Background: an optimization exercise with open tools, aiming at small area and a short achievable clock period. Do not read the settings as production practice.
Where RTL was checked, it was by simulation tests only, not by an equivalence proof against the original.
Not every run is shown, and edits may drop behaviour that the tests do not exercise.
Only the layout flow was run in runs 2 and 3; the RTL was not checked for function there.
Power and IR drop assume default switching activity.

`flow/config.mk`:
```
export PLATFORM = sky130hd
export DESIGN_NAME = vga_unit
export DESIGN_NICKNAME = vga_unit
export VERILOG_FILES = /design/flow/design.v
export SDC_FILE = /design/flow/constraint.sdc
export NUM_CORES = 4
export LEC_CHECK = 0
export CAP_MARGIN = 20
export CORE_MARGIN = 2
export CORE_UTILIZATION = 45
export PLACE_DENSITY = 0.6
export SLEW_MARGIN = 20
```
`flow/constraint.sdc`:
```
create_clock -name core_clock -period 7.0 [get_ports {clk}]
set_input_delay 1.4000 -clock core_clock [delete_from_list [all_inputs] [get_ports {clk}]]
set_output_delay 1.4000 -clock core_clock [all_outputs]
set_load 0.01 [all_outputs]
```
`flow/design.v`:
```
module vga_core( 
   Hsync, Vsync, vgaRed, vgaGreen, vgaBlue, vg__stall,
   clk, rst_b, vg__color
   );
   parameter HOR_BITS = 11;
   parameter VER_BITS = 10;
   parameter HOR_ADDR = 800;
   parameter HOR_BLANK = 240;
   parameter HOR_TOTAL = HOR_ADDR + HOR_BLANK;
   parameter VER_ADDR = 600;
   parameter VER_BLANK = 66;
   parameter VER_TOTAL = VER_ADDR + VER_BLANK;
   parameter HSYNC_START = 856;
   parameter HSYNC_LENGTH = 120;
   parameter VSYNC_START = 637;
   parameter VSYNC_LENGTH = 6;
   output reg 	     Hsync;
   output reg 	     Vsync; 
   output [1:3]      vgaRed;
   output [1:3]      vgaGreen;
   output [2:3]      vgaBlue;
   output 	     vg__stall;
   input 	     clk;
   input 	     rst_b;
   input [7:0] 	     vg__color;
   reg [HOR_BITS-1:0] h_addr;
   reg [VER_BITS-1:0] v_addr;
   assign vg__stall = (h_addr >= HOR_ADDR || v_addr >= VER_ADDR);
   assign { vgaRed, vgaGreen, vgaBlue } = vg__stall ? 8'b0 : vg__color;
   always @(posedge clk or negedge rst_b) begin
      if (!rst_b) begin
	 Hsync <= 1'h0;
	 Vsync <= 1'h0;
	 h_addr <= {HOR_BITS{1'b0}};
	 v_addr <= {VER_BITS{1'b0}};
      end else begin
	 if (h_addr == (HOR_TOTAL - 1)) begin
	    h_addr <= {HOR_BITS{1'b0}};
	    if (v_addr == (VER_TOTAL - 1))
	      v_addr <= {VER_BITS{1'b0}};
	    else
	      v_addr <= v_addr + 1;
	 end else begin
	    h_addr <= h_addr + 1;
	 end
	 Hsync <= (HSYNC_START <= h_addr && h_addr < (HSYNC_START + HSYNC_LENGTH));
	 Vsync <= (VSYNC_START <= v_addr && v_addr < (VSYNC_START + VSYNC_LENGTH));
      end
   end
endmodule
module vga_stage_rectangle( 
   st__color_1a, st__x_1a, st__y_1a,
   clk, rst_b, st__color_0a, st__x_0a, st__y_0a, st__conf_multi_index,
   st__a0, st__data, vg__rect_write, vg__stall
   );
   parameter WIDTHBITS = 10;
   parameter HEIGHTBITS = 10;
   parameter COLORBITS = 8;
   parameter MULTIBITS = 5;
   output reg [COLORBITS-1:0]  st__color_1a;
   output reg [WIDTHBITS-1:0]  st__x_1a;
   output reg [HEIGHTBITS-1:0] st__y_1a;
   input 		       clk;
   input 		       rst_b;
   input [COLORBITS-1:0]       st__color_0a;
   input [WIDTHBITS-1:0]       st__x_0a;
   input [HEIGHTBITS-1:0]      st__y_0a;
   input [MULTIBITS-1:0]       st__conf_multi_index;
   input                       st__a0;
   input [31:0]                st__data;
   input 		       vg__rect_write;
   input 		       vg__stall;
   reg [COLORBITS-1:0] 	       color [0:2**MULTIBITS-1];
   reg 			       enabled[0:2**MULTIBITS-1];
   reg [WIDTHBITS-1:0] 	       rect_x1[0:2**MULTIBITS-1];
   reg [WIDTHBITS-1:0] 	       rect_x2[0:2**MULTIBITS-1];
   reg [HEIGHTBITS-1:0]        rect_y1[0:2**MULTIBITS-1];
   reg [HEIGHTBITS-1:0]        rect_y2[0:2**MULTIBITS-1];
   wire [0:2**MULTIBITS-1]     valid_bus;
   wire [COLORBITS-1:0]        color_bus[0:2**MULTIBITS];
   always @(posedge clk or negedge rst_b) begin
      if (!rst_b) begin
	 st__color_1a <= {COLORBITS{1'b0}};
	 st__x_1a <= {WIDTHBITS{1'b0}};
	 st__y_1a <= {HEIGHTBITS{1'b0}};
      end else begin
	 if (!vg__stall) begin
	    st__color_1a <= (|valid_bus) ? color_bus[2**MULTIBITS] : st__color_0a;
	    st__x_1a <= st__x_0a;
	    st__y_1a <= st__y_0a;
	 end
      end
   end
   assign color_bus[0] = {COLORBITS{1'b0}};
   generate
      genvar 		       i;
      for (i = 1; i <= 2**MULTIBITS; i = i + 1) begin : buses
	 assign valid_bus[i-1] = enabled[i-1] &&
				 rect_x1[i-1] <= st__x_0a && st__x_0a <= rect_x2[i-1] &&
				 rect_y1[i-1] <= st__y_0a && st__y_0a <= rect_y2[i-1];
	 assign color_bus[i] = valid_bus[i-1] ? (color[i-1] | color_bus[i-1]) : color_bus[i-1];
      end
      for (i = 0; i < 2**MULTIBITS; i = i + 1) begin : registers
	 always @(posedge clk or negedge rst_b) begin
	    if (!rst_b) begin
	       enabled[i] <= 1'h0;
	    end else begin
	       if (vg__rect_write && st__conf_multi_index == i) begin
                  if (st__a0 == 1'b0) begin
		     rect_x1[i] <= st__data[9:0];
		     rect_y1[i] <= st__data[19:10];
		     color[i] <= st__data[27:20];
		     enabled[i] <= st__data[28];
                  end else begin
		     rect_x2[i] <= st__data[9:0];
		     rect_y2[i] <= st__data[19:10];
                  end
	       end
	    end
	 end
      end
   endgenerate
endmodule
module vga_pipeline( 
   vg__color,
   clk, rst_b, st__data, vg__addr, vg__rect_write, vg__stall
   );
   parameter WIDTH = 800;
   parameter HEIGHT = 600;
   parameter WIDTHBITS = 10;
   parameter HEIGHTBITS = 10;
   parameter COLORBITS = 8;
   parameter RECTBITS = 6;
   output [COLORBITS-1:0] vg__color;
   input 		  clk, rst_b;
   input [31:0]           st__data;
   input [RECTBITS:0]     vg__addr;
   input 		  vg__rect_write;
   input 		  vg__stall;
   wire [COLORBITS-1:0]   color[0:1];
   wire [WIDTHBITS-1:0]   x[0:1];
   wire [HEIGHTBITS-1:0]  y[0:1];
   reg [WIDTHBITS-1:0] 	  x_counter;
   reg [HEIGHTBITS-1:0]   y_counter;
   assign color[0] = 8'h00;
   assign vg__color = color[1];
   assign x[0] = x_counter;
   assign y[0] = y_counter;
   always @(posedge clk or negedge rst_b) begin
      if (!rst_b) begin
	 x_counter <= {WIDTHBITS{1'b0}};
	 y_counter <= {HEIGHTBITS{1'b0}};
      end else begin
	 if (!vg__stall) begin
	    if (x_counter == (WIDTH - 1)) begin
	       x_counter <= 0;
	       if (y_counter == (HEIGHT - 1))
		 y_counter <= 0;
	       else
		 y_counter <= y_counter + 1;
	    end else begin
	       x_counter <= x_counter + 1;
	    end
	 end
      end
   end
   vga_stage_rectangle #(WIDTHBITS,HEIGHTBITS,COLORBITS,RECTBITS)
   RectangleStage(.st__conf_multi_index(vg__addr[RECTBITS:1]),
		  .st__a0		(vg__addr[0]),
		  .st__color_0a(color[0]),
		  .st__color_1a(color[1]),
		  .st__x_0a(x[0]),
		  .st__x_1a(x[1]),
		  .st__y_0a(y[0]),
		  .st__y_1a(y[1]),
		  .clk			(clk),
		  .rst_b		(rst_b),
		  .st__data		(st__data[31:0]),
		  .vg__rect_write	(vg__rect_write),
		  .vg__stall		(vg__stall));
endmodule
module vga_unit( 
   Hsync, Vsync, vgaRed, vgaGreen, vgaBlue,
   clk, rst_b, vg__data, vg__addr, vg__write
   );
   parameter WIDTH = 800;
   parameter HEIGHT = 600;
   parameter WIDTHBITS = 10;
   parameter HEIGHTBITS = 10;
   parameter COLORBITS = 8;
   parameter RECTBITS = 6;
   output 		Hsync;
   output 		Vsync; 
   output [1:3] 	vgaRed;
   output [1:3] 	vgaGreen;
   output [2:3] 	vgaBlue;
   input 		clk;
   input                rst_b;
   input [31:0]         vg__data;
   input [RECTBITS:0]   vg__addr;
   input                vg__write;
   wire [COLORBITS-1:0]	vg__color;		 
   wire			vg__stall;		 
   vga_core VGA( 
		.Hsync			(Hsync),
		.Vsync			(Vsync),
		.vgaRed			(vgaRed[1:3]),
		.vgaGreen		(vgaGreen[1:3]),
		.vgaBlue		(vgaBlue[2:3]),
		.vg__stall		(vg__stall),
		.clk			(clk),
		.rst_b			(rst_b),
		.vg__color		(vg__color[7:0]));
   vga_pipeline #(WIDTH, HEIGHT, WIDTHBITS, HEIGHTBITS, COLORBITS, RECTBITS)
   Video(.vg__rect_write		(vg__write),
	 .st__data			(vg__data),
	 .vg__color			(vg__color[COLORBITS-1:0]),
	 .clk				(clk),
	 .rst_b				(rst_b),
	 .vg__addr			(vg__addr[RECTBITS:0]),
	 .vg__stall			(vg__stall));
endmodule
```
`flow/run.sh`:
```
#!/bin/bash
# synth_recipe.tcl (not shown) runs the flow's synth.tcl, then flattens the netlist and writes it again
# the make line also repeats each setting of config.mk as NAME=value (left out here)
make -C /OpenROAD-flow-scripts/flow DESIGN_CONFIG=/design/flow/config.mk WORK_HOME=/design/flow/orfs CLKGATE_MAP_FILE= SYNTH_SCRIPT=/design/flow/synth_recipe.tcl finish
```
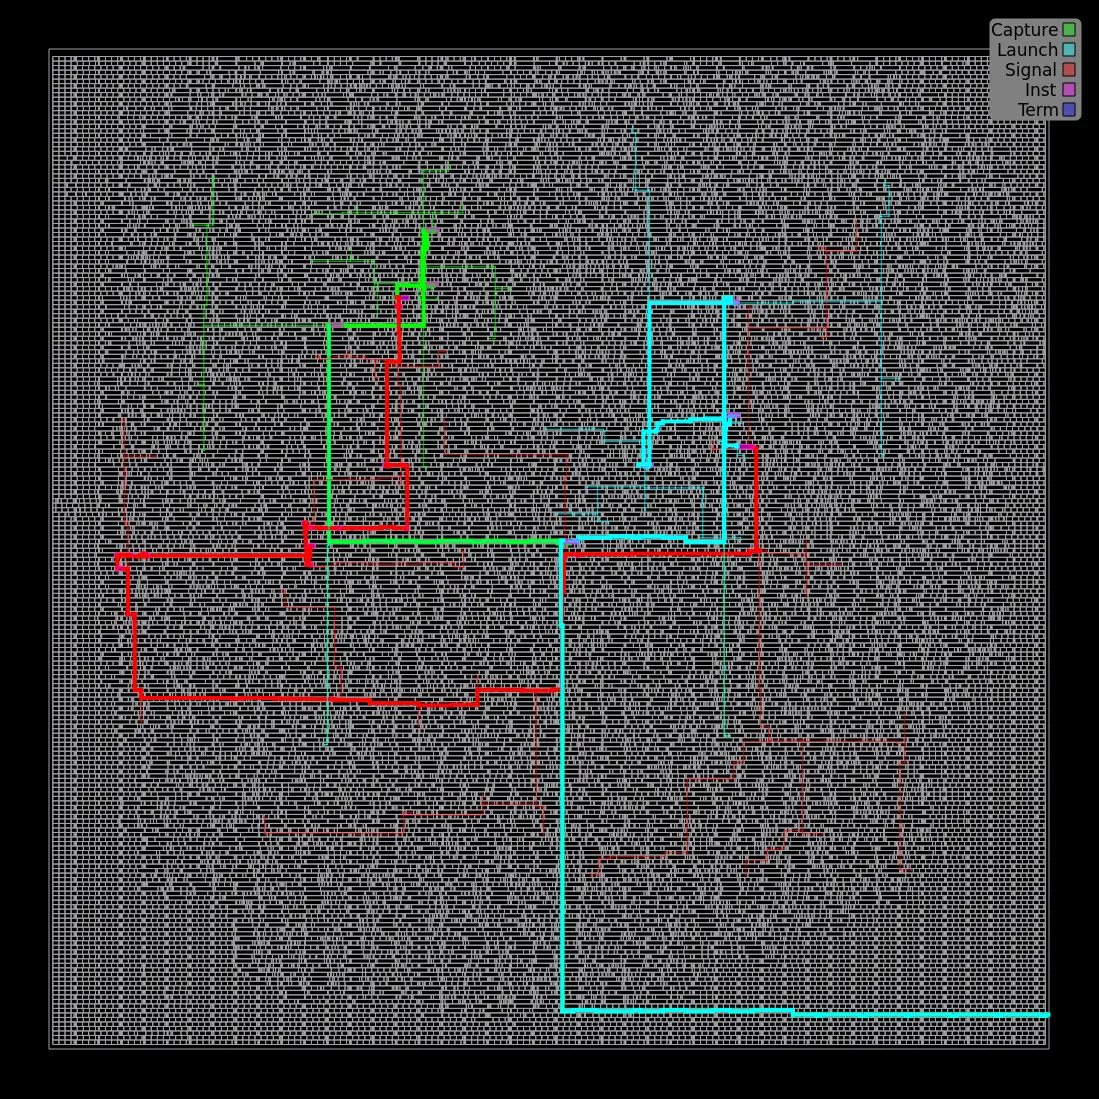
*Worst path highlighted, run 1*
post-layout min period: 5480 ps
Fin Setup TNS: 0 ps
Non-Filler Instances: 17828
final setup margin: 1520 ps
Final Util: 51.4%

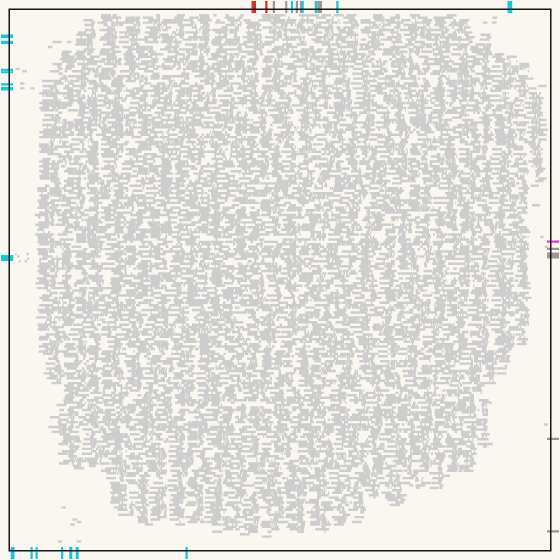
*I/O pins on the die edge, run 1*
Pins as bars across the die edge, other pins in gray.
legend:
  red:
    port: `vgaGreen`
    pins: 3
    direction: output
    edge: top
  magenta:
    port: `Hsync`
    pins: 1
    direction: output
    edge: right
  cyan:
    port: `vg__data`
    pins: 32
    direction: input
    edge: 13 left, 11 bottom, 8 top
all pins by edge: 20 top, 13 left, 11 bottom, 8 right
Die H: 603 um
die width: 603 um
Port Buffers: 48

==> results by group, run 1 <==
Finish
  – Filler cells: 29421
  – Most frequent cells in the layout: edfxtp_1, ha_1, inv_1
  – Multi-input gate area in the final layout: 0.0608 mm^2
  – Sequential cell area: 0.0952 mm^2
  – Synthesis-to-layout area growth: 13.6%

Detailed routing
  – Antenna-violating nets left: 0
  – Metal-1 WL: 212 mm
  – Max Used Layer: met5
  – Drt wl/cell: 29.5 um
  – WL final: 525 mm

Clock tree
  – # hold bufs at CTS: 0
  – Inserted Clock Buffers: 352
  – Clock Tree Buf Depth: 4
  – Setup Buffers After CTS: 0
  – Htree depth: 5

GRT
  – GRT busiest layer: met2
  – Met2 usage: 45.7%

Timing
  – Final Hold Fails: 0
  – Clk_skew: 60.4 ps

Synthesis
  – Synthesized flop and latch total: 3187
  – Post-synthesis compound-gate area fraction: 9.75%
  – Post-synthesis xor/xnor area fraction: 0.152%
  – Mux share of post-synthesis cell area: 0.452%
  – Synth Area in Simple Gates: 6.86%

Power and ir drop
  – P_int: 31800 uW
  – Combinational share of power: 2.8%
  – P_comb: 1150 uW
  – Pwr top: registers
  – Sequential Power Share: 51.8%

Run
  – Max-cap violations: 0

Floorplan
  – Num rows: 219

Setup path
  – Arr. time, crit path: 6320 ps
  – Worst Setup Path Type: reg2reg
  – CP max FO: 29

Placed design
  – Placed Cells: 17160

Run status
  – Outcome: finished clean
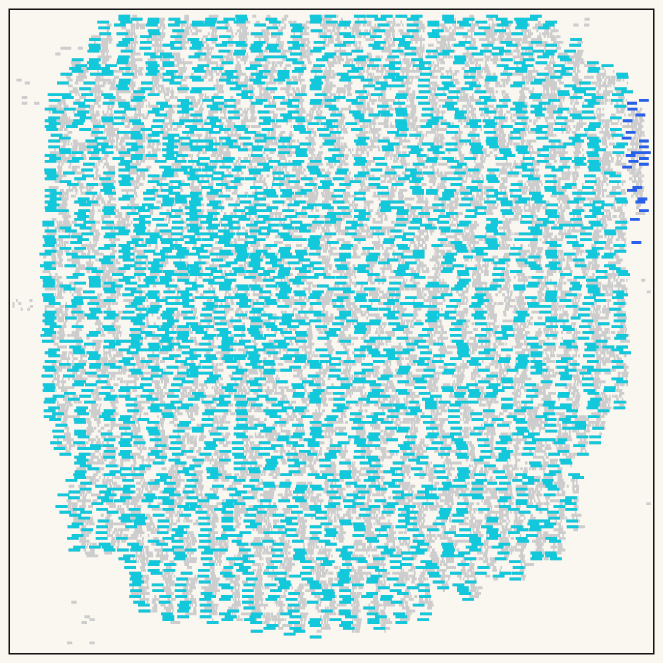
*Hierarchy map of the flops, run 1*
Other cells in gray.
legend:
  blue:
    scope: `VGA`
    flops: 23
    where: top right
  cyan:
    scope: `Video`
    flops: 3164
    where: spread over the die
die area: 0.364 mm^2

==> run 1: stage by stage <==
stage,hold WS (ps),area (um^2)
floorplan,465,161000
global placement,490,172000
detailed placement,496,172000
CTS,401,183000
global route,451,183000
finish,422,183000
==> run 1: flip-flops by register name, summed over array words and instances (netlist names) <==
signal,count
Video.RectangleStage.rect_x1,640
Video.RectangleStage.rect_x2,640
Video.RectangleStage.rect_y1,640
Video.RectangleStage.rect_y2,640
Video.RectangleStage.color,512
Video.RectangleStage.enabled,64
VGA.h_addr,11
VGA.v_addr,10
Video.x_counter,10
Video.y_counter,10
Video.RectangleStage.st__color_1a,8
VGA.Hsync,1
VGA.Vsync,1
==> run 1: final timing paths <==
path / end / start / cells past startpoint / slack (ps)
min in group core_clock: Video.RectangleStage.enabled[19]$_DFFE_PN0P_ / Video.RectangleStage.enabled[19]$_DFFE_PN0P_ / 1 / 510
max reg2reg: Video.RectangleStage.st__color_1a[5]$_DFFE_PN0N_ / Video.y_counter[7]$_DFFE_PN0P_ / 14 / 1520
min: VGA.Hsync$_DFF_PN0_ / rst_b / 1 / 420
max in group asynchronous: Video.RectangleStage.enabled[61]$_DFFE_PN0P_ / rst_b / 3 / 4300
min reg2reg: Video.RectangleStage.enabled[19]$_DFFE_PN0P_ / Video.RectangleStage.enabled[19]$_DFFE_PN0P_ / 1 / 510
max: Video.RectangleStage.st__color_1a[5]$_DFFE_PN0N_ / Video.y_counter[7]$_DFFE_PN0P_ / 14 / 1520
==> run 1: layout make-up <==
class                           count  area share, %
Sequential cell                  3187           51.9
Multi-Input combinational cell   7161           33.1
Clock buffer                      466           5.22
Inverter                         1659           3.42
Tap cell                         4751           3.24
Timing Repair Buffer              412           2.12
Clock inverter                    178          0.943
Antenna cell                       14         0.0191
==> run 1: cells by family (layout without fill, tap and decap cells) <==
logic type	after synthesis	after routing
compound gates	2366	2366
xor+xnor	28	28
fa+ha+maj	2566	2566
buf+inv	1708	2715
flops	3187	3187
mux	65	65
other cells	0	14
simple gates	2136	2136
==> run 1: worst max-delay path, cell delays in order, from the launching register on <==
cell,delay [ps]
dfrtp_4,970
inv_4,470
ha_1,470
and3_1,180
nand3_1,100
a21o_1,160
a221oi_1,710
nor4_2,120
buf_4,260
a22o_1,250
a221oi_1,240
buf_4,170
nand4_1,150
or4_1,680
o32a_1,330
## Run 2: what changed since run 1
==> flow/design.v (replaced) <==
module vga_unit(
   Hsync, Vsync, vgaRed, vgaGreen, vgaBlue,
   clk, rst_b, vg__data, vg__addr, vg__write
   );
   output reg           Hsync;
   output reg           Vsync;
   output [1:3]         vgaRed;
   output [1:3]         vgaGreen;
   output [2:3]         vgaBlue;
   input                clk;
   input                rst_b;
   input [31:0]         vg__data;
   input [6:0]          vg__addr;
   input                vg__write;
   reg [10:0] h;
   reg [9:0]  v;
   reg        blank;             
   wire       h_end = (h == 11'd1039);
   wire       v_end = (v == 10'd665);
   wire [10:0] h_nx = h_end ? 11'd0 : h + 11'd1;
   wire [9:0]  v_nx = h_end ? (v_end ? 10'd0 : v + 10'd1) : v;
   wire        blank_nx = (h_nx >= 11'd800) || (v_nx >= 10'd600);
   always @(posedge clk or negedge rst_b) begin
      if (!rst_b) begin
         h <= 11'd0;
         v <= 10'd0;
         blank <= 1'b0;
         Hsync <= 1'b0;
         Vsync <= 1'b0;
      end else begin
         h <= h_nx;
         v <= v_nx;
         blank <= blank_nx;
         Hsync <= (h >= 11'd856) && (h < 11'd976);
         Vsync <= (v >= 10'd637) && (v < 10'd643);
      end
   end
   reg [9:0] x1 [0:63];
   reg [9:0] y1 [0:63];
   reg [9:0] x2 [0:63];
   reg [9:0] y2 [0:63];
   reg [7:0] col [0:63];
   reg       en [0:63];
   wire [9:0] px = h[9:0];
   wire [9:0] py = v;
   function le10(input [9:0] a, input [9:0] b);
      integer j;
      reg r;
      begin
         r = 1'b1;
         for (j = 0; j < 10; j = j + 1)
           r = (a[j] ^ b[j]) ? b[j] : r;
         le10 = r;
      end
   endfunction
   reg [7:0] newcol;
   integer k;
   always @(*) begin
      newcol = 8'd0;
      for (k = 0; k < 64; k = k + 1)
        if (en[k] && le10(x1[k], px) && le10(px, x2[k]) && le10(y1[k], py) && le10(py, y2[k]))
          newcol = newcol | col[k];
   end
   genvar i;
   generate
      for (i = 0; i < 64; i = i + 1) begin : rect
         always @(posedge clk or negedge rst_b) begin
            if (!rst_b) begin
               en[i] <= 1'b0;
            end else if (vg__write && vg__addr[6:1] == i && !vg__addr[0]) begin
               en[i] <= vg__data[28];
            end
         end
         always @(posedge clk) begin
            if (vg__write && vg__addr[6:1] == i) begin
               if (!vg__addr[0]) begin
                  x1[i]  <= vg__data[9:0];
                  y1[i]  <= vg__data[19:10];
                  col[i] <= vg__data[27:20];
               end else begin
                  x2[i] <= vg__data[9:0];
                  y2[i] <= vg__data[19:10];
               end
            end
         end
      end
   endgenerate
   reg [7:0] held;
   reg [7:0] rgb;
   always @(posedge clk or negedge rst_b) begin
      if (!rst_b) begin
         held <= 8'd0;
         rgb <= 8'd0;
      end else begin
         if (!blank)
           held <= newcol;
         rgb <= blank_nx ? 8'd0 : (blank ? held : newcol);
      end
   end
   assign {vgaRed, vgaGreen, vgaBlue} = rgb;
endmodule
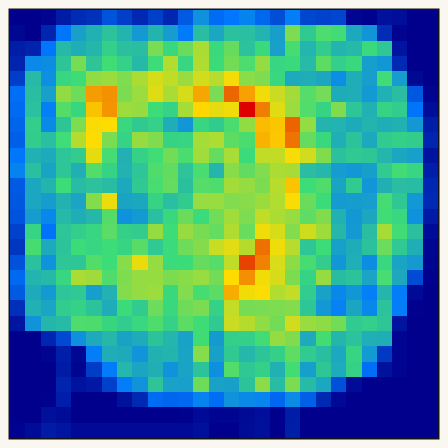
*Wiring heat map, run 2*
The die is cut into 28 by 28 equal tiles; dark blue is low, red is high, scaled to the fullest tile. Values are wire area over tile area, all layers added.
tiles over half the peak: 31%
fullest tile: 0.69
nearly empty tiles: 13%
densest ninth of the die: middle
vias post-DR: 95344
drt wl/cell: 33.6 um
GRT Overall Usage: 30.3%

==> results by group, run 2 <==
Timing
  – Clk_skew: 46.4 ps
  – Fin Setup TNS: 0 ps
  – Final Hold Fails: 0
  – Fin Hold WS: 503 ps

Clock tree
  – Setup Buffers After CTS: 0
  – Htree depth: 5
  – # hold bufs at CTS: 0

Run
  – Max-cap violations: 0

Run status
  – Outcome: finished clean

Setup path
  – Critical path's top delay family: simple AND/OR/NAND/NOR gates
  – FF-to-FF path depth: 12
  – Crit path depth: 12
  – CP dominant cell by count: maj3_2
  – Worst Path Buf+Inv: 1
  – FF-to-FF End: rgb[3]$_DFF_PN0_
  – Crit path launch: h[1]$_DFF_PN0_
  – CP max FO: 66
  – Worst reg-to-reg setup slack: 1370 ps
  – RR Startpoint: h[1]$_DFF_PN0_

Detailed routing
  – Antenna-violating nets left: 0

Finish
  – Synthesis-to-layout area growth: 13.1%
  – Final Util: 51.2%
  – Most frequent cells in the layout: edfxtp_1, nor2b_1, nand2b_1

Min path
  – Hold Path Class: reg2reg

Placed design
  – Port Buffers: 48

Floorplan
  – Num rows: 203
  – Die area: 0.312 mm^2
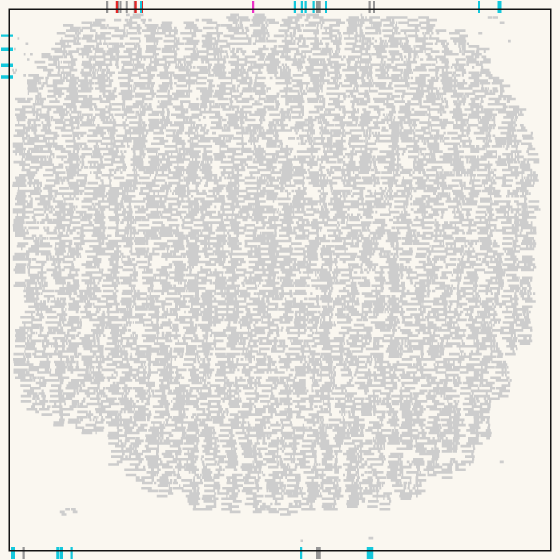
*I/O pins on the die edge, run 2*
Pins as bars across the die edge, other pins in gray.
legend:
  magenta:
    port: `Hsync`
    pins: 1
    direction: output
    edge: top
  red:
    port: `vgaGreen`
    pins: 3
    direction: output
    edge: top
  cyan:
    port: `vg__data`
    pins: 32
    direction: input
    edge: 15 bottom, 10 top, 7 left
all pins by edge: 25 top, 20 bottom, 7 left
Die H: 559 um
die width: 559 um

==> run 2: cell types whose count changed in the layout (fill, tap and decap cells not counted), moves of 307 or more <==
cell	previous run	this run
nor2b_1	117	586
a21oi_1	584	277
maj3_1	0	491
nand2b_1	144	567
nand4_1	532	62
ha_1	2566	5
inv_1	1639	379
==> run 2: worst min-delay path by stage <==
stage / slack, ps / depth (start not counted) / endpoint
global route: 490 / 1 / en[28]$_DFFE_PN0P_
floorplan: 440 / 1 / Hsync$_DFF_PN0_
finish: 500 / 1 / en[0]$_DFFE_PN0P_
CTS: 480 / 1 / en[34]$_DFFE_PN0P_
detailed placement: 490 / 2 / held[2]$_DFF_PN0_
global placement: 460 / 2 / held[7]$_DFF_PN0_
==> run 2: layout make-up <==
type | count | area, um^2
Fill cell | 25227 | 149000
Sequential cell | 3176 | 94900
Multi-Input combinational cell | 5651 | 39900
Clock buffer | 455 | 9230
Tap cell | 4100 | 5130
Timing Repair Buffer | 430 | 3930
Clock inverter | 169 | 1730
Inverter | 399 | 1630
Antenna cell | 12 | 30.0
==> run 2: layer usage <==
metal	vias to the layer above	global-route usage (%)	routed length (um)
li1	39344	-	-
met1	48761	41.0	188000
met2	6089	48.5	222000
met3	1146	4.72	50300
met4	4	13.3	23000
met5	-	0	27
==> run 2: power by group <==
part           internal [uW]  switching [uW]  total, uW  leakage [uW]
Combinational            106             674        780        0.0154
Sequential             20900            43.5      21000        0.0290
Clock                  10300            7660      17900       0.00535
Total                  31300            8380      39700        0.0497
==> run 2: logic make-up (layout without fill, tap and decap cells) <==
family	count (synthesis)	count (layout)	synth area share, %
AOI/OAI and AO/OA	2628	2628	14.2
xor gates and xnor gates	15	15	0.0949
adders and majority gates	524	524	3.82
buffers and inverters	959	1453	3.09
DFF	3176	3176	68.5
muxes	66	66	0.536
other	0	12	0
and+or+nand+nor	2418	2418	9.69
==> run 2: metrics by stage <==
step,instances,cell area (um^2)
2_1_floorplan,9786,138000
3_3_place_gp,13752,145000
3_5_place_dp,13753,145000
4_1_cts,14377,156000
5_1_grt,14383,156000
6_report,14392,157000
## Run 3: what changed since run 2
--- a/flow/design.v
+++ b/flow/design.v
@@ -13,35 +13,4 @@
    input [6:0]          vg__addr;
    input                vg__write;
-   reg [10:0] h;
-   reg [9:0]  v;
-   reg        blank;             
-   wire       h_end = (h == 11'd1039);
-   wire       v_end = (v == 10'd665);
-   wire [10:0] h_nx = h_end ? 11'd0 : h + 11'd1;
-   wire [9:0]  v_nx = h_end ? (v_end ? 10'd0 : v + 10'd1) : v;
-   wire        blank_nx = (h_nx >= 11'd800) || (v_nx >= 10'd600);
-   always @(posedge clk or negedge rst_b) begin
-      if (!rst_b) begin
-         h <= 11'd0;
-         v <= 10'd0;
-         blank <= 1'b0;
-         Hsync <= 1'b0;
-         Vsync <= 1'b0;
-      end else begin
-         h <= h_nx;
-         v <= v_nx;
-         blank <= blank_nx;
-         Hsync <= (h >= 11'd856) && (h < 11'd976);
-         Vsync <= (v >= 10'd637) && (v < 10'd643);
-      end
-   end
-   reg [9:0] x1 [0:63];
-   reg [9:0] y1 [0:63];
-   reg [9:0] x2 [0:63];
-   reg [9:0] y2 [0:63];
-   reg [7:0] col [0:63];
-   reg       en [0:63];
-   wire [9:0] px = h[9:0];
-   wire [9:0] py = v;
    function le10(input [9:0] a, input [9:0] b);
       integer j;
@@ -54,11 +23,53 @@
       end
    endfunction
-   reg [7:0] newcol;
-   integer k;
-   always @(*) begin
-      newcol = 8'd0;
-      for (k = 0; k < 64; k = k + 1)
-        if (en[k] && le10(x1[k], px) && le10(px, x2[k]) && le10(y1[k], py) && le10(py, y2[k]))
-          newcol = newcol | col[k];
+   reg [10:0] hn;
+   reg [9:0]  vn;
+   reg        blank;             
+   wire       hn_end = (hn == 11'd1039);
+   wire       vn_end = (vn == 10'd665);
+   wire       blank_nx = (hn >= 11'd800) || (vn >= 10'd600);
+   always @(posedge clk or negedge rst_b) begin
+      if (!rst_b) begin
+         hn <= 11'd1;
+         vn <= 10'd0;
+         blank <= 1'b0;
+         Hsync <= 1'b0;
+         Vsync <= 1'b0;
+      end else begin
+         hn <= hn_end ? 11'd0 : hn + 11'd1;
+         if (hn_end)
+           vn <= vn_end ? 10'd0 : vn + 10'd1;
+         blank <= blank_nx;
+         Hsync <= (hn >= 11'd857) && (hn < 11'd977);
+         Vsync <= (hn == 11'd0) ? ((vn >= 10'd638) && (vn < 10'd644))
+                                : ((vn >= 10'd637) && (vn < 10'd643));
+      end
+   end
+   wire [9:0] pxn = hn[9:0];
+   wire [9:0] pyn = vn;
+   reg [9:0] x1 [0:63];
+   reg [9:0] y1 [0:63];
+   reg [9:0] x2 [0:63];
+   reg [9:0] y2 [0:63];
+   reg [7:0] col [0:63];
+   reg       en [0:63];
+   reg       f1 [0:63];          
+   reg       f2 [0:63];          
+   reg       wr_r;
+   reg [5:0] idx_r;
+   reg       half_r;
+   reg       gge;                
+   reg       gle;                
+   always @(posedge clk or negedge rst_b) begin
+      if (!rst_b)
+        wr_r <= 1'b0;
+      else
+        wr_r <= vg__write;
+   end
+   always @(posedge clk) begin
+      idx_r <= vg__addr[6:1];
+      half_r <= vg__addr[0];
+      gge <= le10(vg__data[9:0], pxn) && le10(vg__data[19:10], pyn);
+      gle <= le10(pxn, vg__data[9:0]) && le10(pyn, vg__data[19:10]);
    end
    genvar i;
@@ -83,7 +94,22 @@
                end
             end
+            f1[i] <= le10(x1[i], pxn) && le10(y1[i], pyn);
+            f2[i] <= le10(pxn, x2[i]) && le10(pyn, y2[i]);
          end
       end
    endgenerate
+   reg [7:0] newcol;
+   reg       hit, a1, a2;
+   integer k;
+   always @(*) begin
+      newcol = 8'd0;
+      for (k = 0; k < 64; k = k + 1) begin
+         hit = wr_r && idx_r == k;
+         a1 = (hit && !half_r) ? gge : f1[k];
+         a2 = (hit && half_r) ? gle : f2[k];
+         if (en[k] && a1 && a2)
+           newcol = newcol | col[k];
+      end
+   end
    reg [7:0] held;
    reg [7:0] rgb;
--- a/flow/config.mk
+++ b/flow/config.mk
@@ -10,3 +10,4 @@
 export CORE_UTILIZATION = 45
 export PLACE_DENSITY = 0.6
+export SETUP_SLACK_MARGIN = 4.5
 export SLEW_MARGIN = 20
==> results by group, run 3 <==
Run status
  – Outcome: finished clean

Finish
  – Most frequent cells in the layout: edfxtp_1, maj3_2, nand2b_1
  – Sequential cell area: 0.0977 mm^2
  – Multi-input gate area in the final layout: 0.0480 mm^2
  – Filler cells: 23460
  – Synthesis-to-layout area growth: 27.4%

Setup path
  – Worst reg-to-reg setup slack: 3470 ps
  – Worst Setup Path Type: reg2reg
  – Crit end category: flip-flop
  – Crit path launch: wr_r$_DFF_PN0_
  – CP max FO: 6
  – Arr. time, crit path: 4330 ps
  – RR Startpoint: wr_r$_DFF_PN0_

Synthesis
  – Primary FF master, synth: edfxtp_1
  – Top cells by count, synth: edfxtp_1, maj3_1, nand2b_1, nor2b_1, clkbuf_1
  – Synthesized flop and latch total: 3314
  – Syn Nets: 9364
  – Mapped cell area: 0.140 mm^2
  – Most frequent cell after synthesis: edfxtp_1
  – Yosys top cell by area: edfxtp_1

Power and ir drop
  – P_comb: 1180 uW
  – Pwr top: registers
  – Clock Power Share: 45.4%
  – P_int: 33100 uW
  – Sequential Power Share: 51.8%
  – Seq pwr: 21800 uW
  – Combinational share of power: 2.8%
  – Sw power: 8960 uW
  – Switching share of total power: 21.3%
  – Clock-net power: 19100 uW

Timing
  – Final Hold Fails: 0
  – Fin Setup TNS: 0 ps
  – Max Clk Rate: 0.283 GHz
  – Fin Hold WS: 316 ps
  – Clk_skew: 50.2 ps
  – Post-layout min period: 3530 ps

Floorplan
  – Die area: 0.315 mm^2
  – Core Region: 0.309 mm^2
  – Num rows: 204

Placed design
  – Port Buffers: 48

Detailed routing
  – Max Used Layer: met5
  – Met2 Wirelength: 246 mm
  – Initial DRC Count: 13844
  – Metal-1 WL: 204 mm
  – DR WL met3: 62.0 mm
  – Antenna-violating nets left: 0

Clock tree
  – TritonCTS clock tree: done
  – Htree depth: 5
  – Inserted Clock Buffers: 353
  – # hold bufs at CTS: 0
  – Clock Tree Buf Depth: 4

Run
  – Max-cap violations: 0

Min path
  – Hold Path Class: in2async
[run 3: cell count changes in the layout (fill, tap and decap cells not counted), sizes merged, moves of 83 or more]
cell    previous run  this run
a211oi           117        18
a221oi           156       239
buf              396       982
dfxtp              0       137
maj3             519      1247
nand2            352       140
o22ai            318        62
[run 3: repair_timing]
action	in CTS	in global routing
setup buffers	579	124
hold endpoints to repair	0	0
pin swaps	1023	742
endpoints found under the setup margin	3342	1401
cloned	157	19
gates resized for setup	1374	466
[run 3: worst max-delay path, cell delays in order (launching register included)]
cell and delay (ps):
dfrtp_4 460, or4b_4 610, buf_6 200, o21ai_4 140
a22oi_2 150, a222oi_1 960, nand4_1 280, nor4_4 330
buf_4 180, a211oi_1 50
[run 3: routing by layer]
metal	GRT usage [%]	vias up
met5	0	-
met4	17.5	10
met3	7.10	1460
met2	52.1	6216
met1	44.4	50053
li1	-	38678
[run 3: cell type report]
| type | count | share of cell area [%] |
|---|---|---|
| Antenna cell | 16 | 0.0225 |
| Clock buffer | 495 | 5.53 |
| Timing Repair inverter | 5 | 0.0386 |
| Inverter | 384 | 0.905 |
| Multi-Input combinational cell | 5218 | 26.9 |
| Clock inverter | 155 | 1.02 |
| Sequential cell | 3314 | 54.9 |
| Tap cell | 4120 | 2.89 |
| Timing Repair Buffer | 1011 | 7.79 |
[run 3: final timing paths]
check	to	cells after the start
setup / recovery	rgb[7]$_DFF_PN0_	9
hold / removal	held[2]$_DFF_PN0_	1
setup reg to reg	rgb[7]$_DFF_PN0_	9
hold reg to reg	en[11]$_DFFE_PN0P_	1
max in group asynchronous	hn[6]$_DFF_PN0_	2
min in group core_clock	en[11]$_DFFE_PN0P_	1
[run 3: stage by stage]
| step | utilization [%] | instances | area (um^2) | setup slack (ps) |
|---|---|---|---|---|
| CTS | 56.5 | 14559 | 174000 | 3450 |
| global placement | 48.0 | 13171 | 148000 | 2230 |
| global route | 57.7 | 14712 | 178000 | 3470 |
| detailed placement | 48.0 | 13173 | 148000 | 2130 |
| finish | 57.7 | 14718 | 178000 | 3470 |
| floorplan | - | 9315 | 143000 | 3650 |
[run 3: cells by family after synthesis]
logic type	synth area share, %
flops	69.8
compound gates	10.2
simple gates	7.84
fa+ha+maj	9.01
buf+inv	2.47
mux	0.542
xor+xnor	0.0940
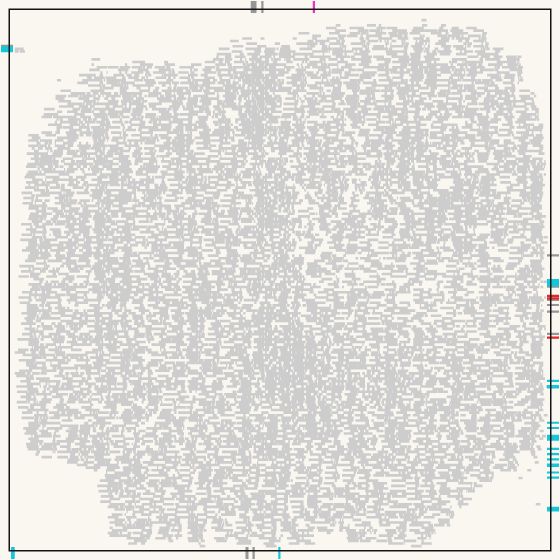
*I/O pins on the die edge, run 3*
Pins as bars across the die edge, other pins in gray.
legend:
  cyan:
    port: `vg__data`
    pins: 32
    direction: input
    edge: 24 right, 4 left, 4 bottom
  magenta:
    port: `Hsync`
    pins: 1
    direction: output
    edge: top
  red:
    port: `vgaGreen`
    pins: 3
    direction: output
    edge: right
die width: 561 um
Die H: 561 um

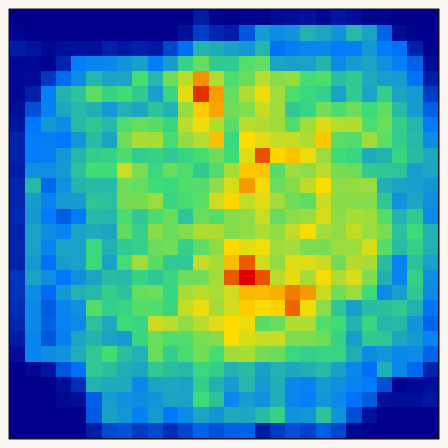
*Wiring heat map, run 3*
The die is cut into 28 by 28 equal tiles; dark blue is low, red is high, scaled to the fullest tile. Values are wire area over tile area, all layers added.
mean over tiles: 0.30
fullest tile: 0.76
nearly empty tiles: 9.3%
emptiest ninth of the die: top left
GRT Overall Usage: 33.5%
vias post-DR: 96417
WL final: 546 mm
drt wl/cell: 37.1 um

## Run 4: what changed since run 3
==> flow/design.v (replaced) <==
module vga_unit(
   Hsync, Vsync, vgaRed, vgaGreen, vgaBlue,
   clk, rst_b, vg__data, vg__addr, vg__write
   );
   output reg           Hsync;
   output reg           Vsync;
   output [1:3]         vgaRed;
   output [1:3]         vgaGreen;
   output [2:3]         vgaBlue;
   input                clk;
   input                rst_b;
   input [31:0]         vg__data;
   input [6:0]          vg__addr;
   input                vg__write;
   function le10(input [9:0] a, input [9:0] b);
      integer j;
      reg r;
      begin
         r = 1'b1;
         for (j = 0; j < 10; j = j + 1)
           r = (a[j] ^ b[j]) ? b[j] : r;
         le10 = r;
      end
   endfunction
   reg [10:0] hn;
   reg [9:0]  vn;
   reg        blank;             
   wire       hn_end = (hn == 11'd1039);
   wire       vn_end = (vn == 10'd665);
   wire [10:0] hn_nx = hn_end ? 11'd0 : hn + 11'd1;
   wire [9:0]  vn_nx = hn_end ? (vn_end ? 10'd0 : vn + 10'd1) : vn;
   wire       blank_nx = (hn >= 11'd800) || (vn >= 10'd600);
   reg [9:0]  pxa, pya, pxb, pyb;
   always @(posedge clk or negedge rst_b) begin
      if (!rst_b) begin
         hn <= 11'd1;
         vn <= 10'd0;
         pxa <= 10'd1;
         pya <= 10'd0;
         pxb <= ~10'd1;
         pyb <= ~10'd0;
         blank <= 1'b0;
         Hsync <= 1'b0;
         Vsync <= 1'b0;
      end else begin
         hn <= hn_nx;
         vn <= vn_nx;
         pxa <= hn_nx[9:0];
         pya <= vn_nx;
         pxb <= ~hn_nx[9:0];
         pyb <= ~vn_nx;
         blank <= blank_nx;
         Hsync <= (hn >= 11'd857) && (hn < 11'd977);
         Vsync <= (hn == 11'd0) ? ((vn >= 10'd638) && (vn < 10'd644))
                                : ((vn >= 10'd637) && (vn < 10'd643));
      end
   end
   wire [9:0] dx = vg__data[9:0];
   wire [9:0] dy = vg__data[19:10];
   wire       gge = le10(dx, pxa) && le10(dy, pya);
   wire       gle = le10(pxa, dx) && le10(pya, dy);
   reg [9:0] x1 [0:63];
   reg [9:0] y1 [0:63];
   reg [9:0] x2 [0:63];
   reg [9:0] y2 [0:63];
   reg [7:0] col [0:63];
   reg       en [0:63];
   reg       f1 [0:63];          
   reg       f2 [0:63];          
   genvar i;
   generate
      for (i = 0; i < 64; i = i + 1) begin : rect
         wire w1 = vg__write && vg__addr[6:1] == i && !vg__addr[0];
         wire w2 = vg__write && vg__addr[6:1] == i && vg__addr[0];
         wire [9:0] qx = (i % 2 == 0) ? pxa : ~pxb;
         wire [9:0] qy = (i % 2 == 0) ? pya : ~pyb;
         always @(posedge clk or negedge rst_b) begin
            if (!rst_b)
              en[i] <= 1'b0;
            else if (w1)
              en[i] <= vg__data[28];
         end
         always @(posedge clk) begin
            if (w1) begin
               x1[i]  <= dx;
               y1[i]  <= dy;
               col[i] <= vg__data[27:20];
            end
            if (w2) begin
               x2[i] <= dx;
               y2[i] <= dy;
            end
            f1[i] <= w1 ? gge : (le10(x1[i], qx) && le10(y1[i], qy));
            f2[i] <= w2 ? gle : (le10(qx, x2[i]) && le10(qy, y2[i]));
         end
      end
   endgenerate
   reg [7:0] newcol;
   integer k;
   always @(*) begin
      newcol = 8'd0;
      for (k = 0; k < 64; k = k + 1)
        if (en[k] && f1[k] && f2[k])
          newcol = newcol | col[k];
   end
   reg [7:0] held;
   reg [7:0] rgb;
   always @(posedge clk or negedge rst_b) begin
      if (!rst_b) begin
         held <= 8'd0;
         rgb <= 8'd0;
      end else begin
         if (!blank)
           held <= newcol;
         rgb <= blank_nx ? 8'd0 : (blank ? held : newcol);
      end
   end
   assign {vgaRed, vgaGreen, vgaBlue} = rgb;
endmodule
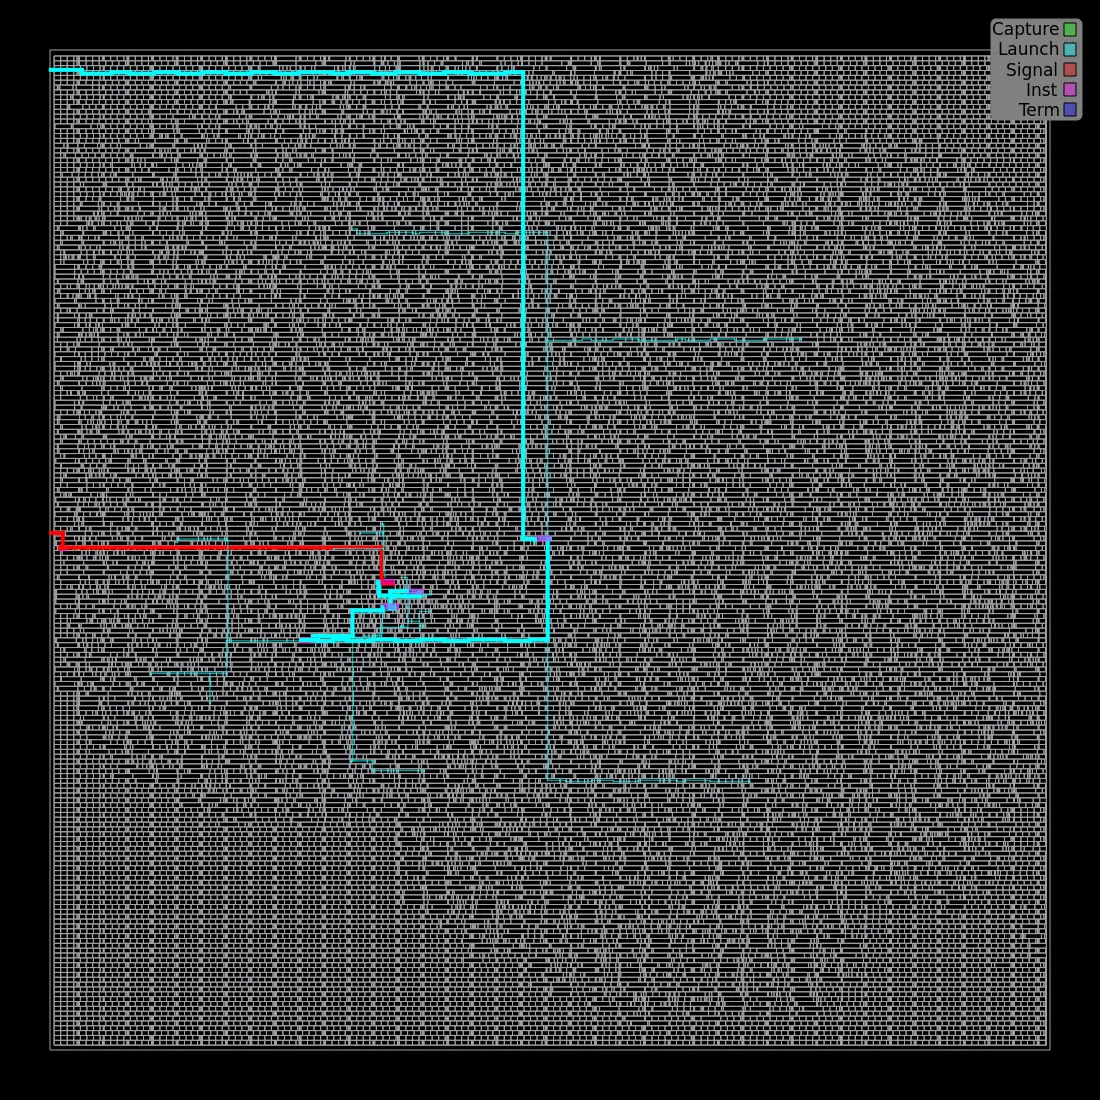
*Worst path highlighted, run 4*
Non-Filler Instances: 14849
Final Util: 53.9%

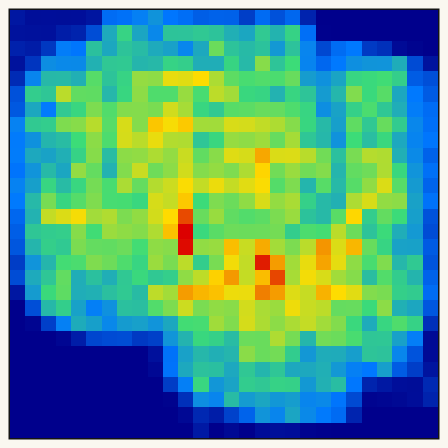
*Wiring heat map, run 4*
The die is cut into 28 by 28 equal tiles; dark blue is low, red is high, scaled to the fullest tile. Values are wire area over tile area, all layers added.
nearly empty tiles: 14%
densest ninth of the die: middle
tiles over half the peak: 37%
mean over tiles: 0.31
fullest tile: 0.79
drt wl/cell: 37.0 um
WL final: 549 mm
GRT Overall Usage: 33.0%
vias post-DR: 103900

==> results by group, run 4 <==
Synthesis
  – Top cells by count, synth: edfxtp_1, nor2_1, clkbuf_1, a21oi_1, o22ai_1
  – Mux share of post-synthesis cell area: 0.753%
  – Largest family of logic cells by synthesized area: compound AO/OA/AOI/OAI gates
  – Primary FF master, synth: edfxtp_1
  – Syn Nets: 10055
  – Yosys top cell by area: edfxtp_1
  – Post-synthesis compound-gate area fraction: 17.1%
  – Post-synthesis xor/xnor area fraction: 0.0816%
  – Synthesized flop and latch total: 3324
  – Most frequent cell after synthesis: edfxtp_1
  – Synth Area in Simple Gates: 7.63%
  – Mapped cell area: 0.140 mm^2

Floorplan
  – Die width: 561 um
  – Core Region: 0.309 mm^2
  – Num rows: 204
  – Die H: 561 um
  – Die area: 0.315 mm^2

Clock tree
  – # hold bufs at CTS: 0
  – Clock Tree Buf Depth: 4
  – Inserted Clock Buffers: 351
  – TritonCTS clock tree: done

Setup path
  – Crit end category: output pin
  – Critical path's top delay family: flip-flops
  – Slowest cell on crit path: dfrtp_2
  – Worst Setup Path Type: reg2out
  – Worst path cell trace: buf_6
  – Arr. time, crit path: 1590 ps
  – Worst Path Buf+Inv: 1

Timing
  – Clk_skew: 79.7 ps
  – Final setup margin: 4010 ps
  – Least-Margin Pin Slew: 1070 ps
  – Max Clk Rate: 0.335 GHz
  – Final Hold Fails: 0
  – Post-layout min period: 2990 ps

Min path
  – Hold Path Class: in2async

Run status
  – Outcome: finished clean

Detailed routing
  – Initial DRC Count: 19220

Placed design
  – Port Buffers: 48

Finish
  – Synthesis-to-layout area growth: 19.3%
  – Most frequent cells in the layout: edfxtp_1, a21oi_1, o22ai_1

GRT
  – Vias in the first global route: 96378

Run
  – Max-cap violations: 0
==> run 4: final cells by class <==
cell class	instances	area [um^2]
inverters	172	845
repair inverters	7	61.3
diodes	23	57.6
repair buffers	635	8710
clock buffers	491	9860
fillers	24692	142000
well taps	4120	5150
flip-flops and latches	3324	98100
multi-input cells	5912	41700
clock inverters	165	2030
==> run 4: path summary, 6_finish.rpt <==
check,start,end,slack (ps),depth (start not counted)
max,Vsync$_DFF_PN0_,Vsync,4010,1
min,rst_b,en[42]$_DFFE_PN0P_,280,1
max reg2reg,f2[42]$_DFF_P_,rgb[5]$_DFF_PN0_,4300,7
min reg2reg,held[6]$_DFF_PN0_,held[6]$_DFF_PN0_,490,2
max in group asynchronous,rst_b,pya[2]$_DFF_PN0_,5440,2
min in group core_clock,held[6]$_DFF_PN0_,held[6]$_DFF_PN0_,490,2
==> run 4: per-layer routing <==
layer	track usage [%]	vias up	routed length [um]
met5	0	-	66
met4	18.2	10	35100
met3	8.01	1637	76200
met2	50.3	8209	241000
met1	43.6	52341	197000
li1	-	41703	-
==> run 4: cells by family after synthesis <==
family,count (synthesis)
compound gates,3344
xor+xnor,13
fa+ha+maj,254
buf+inv,883
flops,3324
mux,97
simple gates,2091
==> run 4: power by group <==
group,internal (uW),total (uW),switching (uW)
combinational,184,1030,849
clock,11100,19200,8100
sequential,21800,21900,79.2
total,33100,42100,9030
==> run 4: stage by stage <==
step	cells	util, %	hold slack (ps)	area, um^2
detailed placement	13650	47.1	479	145000
global route	14838	53.9	278	167000
floorplan	10006	-	447	141000
CTS	14741	53.3	260	165000
global placement	13648	47.1	460	145000
finish	14849	53.9	278	167000
==> run 4: what timing repair did <==
item	CTS	global route
gates resized for setup	565	209
pin swaps	174	55
buffers inserted	297	60
cloned	138	25
endpoints found under the setup margin	3503	527
## Run 5: what changed since run 4
--- a/flow/config.mk
+++ b/flow/config.mk
@@ -8,6 +8,8 @@
 export CAP_MARGIN = 20
 export CORE_MARGIN = 2
-export CORE_UTILIZATION = 45
-export PLACE_DENSITY = 0.6
-export SETUP_SLACK_MARGIN = 4.5
+export CORE_UTILIZATION = 65
+export CTS_CLUSTER_DIAMETER = 100
+export CTS_CLUSTER_SIZE = 25
+export PLACE_DENSITY = 0.8
+export SETUP_SLACK_MARGIN = 4.3
 export SLEW_MARGIN = 20
==> results by group, run 5 <==
Finish
  – Most frequent cells in the layout: edfxtp_1, a21oi_1, o22ai_1
  – Multi-input gate area in the final layout: 0.0412 mm^2
  – Synthesis-to-layout area growth: 11.5%

Run
  – Max-cap violations: 0

Synthesis
  – Most frequent cell after synthesis: edfxtp_1
  – Synthesized flop and latch total: 3324
  – Mux share of post-synthesis cell area: 0.753%
  – Top cells by count, synth: edfxtp_1, nor2_1, clkbuf_1, a21oi_1, o22ai_1
  – Post-synthesis xor/xnor area fraction: 0.0816%
  – Synth Area in Adders: 1.84%
  – Primary FF master, synth: edfxtp_1
  – Post-synthesis compound-gate area fraction: 17.1%
  – Yosys top cell by area: edfxtp_1

Setup path
  – FF-to-FF End: rgb[6]$_DFF_PN0_
  – Slowest cell on crit path: dfrtp_2
  – FF-to-FF path depth: 6
  – Worst Setup Path Type: reg2out
  – Peak per-stage delay on the critical path: 500 ps
  – Crit end category: output pin
  – Worst Path Buf+Inv: 1
  – Worst path cell trace: buf_6

Run status
  – Outcome: finished clean

Clock tree
  – Clock Tree Buf Depth: 3
  – Htree depth: 4
  – # hold bufs at CTS: 0

Detailed routing
  – Initial DRC Count: 24801
  – Antenna-violating nets left: 0
  – Drt wl/cell: 37.6 um

Floorplan
  – Core Region: 0.214 mm^2
  – Num rows: 170

Placed design
  – Port Buffers: 48

Timing
  – Max Clk Rate: 0.338 GHz
  – Final Hold Fails: 0
  – Clk_skew: 37.1 ps
  – Post-layout min period: 2960 ps
  – Fin Hold WS: 511 ps

GRT
  – GRT Overall Usage: 43.2%
## run 5: cell count changes in the layout (fill, tap and decap cells not counted), moves of 24 or more
cell,before,now
buf_4,301,328
clkinv_1,45,1
bufinv_16,34,1
clkbuf_16,379,166
clkbuf_8,48,3
and3_1,50,74
clkinv_2,56,0
buf_16,50,15
## run 5: worst max-delay path by stage
stage / to / slack, ps / depth (start not counted)
detailed placement: en[21]$_DFFE_PN0P_ / 1930 / 4
global placement: en[21]$_DFFE_PN0P_ / 1990 / 4
finish: Vsync / 4040 / 1
global route: Vsync / 4040 / 1
CTS: Hsync / 4020 / 1
floorplan: en[39]$_DFFE_PN0P_ / 3650 / 5
## run 5: routing by layer
layer | GRT usage [%] | share of wire (%) | vias to the layer above
li1 | - | - | 41019
met1 | 55.1 | 31 | 50608
met2 | 62.4 | 42 | 11300
met3 | 14.5 | 19 | 2563
met4 | 30.9 | 8.7 | 28
met5 | 0.0220 | 0.044 | -
## run 5: per-stage QoR
step | utilization, % | instance area (um^2)
finish | 72.7 | 156000
global route | 72.7 | 156000
CTS | 71.9 | 154000
detailed placement | 67.1 | 144000
global placement | 67.1 | 144000
floorplan | - | 141000
## run 5: repair_timing
item,4_1_cts,5_1_grt
pin swaps,170,40
gates cloned,121,19
endpoints found under the hold margin,0,0
buffers inserted,281,89
endpoints found under the setup margin,3313,1020
gates resized for setup,352,147
## run 5: cell type report
cell class,instances,area share [%]
Antenna cell,17,0.0273
Clock buffer,270,2.81
Clock inverter,13,0.0965
Inverter,172,0.507
Multi-Input combinational cell,5921,26.4
Sequential cell,3324,63.0
Tap cell,2838,2.28
Timing Repair Buffer,611,4.81
Timing Repair inverter,1,0.00563
## run 5: power breakdown
group / switching (uW) / internal (uW) / total (uW)
sequential: 83.4 / 21800 / 21800
combinational: 802 / 176 / 978
clock: 6140 / 4330 / 10500
## run 5: kinds of logic (layout without fill, tap and decap cells)
kind of cell               after synthesis  after routing
adders and majority gates              254            254
buffers and inverters                  883           1067
DFF                                   3324           3324
and+or+nand+nor                       2091           2213
muxes                                   97             97
AOI/OAI and AO/OA                     3344           3344
other                                    0             17
xor gates and xnor gates                13             13
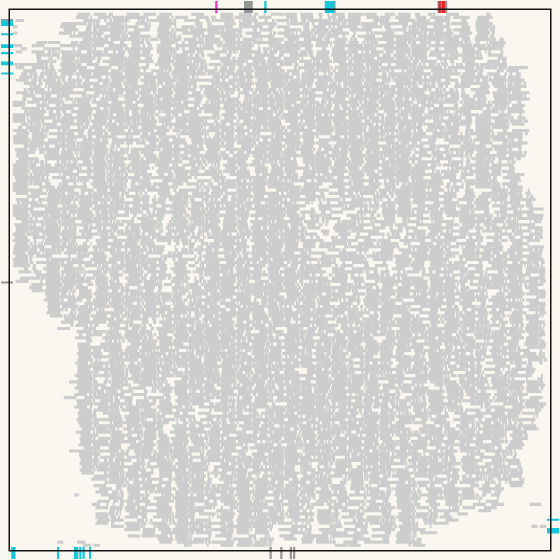
*I/O pins on the die edge, run 5*
Pins as bars across the die edge, other pins in gray.
legend:
  cyan:
    port: `vg__data`
    pins: 32
    direction: input
    edge: 10 left, 9 top, 9 bottom, 4 right
  red:
    port: `vgaGreen`
    pins: 3
    direction: output
    edge: top
  magenta:
    port: `Hsync`
    pins: 1
    direction: output
    edge: top
all pins by edge: 23 top, 13 bottom, 12 left, 4 right
die width: 467 um
Die H: 467 um

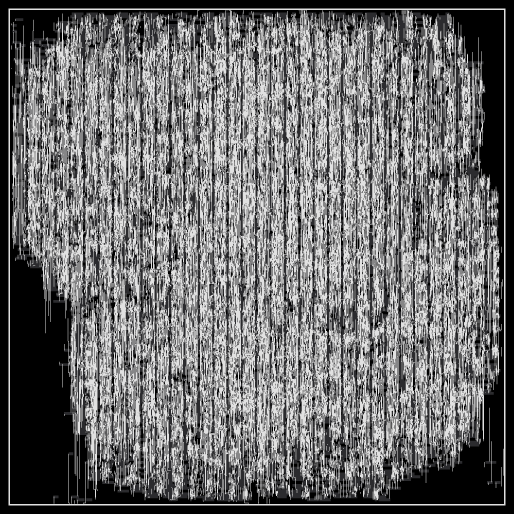
*Metal 2, run 5*
nets with wire on the layer: 9058
share of all routed wire: 42%
main direction: vertical
wire length on this layer: 209 mm
longest straight run: 155 um
WL final: 495 mm
vias post-DR: 105518

## Run 6: what changed since run 5
--- a/flow/config.mk
+++ b/flow/config.mk
@@ -8,8 +8,8 @@
 export CAP_MARGIN = 20
 export CORE_MARGIN = 2
-export CORE_UTILIZATION = 65
+export CORE_UTILIZATION = 55
 export CTS_CLUSTER_DIAMETER = 100
 export CTS_CLUSTER_SIZE = 25
-export PLACE_DENSITY = 0.8
+export PLACE_DENSITY = 0.7
 export SETUP_SLACK_MARGIN = 4.3
 export SLEW_MARGIN = 20
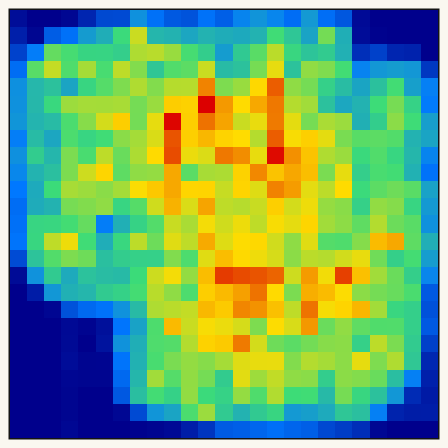
*Wiring heat map, run 6*
The die is cut into 25 by 25 equal tiles; dark blue is low, red is high, scaled to the fullest tile. Values are wire area over tile area, all layers added.
emptiest ninth of the die: bottom left
nearly empty tiles: 10%
tiles over half the peak: 54%
densest ninth of the die: middle
fullest tile: 0.71
mean over tiles: 0.34
vias post-DR: 101293
GRT Overall Usage: 36.1%
drt wl/cell: 35.6 um
WL final: 486 mm

==> results by group, run 6 <==
Synthesis
  – Primary FF master, synth: edfxtp_1
  – Mapped Cells: 10006
  – Syn Nets: 10055
  – Top cells by count, synth: edfxtp_1, nor2_1, clkbuf_1, a21oi_1, o22ai_1
  – Mapped cell area: 0.140 mm^2
  – Synthesized flop and latch total: 3324
  – Most frequent cell after synthesis: edfxtp_1

Setup path
  – Worst Path Buf+Inv: 1
  – Worst Setup Path Type: reg2out
  – Worst path cell trace: buf_6
  – CP max FO: 1
  – Worst reg-to-reg setup slack: 4110 ps
  – Slowest cell on crit path: dfrtp_2
  – Peak per-stage delay on the critical path: 480 ps

Power and ir drop
  – P_int: 26100 uW
  – Sw power: 7060 uW
  – Switching share of total power: 21.3%
  – Clock Power Share: 31.3%
  – Combinational share of power: 2.9%
  – Sequential Power Share: 65.8%
  – Pwr/cell area: 213 mW/mm^2

Clock tree
  – # hold bufs at CTS: 0
  – Htree depth: 4
  – Clock Tree Buf Depth: 3
  – TritonCTS clock tree: done

Floorplan
  – Die H: 508 um
  – Die area: 0.258 mm^2
  – Core Region: 0.252 mm^2
  – Die width: 508 um
  – Num rows: 184

Timing
  – Least-Margin Pin Slew: 1170 ps
  – # setup viols final: 0
  – Max Clk Rate: 0.342 GHz
  – Post-layout min period: 2920 ps
  – Final Hold Fails: 0
  – Max Slew Vio Count: 0
  – Clk_skew: 65.9 ps

Run status
  – Outcome: finished clean

Finish
  – Final Util: 61.9%
  – Final Instance Area: 0.156 mm^2
  – Synthesis-to-layout area growth: 11.7%
  – Nets: 10209
  – Most frequent cells in the layout: edfxtp_1, a21oi_1, o22ai_1

GRT
  – Vias in the first global route: 94409
  – Initial antenna violation count: 29

Detailed routing
  – Initial DRC Count: 19899

Placed design
  – Port Buffers: 48
  – Placed Area: 0.144 mm^2
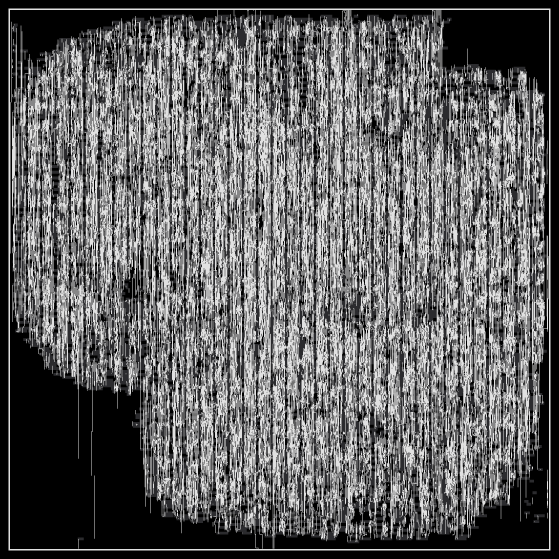
*Metal 2, run 6*
longest straight run: 142 um
nets with wire on the layer: 8806
main direction: vertical
met2 usage: 55.6%

## run 6: cell counts after synthesis
Identical to the previous run, type by type.
## run 6: area by class of cell
class | count | area, um^2
Clock buffer | 258 | 4210
Inverter | 172 | 787
Sequential cell | 3324 | 98100
Timing Repair inverter | 2 | 17.5
Clock inverter | 16 | 239
Fill cell | 18213 | 96000
Timing Repair Buffer | 584 | 7000
Tap cell | 3348 | 4190
Multi-Input combinational cell | 5925 | 41300
Antenna cell | 16 | 40.0
## run 6: timing repair
item / CTS / global route
setup endpoints to repair: 3413 / 1529
pin swaps: 129 / 47
setup buffers: 220 / 118
resized for setup: 352 / 187
gates cloned: 121 / 19
## run 6: per-layer routing
metal	global-route usage, %	wire length [um]	vias to the layer above
li1	-	-	40996
met2	55.6	218000	8513
met4	20.5	30300	18
met5	0	115	-
met3	8.46	71800	1498
met1	47.4	166000	50268
## run 6: power by group through the flow
stage	clock network [uW]	registers (uW)	logic, uW
3_3_place_gp	0	22300	780
2_1_floorplan	0	22200	189
4_1_cts	10400	21800	877
3_5_place_dp	0	22300	792
6_report	10400	21800	956
5_1_grt	11000	21800	946
## run 6: final timing paths
check,cells past startpoint,from,end
max,1,Vsync$_DFF_PN0_,Vsync
min,2,held[2]$_DFF_PN0_,held[2]$_DFF_PN0_
max reg2reg,6,f2[43]$_DFF_P_,rgb[5]$_DFF_PN0_
min reg2reg,2,held[2]$_DFF_PN0_,held[2]$_DFF_PN0_
max in group asynchronous,2,rst_b,pya[8]$_DFF_PN0_
min in group asynchronous,1,rst_b,en[56]$_DFFE_PN0P_
## run 6: logic make-up (layout without fill, tap and decap cells)
logic type / count (synthesis) / in the layout / share of synthesized area [%]
flops: 3324 / 3324 / 70.2
compound gates: 3344 / 3344 / 17.1
other cells: 0 / 16 / 0
simple gates: 2091 / 2217 / 7.63
buf+inv: 883 / 1032 / 2.46
fa+ha+maj: 254 / 254 / 1.84
mux: 97 / 97 / 0.753
xor+xnor: 13 / 13 / 0.0816
## run 6: per-stage QoR
stage | setup WS (ps) | hold WS [ps] | instances
finish | 4080 | 506 | 13645
global route | 4050 | 526 | 13643
CTS | 3650 | 505 | 13491
global placement | 2060 | 460 | 12876
floorplan | 3650 | 447 | 10006
detailed placement | 2020 | 482 | 12876
## Run 7: what changed since run 6
--- a/flow/config.mk
+++ b/flow/config.mk
@@ -12,4 +12,4 @@
 export CTS_CLUSTER_SIZE = 25
 export PLACE_DENSITY = 0.7
-export SETUP_SLACK_MARGIN = 4.3
+export SETUP_SLACK_MARGIN = 4.5
 export SLEW_MARGIN = 20
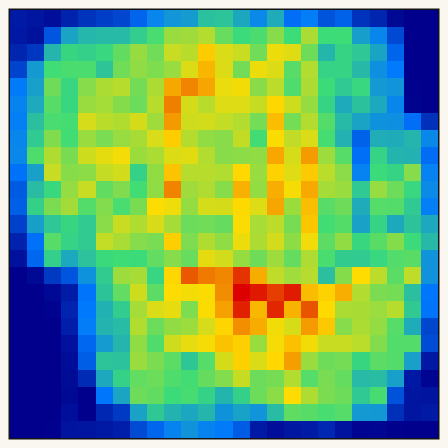
*Wiring heat map, run 7*
The die is cut into 25 by 25 equal tiles; dark blue is low, red is high, scaled to the fullest tile. Values are wire area over tile area, all layers added.
tiles over half the peak: 55%
fullest tile: 0.80
emptiest ninth of the die: bottom left
mean over tiles: 0.38
nearly empty tiles: 8.2%
densest ninth of the die: middle
WL final: 528 mm
drt wl/cell: 38.4 um
vias post-DR: 104703
GRT Overall Usage: 39.1%

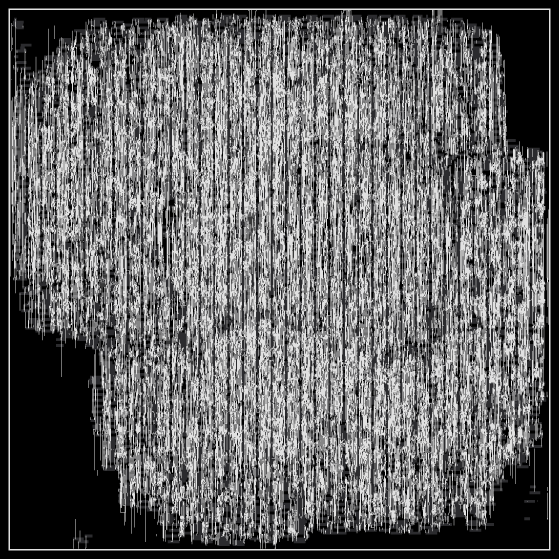
*Metal 2, run 7*
share of all routed wire: 43%
nets with wire on the layer: 9074
wire length on this layer: 227 mm
met2 usage: 57.3%

==> results by group, run 7 <==
Setup path
  – Worst path cell trace: buf_6
  – Slowest cell on crit path: dfrtp_2
  – Peak per-stage delay on the critical path: 490 ps
  – Crit end category: output pin
  – Worst Setup Path Type: reg2out
  – CP Launch Type: flip-flop
  – CP max FO: 1
  – Worst Path Buf+Inv: 1
  – Arr. time, crit path: 1550 ps
  – Critical path's top delay family: flip-flops

Synthesis
  – Netlist cell types: 86
  – Top cells by count, synth: edfxtp_1, nor2_1, clkbuf_1, a21oi_1, o22ai_1
  – Most frequent cell after synthesis: edfxtp_1
  – Synth warnings: 9
  – Mapped cell area: 0.140 mm^2
  – Primary FF master, synth: edfxtp_1
  – Syn Nets: 10055
  – Yosys top cell by area: edfxtp_1
  – Synthesized flop and latch total: 3324

Power and ir drop
  – Pwr/cell area: 209 mW/mm^2
  – Sequential Power Share: 65.3%
  – Switching share of total power: 21.6%
  – P_int: 26200 uW
  – Clock Power Share: 31.6%
  – Combinational share of power: 3.1%
  – Sw power: 7240 uW

Floorplan
  – Num rows: 184
  – Die H: 508 um
  – Die area: 0.258 mm^2
  – Core Region: 0.252 mm^2
  – Die width: 508 um

Timing
  – Least-Margin Pin Slew: 1140 ps
  – Max Clk Rate: 0.339 GHz
  – Max Slew Vio Count: 0
  – Final Hold Fails: 0
  – # setup viols final: 0
  – Clk_skew: 38.3 ps
  – Final setup margin: 4050 ps
  – Fin Setup TNS: 0 ps
  – Post-layout min period: 2950 ps

Clock tree
  – Inserted Clock Buffers: 152
  – Htree depth: 4
  – Clock Tree Buf Depth: 3
  – # hold bufs at CTS: 0

Placed design
  – Port Buffers: 48
  – Place WS: 2070 ps
  – Placed Area: 0.144 mm^2
  – Placed Cells: 12865

GRT
  – First-pass GRT wire length: 711 mm
  – Initial antenna violation count: 36

Run
  – Max-cap violations: 0

Finish
  – Synthesis-to-layout area growth: 14.8%
  – Non-Filler Instances: 13773
  – Nets: 10316
  – Final Instance Area: 0.160 mm^2

Detailed routing
  – Initial DRC Count: 22235
  – DRC violations left: 0
  – Antenna-violating nets left: 0

Run status
  – Outcome: finished clean

Min path
  – Hold Path Class: in2async
==> run 7: cell counts after synthesis <==
No cell type changed its count.
==> run 7: layout make-up <==
class	count	area, um^2
Sequential cell	3324	98100
Fill cell	17728	91700
Multi-Input combinational cell	5922	42800
Timing Repair Buffer	690	9680
Clock buffer	267	4260
Tap cell	3348	4190
Inverter	172	830
Clock inverter	18	262
Antenna cell	27	67.6
Timing Repair inverter	5	43.8
==> run 7: path summary, 6_finish.rpt <==
| check | from | end | slack (ps) | depth (start not counted) |
|---|---|---|---|---|
| setup / recovery | Vsync$_DFF_PN0_ | Vsync | 4050 | 1 |
| hold / removal | rst_b | en[42]$_DFFE_PN0P_ | 380 | 1 |
| setup reg to reg | f2[61]$_DFF_P_ | rgb[5]$_DFF_PN0_ | 4290 | 7 |
| hold reg to reg | en[31]$_DFFE_PN0P_ | en[31]$_DFFE_PN0P_ | 520 | 1 |
| max in group asynchronous | rst_b | pya[4]$_DFF_PN0_ | 5370 | 2 |
| min in group core_clock | en[31]$_DFFE_PN0P_ | en[31]$_DFFE_PN0P_ | 520 | 1 |
==> run 7: power by group through the flow <==
stage          registers, uW  clock network, uW  logic (uW)
2_1_floorplan          22200                  0         190
3_3_place_gp           22300                  0         793
3_5_place_dp           22300                  0         805
4_1_cts                21800              10500         953
5_1_grt                21800              11200        1030
6_report               21800              10600        1050
==> run 7: cell families after synthesis <==
logic type	share of synthesized area (%)
AO/OA/AOI/OAI	17.1
flip-flops	70.2
AND/OR/NAND/NOR	7.63
buffers and inverters	2.46
adder cells (fa/ha/maj)	1.84
multiplexers	0.753
XOR/XNOR	0.0816
==> run 7: what timing repair did <==
item,4_1_cts,5_1_grt
buffers inserted,300,115
endpoints found under the setup margin,3594,1385
gates resized for setup,635,334
gates cloned,166,15
pin swaps,186,139
==> run 7: metrics by stage <==
| step | total power, uW | util (%) | hold WS (ps) |
|---|---|---|---|
| after detailed placement | 23100 | 57.3 | 476 |
| final | 33500 | 63.6 | 383 |
| after global routing | 34100 | 63.6 | 369 |
| after CTS | 33300 | 62.4 | 382 |
| after global placement | 23100 | 57.3 | 460 |
| after floorplan | 22400 | - | 447 |
==> run 7: metal layers <==
metal  part of all wire, %  global-route usage [%]  vias up
li1                      -                       -    41249
met1                    33                    51.0    51760
met2                    43                    57.3     9739
met3                    16                    11.8     1933
met4                   7.5                    24.8       22
met5                 0.031                       0        -
## Run 8: what changed since run 7
--- a/flow/config.mk
+++ b/flow/config.mk
@@ -8,8 +8,8 @@
 export CAP_MARGIN = 20
 export CORE_MARGIN = 2
-export CORE_UTILIZATION = 55
+export CORE_UTILIZATION = 60
 export CTS_CLUSTER_DIAMETER = 100
 export CTS_CLUSTER_SIZE = 25
-export PLACE_DENSITY = 0.7
-export SETUP_SLACK_MARGIN = 4.5
+export PLACE_DENSITY = 0.75
+export SETUP_SLACK_MARGIN = 4.3
 export SLEW_MARGIN = 20
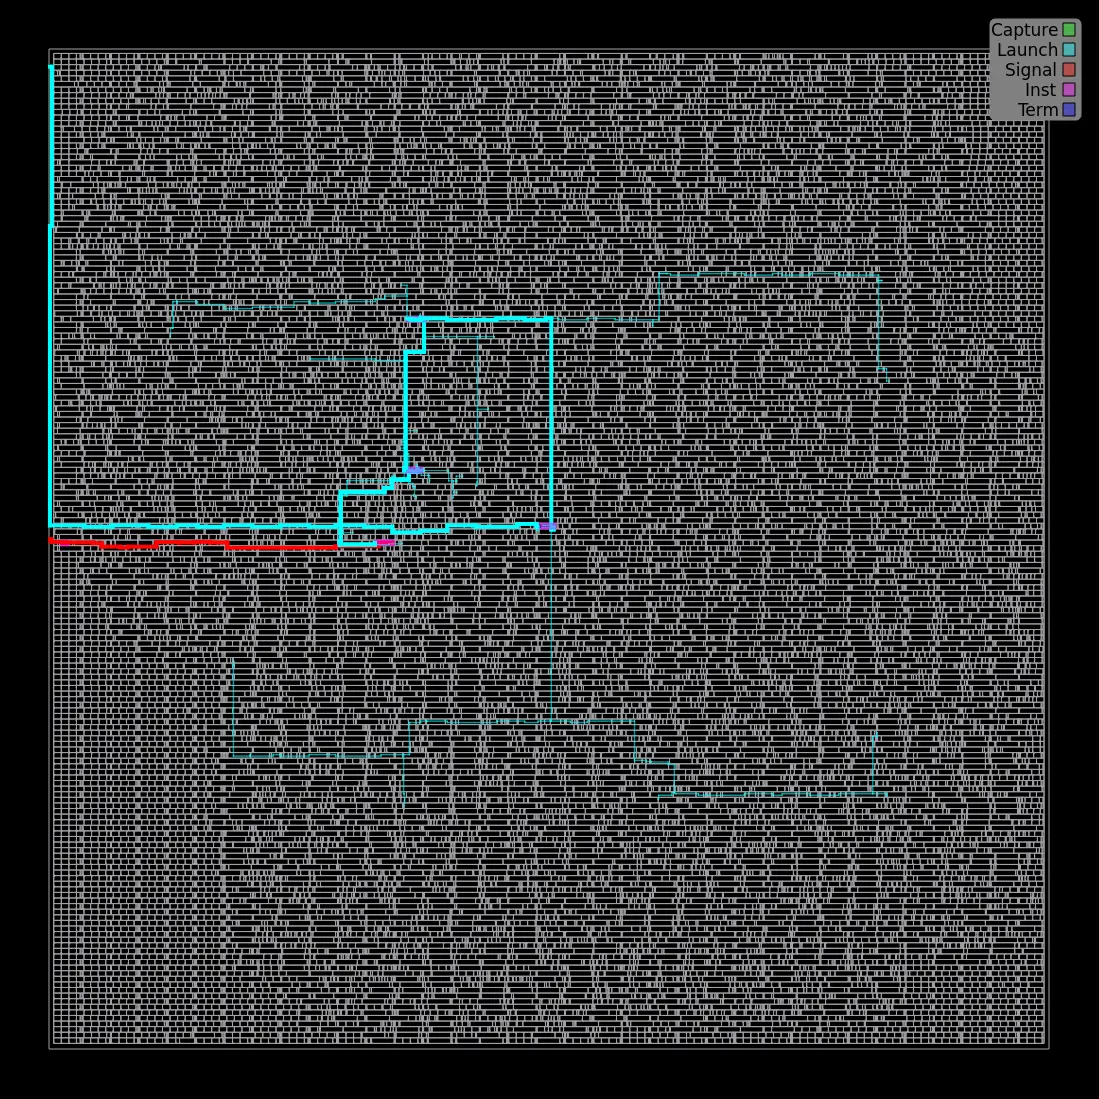
*Worst path highlighted, run 8*
Non-Filler Instances: 13304
Final Util: 67.0%
post-layout min period: 2910 ps
final setup margin: 4090 ps

==> results by group, run 8 <==
GRT
  – First-pass GRT wire length: 673 mm
  – GRT Overall Usage: 39.9%
  – Initial antenna violation count: 47

Finish
  – Nets: 10156
  – Filler cells: 15348
  – Most frequent cells in the layout: edfxtp_1, a21oi_1, o22ai_1

Synthesis
  – Synthesized flop and latch total: 3324
  – Primary FF master, synth: edfxtp_1
  – Mapped Cells: 10006
  – Most frequent cell after synthesis: edfxtp_1
  – Netlist cell types: 86
  – Mapped cell area: 0.140 mm^2
  – Syn Nets: 10055

Setup path
  – CP max FO: 1
  – Slowest cell on crit path: dfrtp_2
  – RR Startpoint: f2[6]$_DFF_P_
  – Peak per-stage delay on the critical path: 500 ps
  – Worst reg-to-reg setup slack: 4180 ps

Clock tree
  – Clock Tree Buf Depth: 3
  – TritonCTS clock tree: done
  – Htree depth: 4

Power and ir drop
  – Switching share of total power: 21.1%
  – Sequential Power Share: 65.5%
  – Sw power: 7030 uW

Timing
  – Final Hold Fails: 0
  – # setup viols final: 0
  – Least-Margin Pin Slew: 1050 ps

Detailed routing
  – Drt wl/cell: 37.4 um
  – Initial DRC Count: 22506
  – Antenna-violating nets left: 0
  – Max Used Layer: met5
  – DRC violations left: 0

Floorplan
  – Die H: 486 um

Run status
  – Outcome: finished clean

Placed design
  – Placed Cells: 12564

Run
  – Max-cap violations: 0
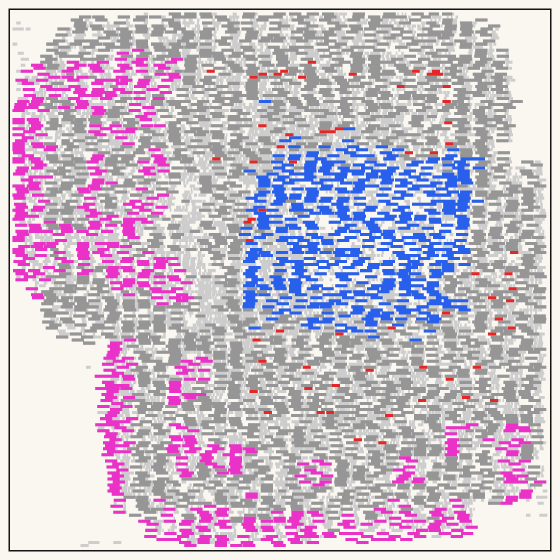
*Where the registers sit, run 8*
Other sequential cells in the stronger gray, the rest of the logic in the fainter gray.
legend:
  blue:
    signal: `col`
    flops: 512
  red:
    signal: `f1`
    flops: 64
  magenta:
    signal: `y2`
    flops: 640
    where: spread over the die
not colored: 2108
sequential cell area: 0.0981 mm^2
sequential share of cell area: 63.1%
seq pwr: 21800 uW

run 8: cell counts after synthesis:
Identical to the previous run, type by type.
run 8: logic make-up after synthesis:
kind of cell	share of synthesized area (%)
AO/OA/AOI/OAI	17.1
AND/OR/NAND/NOR	7.63
flip-flops	70.2
multiplexers	0.753
adder cells (fa/ha/maj)	1.84
XOR/XNOR	0.0816
buffers and inverters	2.46
run 8: area by class of cell:
cell class                 count  area [um^2]  area share, %
antenna                       28         70.1         0.0451
timing repair buffer         533         6810           4.38
clock buffer                 271         4420           2.84
timing repair inverter         6         52.6         0.0338
multi-input combinational   5918        41200           26.5
sequential                  3324        98100           63.1
inverter                     172          835          0.537
clock inverter                 9          143         0.0918
tap                         3043         3810           2.45
run 8: how the worst max path moves through the flow:
stage | slack [ps] | cells after the start | to | from
2_1_floorplan | 3650 | 5 | en[39]$_DFFE_PN0P_ | vg__addr[4]
3_3_place_gp | 2060 | 6 | f2[27]$_DFF_P_ | vg__write
3_5_place_dp | 2020 | 6 | f2[27]$_DFF_P_ | vg__write
4_1_cts | 4070 | 4 | rgb[4]$_DFF_PN0_ | pya[9]$_DFF_PN0_
5_1_grt | 4080 | 1 | Vsync | Vsync$_DFF_PN0_
6_report | 4090 | 1 | Vsync | Vsync$_DFF_PN0_
run 8: layer usage:
metal	GRT usage [%]	vias up
met5	0	-
met4	26.2	28
met3	12.0	2131
met2	58.5	10093
met1	51.8	50456
li1	-	40884
run 8: metrics by stage:
step,setup WS [ps],hold slack [ps],instance area (um^2),util [%]
final,4090,504,155000,67.0
after detailed placement,2020,479,144000,62.1
after floorplan,3650,447,141000,-
after global routing,4080,496,155000,67.0
after global placement,2060,461,144000,62.1
after CTS,4070,500,154000,66.5
run 8: power groups by stage:
stage	logic, uW	registers [uW]	clock network [uW]
2_1_floorplan	189	22200	0
3_3_place_gp	774	22300	0
3_5_place_dp	788	22300	0
4_1_cts	885	21800	10400
5_1_grt	940	21800	11100
6_report	959	21800	10500
run 8: timing repair:
action                     in CTS  in global routing
setup endpoints to repair    3432                380
pin swaps                     159                 19
resized for setup             396                143
cloned                        126                 18
setup buffers                 259                 28
## Run 9: what changed since run 8
--- a/flow/design.v
+++ b/flow/design.v
@@ -26,4 +26,5 @@
    reg [9:0]  vn;
    reg        blank;             
+   reg        hs_pre, vs_pre;    
    wire       hn_end = (hn == 11'd1039);
    wire       vn_end = (vn == 10'd665);
@@ -41,4 +42,6 @@
          pyb <= ~10'd0;
          blank <= 1'b0;
+         hs_pre <= 1'b0;
+         vs_pre <= 1'b0;
          Hsync <= 1'b0;
          Vsync <= 1'b0;
@@ -51,7 +54,8 @@
          pyb <= ~vn_nx;
          blank <= blank_nx;
-         Hsync <= (hn >= 11'd857) && (hn < 11'd977);
-         Vsync <= (hn == 11'd0) ? ((vn >= 10'd638) && (vn < 10'd644))
-                                : ((vn >= 10'd637) && (vn < 10'd643));
+         hs_pre <= (hn >= 11'd856) && (hn < 11'd976);
+         vs_pre <= (vn >= 10'd637) && (vn < 10'd643);
+         Hsync <= hs_pre;
+         Vsync <= vs_pre;
       end
    end
--- a/flow/config.mk
+++ b/flow/config.mk
@@ -8,8 +8,8 @@
 export CAP_MARGIN = 20
 export CORE_MARGIN = 2
-export CORE_UTILIZATION = 60
+export CORE_UTILIZATION = 55
 export CTS_CLUSTER_DIAMETER = 100
 export CTS_CLUSTER_SIZE = 25
-export PLACE_DENSITY = 0.75
+export PLACE_DENSITY = 0.7
 export SETUP_SLACK_MARGIN = 4.3
 export SLEW_MARGIN = 20
==> results by group, run 9 <==
Floorplan
  – Num rows: 186
  – Die area: 0.262 mm^2
  – Core Region: 0.257 mm^2

Timing
  – Fin Setup TNS: 0 ps
  – Fin Hold WS: 389 ps
  – Clk_skew: 58.6 ps
  – Max Clk Rate: 0.307 GHz
  – # setup viols final: 0
  – Least-Margin Pin Slew: 1090 ps

Setup path
  – Peak per-stage delay on the critical path: 790 ps
  – Arr. time, crit path: 4050 ps
  – CP max FO: 13
  – Worst Path Buf+Inv: 2
  – RR Startpoint: vn[1]$_DFF_PN0_
  – Crit end category: flip-flop
  – FF-to-FF End: f1[23]$_DFF_P_
  – Crit path launch: vg__write
  – Critical path's top delay family: simple AND/OR/NAND/NOR gates
  – Worst Setup Path Type: in2reg
  – Slowest cell on crit path: nand3_2
  – FF-to-FF path depth: 17

GRT
  – GRT Overall Usage: 36.8%
  – GRT busiest layer: met2
  – First-pass GRT wire length: 689 mm
  – Met1 usage in global routing: 47.5%

Detailed routing
  – Vias post-DR: 101978
  – WL final: 495 mm
  – Met2 Wirelength: 215 mm
  – Max Used Layer: met5

Synthesis
  – Synthesized flop and latch total: 3326
  – Mux share of post-synthesis cell area: 0.508%
  – Synth warnings: 9
  – Netlist cell types: 74
  – Post-synthesis compound-gate area fraction: 13.3%
  – Mapped cell area: 0.142 mm^2
  – Synth Area in Simple Gates: 9.76%
  – Largest family of logic cells by synthesized area: compound AO/OA/AOI/OAI gates
  – Primary FF master, synth: edfxtp_1
  – Synth Area in Adders: 4.45%
  – Mapped Cells: 10411

Run
  – Max-cap violations: 0

Placed design
  – Placed Cells: 13389
  – Port Buffers: 48

Run status
  – Outcome: finished clean

Finish
  – Synthesis-to-layout area growth: 14.2%
  – Nets: 10709

Clock tree
  – # hold bufs at CTS: 0
  – Clock Tree Buf Depth: 3
-- run 9: cell count changes in the layout (fill, tap and decap cells not counted), sizes merged, moves of 148 or more --
| cell | before | now |
|---|---|---|
| a21oi | 530 | 381 |
| a222oi | 209 | 61 |
| a22oi | 496 | 222 |
| buf | 511 | 700 |
| maj3 | 247 | 610 |
| nand2b | 163 | 362 |
| o21ai | 399 | 246 |
| o22ai | 500 | 211 |
-- run 9: worst register-to-register path, cell delays in order (launching register included) --
cell       delay [ps]
dfrtp_4           490
buf_6             120
buf_6             110
buf_12            140
buf_16            130
nor2b_4           130
o21ai_2            70
a21boi_2          230
a2111oi_4          50
a211oi_2          280
buf_4             170
nand4_1           140
buf_6             230
buf_16            180
buf_12            160
buf_16            150
nand4_1            90
o211ai_1          120
-- run 9: worst min path at each step --
stage,end,startpoint,cells past startpoint
finish,Hsync$_DFF_PN0_,hs_pre$_DFF_PN0_,0
global route,Vsync$_DFF_PN0_,vs_pre$_DFF_PN0_,0
CTS,Hsync$_DFF_PN0_,hs_pre$_DFF_PN0_,0
detailed placement,Vsync$_DFF_PN0_,vs_pre$_DFF_PN0_,0
global placement,Vsync$_DFF_PN0_,vs_pre$_DFF_PN0_,0
floorplan,Hsync$_DFF_PN0_,hs_pre$_DFF_PN0_,0
-- run 9: power breakdown --
group / switching (uW) / internal [uW]
clock network: 6220 / 4230
logic: 875 / 247
registers: 53.1 / 21800
total: 7150 / 26200
-- run 9: final cells by class --
| type | count | area [um^2] |
|---|---|---|
| timing repair inverter | 22 | 136 |
| fill | 18099 | 94800 |
| sequential | 3326 | 98200 |
| tap | 3384 | 4230 |
| multi-input combinational | 6107 | 44200 |
| clock buffer | 263 | 4240 |
| antenna | 14 | 35.0 |
| inverter | 336 | 1520 |
| clock inverter | 17 | 233 |
| timing repair buffer | 717 | 9080 |
-- run 9: metrics by stage --
stage / power, uW / area (um^2)
after floorplan: 22500 / 144000
after global placement: 23100 / 147000
after detailed placement: 23100 / 147000
after CTS: 33200 / 160000
after global routing: 34000 / 162000
final: 33400 / 162000
-- run 9: what timing repair did --
action                     in CTS  in global routing
resized for setup             807                258
gates cloned                  114                  5
pin swaps                     279                181
setup endpoints to repair    3453                922
setup buffers                 314                 70
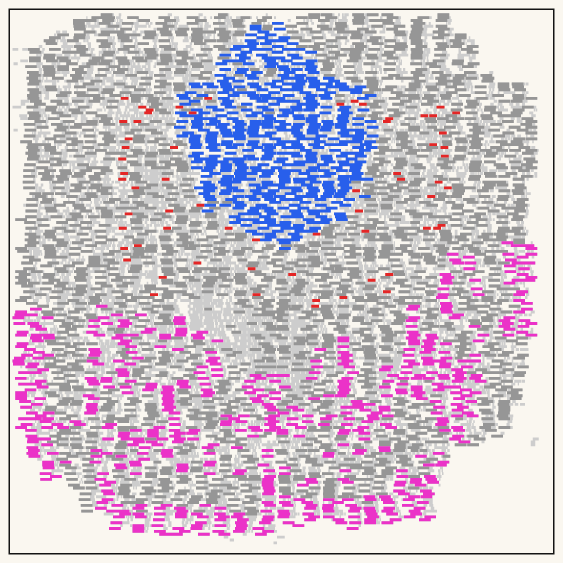
*Where the registers sit, run 9*
Other sequential cells in the stronger gray, the rest of the logic in the fainter gray.
legend:
  magenta:
    signal: `y2`
    flops: 640
  red:
    signal: `f1`
    flops: 64
  blue:
    signal: `col`
    flops: 512
    where: top middle
sequential share of cell area: 60.6%
Final Util: 63.1%
sequential cell area: 0.0982 mm^2

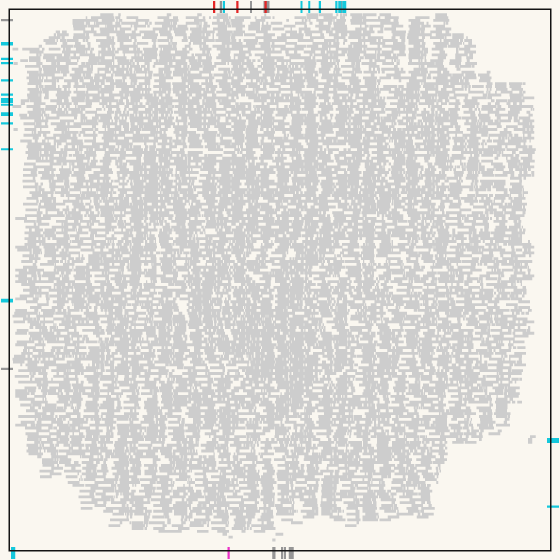
*I/O pins on the die edge, run 9*
Pins as bars across the die edge, other pins in gray.
legend:
  magenta:
    port: `Hsync`
    pins: 1
    direction: output
    edge: bottom
  cyan:
    port: `vg__data`
    pins: 32
    direction: input
    edge: 16 left, 9 top, 4 right, 3 bottom
  red:
    port: `vgaGreen`
    pins: 3
    direction: output
    edge: top
all pins by edge: 18 left, 18 top, 12 bottom, 4 right
Die H: 512 um
die width: 512 um

## Run 10: what changed since run 9
--- a/flow/config.mk
+++ b/flow/config.mk
@@ -6,5 +6,5 @@
 export NUM_CORES = 4
 export LEC_CHECK = 0
-export CAP_MARGIN = 20
+export CAP_MARGIN = 40
 export CORE_MARGIN = 2
 export CORE_UTILIZATION = 55
@@ -13,3 +13,3 @@
 export PLACE_DENSITY = 0.7
 export SETUP_SLACK_MARGIN = 4.3
-export SLEW_MARGIN = 20
+export SLEW_MARGIN = 50
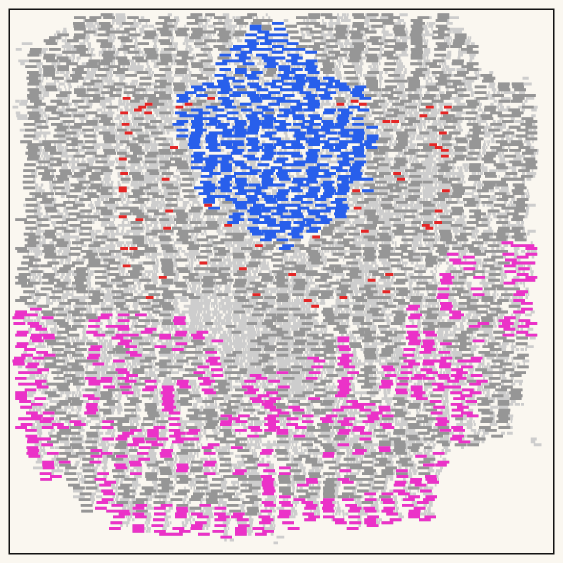
*Where the registers sit, run 10*
Other sequential cells in the stronger gray, the rest of the logic in the fainter gray.
legend:
  magenta:
    signal: `y2`
    flops: 640
  blue:
    signal: `col`
    flops: 512
    where: top middle
  red:
    signal: `f1`
    flops: 64
not colored: 2110
sequential cell area: 0.0982 mm^2
sequential share of cell area: 59.4%
Final Util: 64.4%

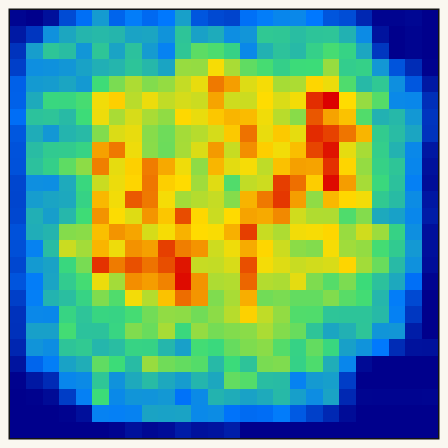
*Wiring heat map, run 10*
The die is cut into 26 by 26 equal tiles; dark blue is low, red is high, scaled to the fullest tile. Values are wire area over tile area, all layers added.
tiles over half the peak: 45%
densest ninth of the die: middle
fullest tile: 0.78
emptiest ninth of the die: bottom right
mean over tiles: 0.36
nearly empty tiles: 9.5%
GRT Overall Usage: 36.7%
WL final: 508 mm
vias post-DR: 103180

==> results by group, run 10 <==
Run status
  – Outcome: finished clean

Floorplan
  – Tapcells: 3384
  – Die area: 0.262 mm^2
  – Core Region: 0.257 mm^2

Timing
  – Least-Margin Pin Slew: 812 ps
  – Final setup margin: 4000 ps
  – Max Clk Rate: 0.333 GHz
  – Fin Setup TNS: 0 ps
  – # setup viols final: 0
  – Final Hold Fails: 0
  – Max Slew Vio Count: 0
  – Post-layout min period: 3000 ps
  – Clk_skew: 41.7 ps

Synthesis
  – Post-synthesis compound-gate area fraction: 13.3%
  – Mux share of post-synthesis cell area: 0.508%
  – Synthesized flop and latch total: 3326
  – Synth warnings: 9
  – Yosys top cell by area: edfxtp_1
  – Synth Area in Adders: 4.45%
  – Mapped Cells: 10411
  – Largest family of logic cells by synthesized area: compound AO/OA/AOI/OAI gates
  – Primary FF master, synth: edfxtp_1
  – Syn Nets: 10459

Clock tree
  – # hold bufs at CTS: 0
  – Htree depth: 4
  – TritonCTS clock tree: done

Detailed routing
  – Drt wl/cell: 35.5 um
  – Initial DRC Count: 18154

GRT
  – Initial antenna violation count: 46
  – Met1 usage in global routing: 47.6%
  – GRT busiest layer: met2

Setup path
  – Crit end category: flip-flop
  – FF-to-FF End: f1[44]$_DFF_P_
  – FF-to-FF path depth: 11
  – Worst Setup Path Type: reg2reg
  – CP Launch Type: flip-flop

Power and ir drop
  – Pwr/cell area: 203 mW/mm^2

Finish
  – Multi-input combinational area share: 27.3%
  – Clock buffer cells: 269
  – Largest class: sequential cells
  – Multi-input gate area in the final layout: 0.0451 mm^2
  – Nets: 10818
  – Most frequent cells in the layout: edfxtp_1, nor2_1, nand2_1
  – Signal buffers share of area: 6.92%
  – Inverter count: 360
  – Synthesis-to-layout area growth: 16.5%
  – # diodes: 21
  – FF+latch count: 3326

Run
  – Max-cap violations: 0

Placed design
  – Port Buffers: 48
  – Placed Cells: 13457

Min path
  – Hold Path Class: reg2reg
  – Cell count of the worst hold path: 0
  – Hold Crit Endpoint: Hsync$_DFF_PN0_
-- run 10: changes by cell type in the layout (fill, tap and decap cells not counted), moves of 33 or more --
cell / previous run / this run
buf_8: 27 / 73
a21oi_1: 367 / 304
clkbuf_16: 155 / 188
maj3_2: 168 / 245
a21oi_2: 14 / 71
maj3_1: 442 / 365
-- run 10: how the worst max path moves through the flow --
stage / startpoint / end / slack (ps) / cells after the start
2_1_floorplan: vg__addr[3] / f1[47]$_DFF_P_ / 3750 / 8
6_report: pxa[0]$_DFF_PN1_ / f1[44]$_DFF_P_ / 4000 / 11
5_1_grt: pxa[0]$_DFF_PN1_ / f1[30]$_DFF_P_ / 3970 / 11
4_1_cts: Hsync$_DFF_PN0_ / Hsync / 4030 / 1
3_3_place_gp: vg__addr[3] / f1[19]$_DFF_P_ / 1750 / 9
3_5_place_dp: vg__addr[1] / en[13]$_DFFE_PN0P_ / 2070 / 7
-- run 10: timing repair --
item | CTS | global route
pin swaps | 339 | 278
gates cloned | 98 | 45
buffers inserted | 269 | 122
endpoints found under the setup margin | 3351 | 688
resized for setup | 816 | 494
-- run 10: cell families (layout without fill, tap and decap cells) --
kind of cell,Yosys count,after routing
flip-flops,3326,3326
AND/OR/NAND/NOR,2753,2786
AO/OA/AOI/OAI,2615,2615
buffers and inverters,1028,1480
adder cells (fa/ha/maj),616,616
multiplexers,64,64
XOR/XNOR,9,9
other,0,21
-- run 10: power breakdown --
part           total, uW  internal (uW)  switching [uW]
Sequential         21800          21800            55.0
Clock              10600           4390            6230
Combinational       1140            264             872
Total              33600          26400            7150
-- run 10: routing by layer --
metal  vias up  part of all wire, %
li1      41540                    -
met1     51074                   34
met2      8524                   43
met3      2020                   14
met4        22                  8.6
met5         -                0.027
-- run 10: per-stage QoR --
step / power (uW) / cell area [um^2] / utilization (%) / hold WS (ps)
floorplan: 22500 / 144000 / - / 331
global placement: 23100 / 147000 / 57.3 / 344
detailed placement: 23100 / 149000 / 57.9 / 342
CTS: 33400 / 161000 / 62.6 / 383
global route: 34100 / 165000 / 64.3 / 390
finish: 33600 / 165000 / 64.4 / 381
-- run 10: worst max-delay path: stages (launching register included) --
cell and delay, ps:
dfstp_4 530, buf_12 170, buf_16 170, buf_4 140, nand2b_1 140, maj3_2 350
a211oi_4 240, a311oi_2 80, maj3_2 330, maj3_2 320, o311ai_2 250, o211ai_1 130

==> static timing again, ports no longer ideal <==
How much do the figures lean on ideal ports? The routed layouts below were timed once more, with nothing changed but the port constraints. Step 1: set_driving_cell puts a clkbuf_16 on clk and a buf_2 on each other input, an assumption about the parent block. Step 2 times the ports against the registers' clock, not the clock port: input delays grow and output delays shrink by t, the midpoint of the rising clock arrivals with the driver on. Slacks: ideal / step 1 / step 2; pairs: ideal / step 1.
run	shift t [ns]	setup slack, ns	worst slew at a driven data input, ns
run 1	1.050	1.519 / 1.519 / 1.519	0.24
run 2	1.034	1.373 / 1.373 / 1.373	0.16
run 3	1.035	3.469 / 3.469 / 2.826	0.33
run 4	1.071	4.014 / 3.899 / 2.853	0.61
run 5	0.980	4.044 / 3.948 / 3.089	0.36
run 6	0.957	4.080 / 3.996 / 3.091	0.45
run 7	1.002	4.048 / 3.963 / 3.152	0.58
run 8	0.943	4.086 / 3.925 / 2.983	0.61
run 9	1.000	3.743 / 3.754 / 2.754	0.25
run 10	0.983	3.997 / 3.860 / 2.877	0.51
After both steps setup and hold are still met in every run listed. The setup slack of run 4, which loses most, moves by -0.115 ns with the drivers and by -1.161 ns with both steps.
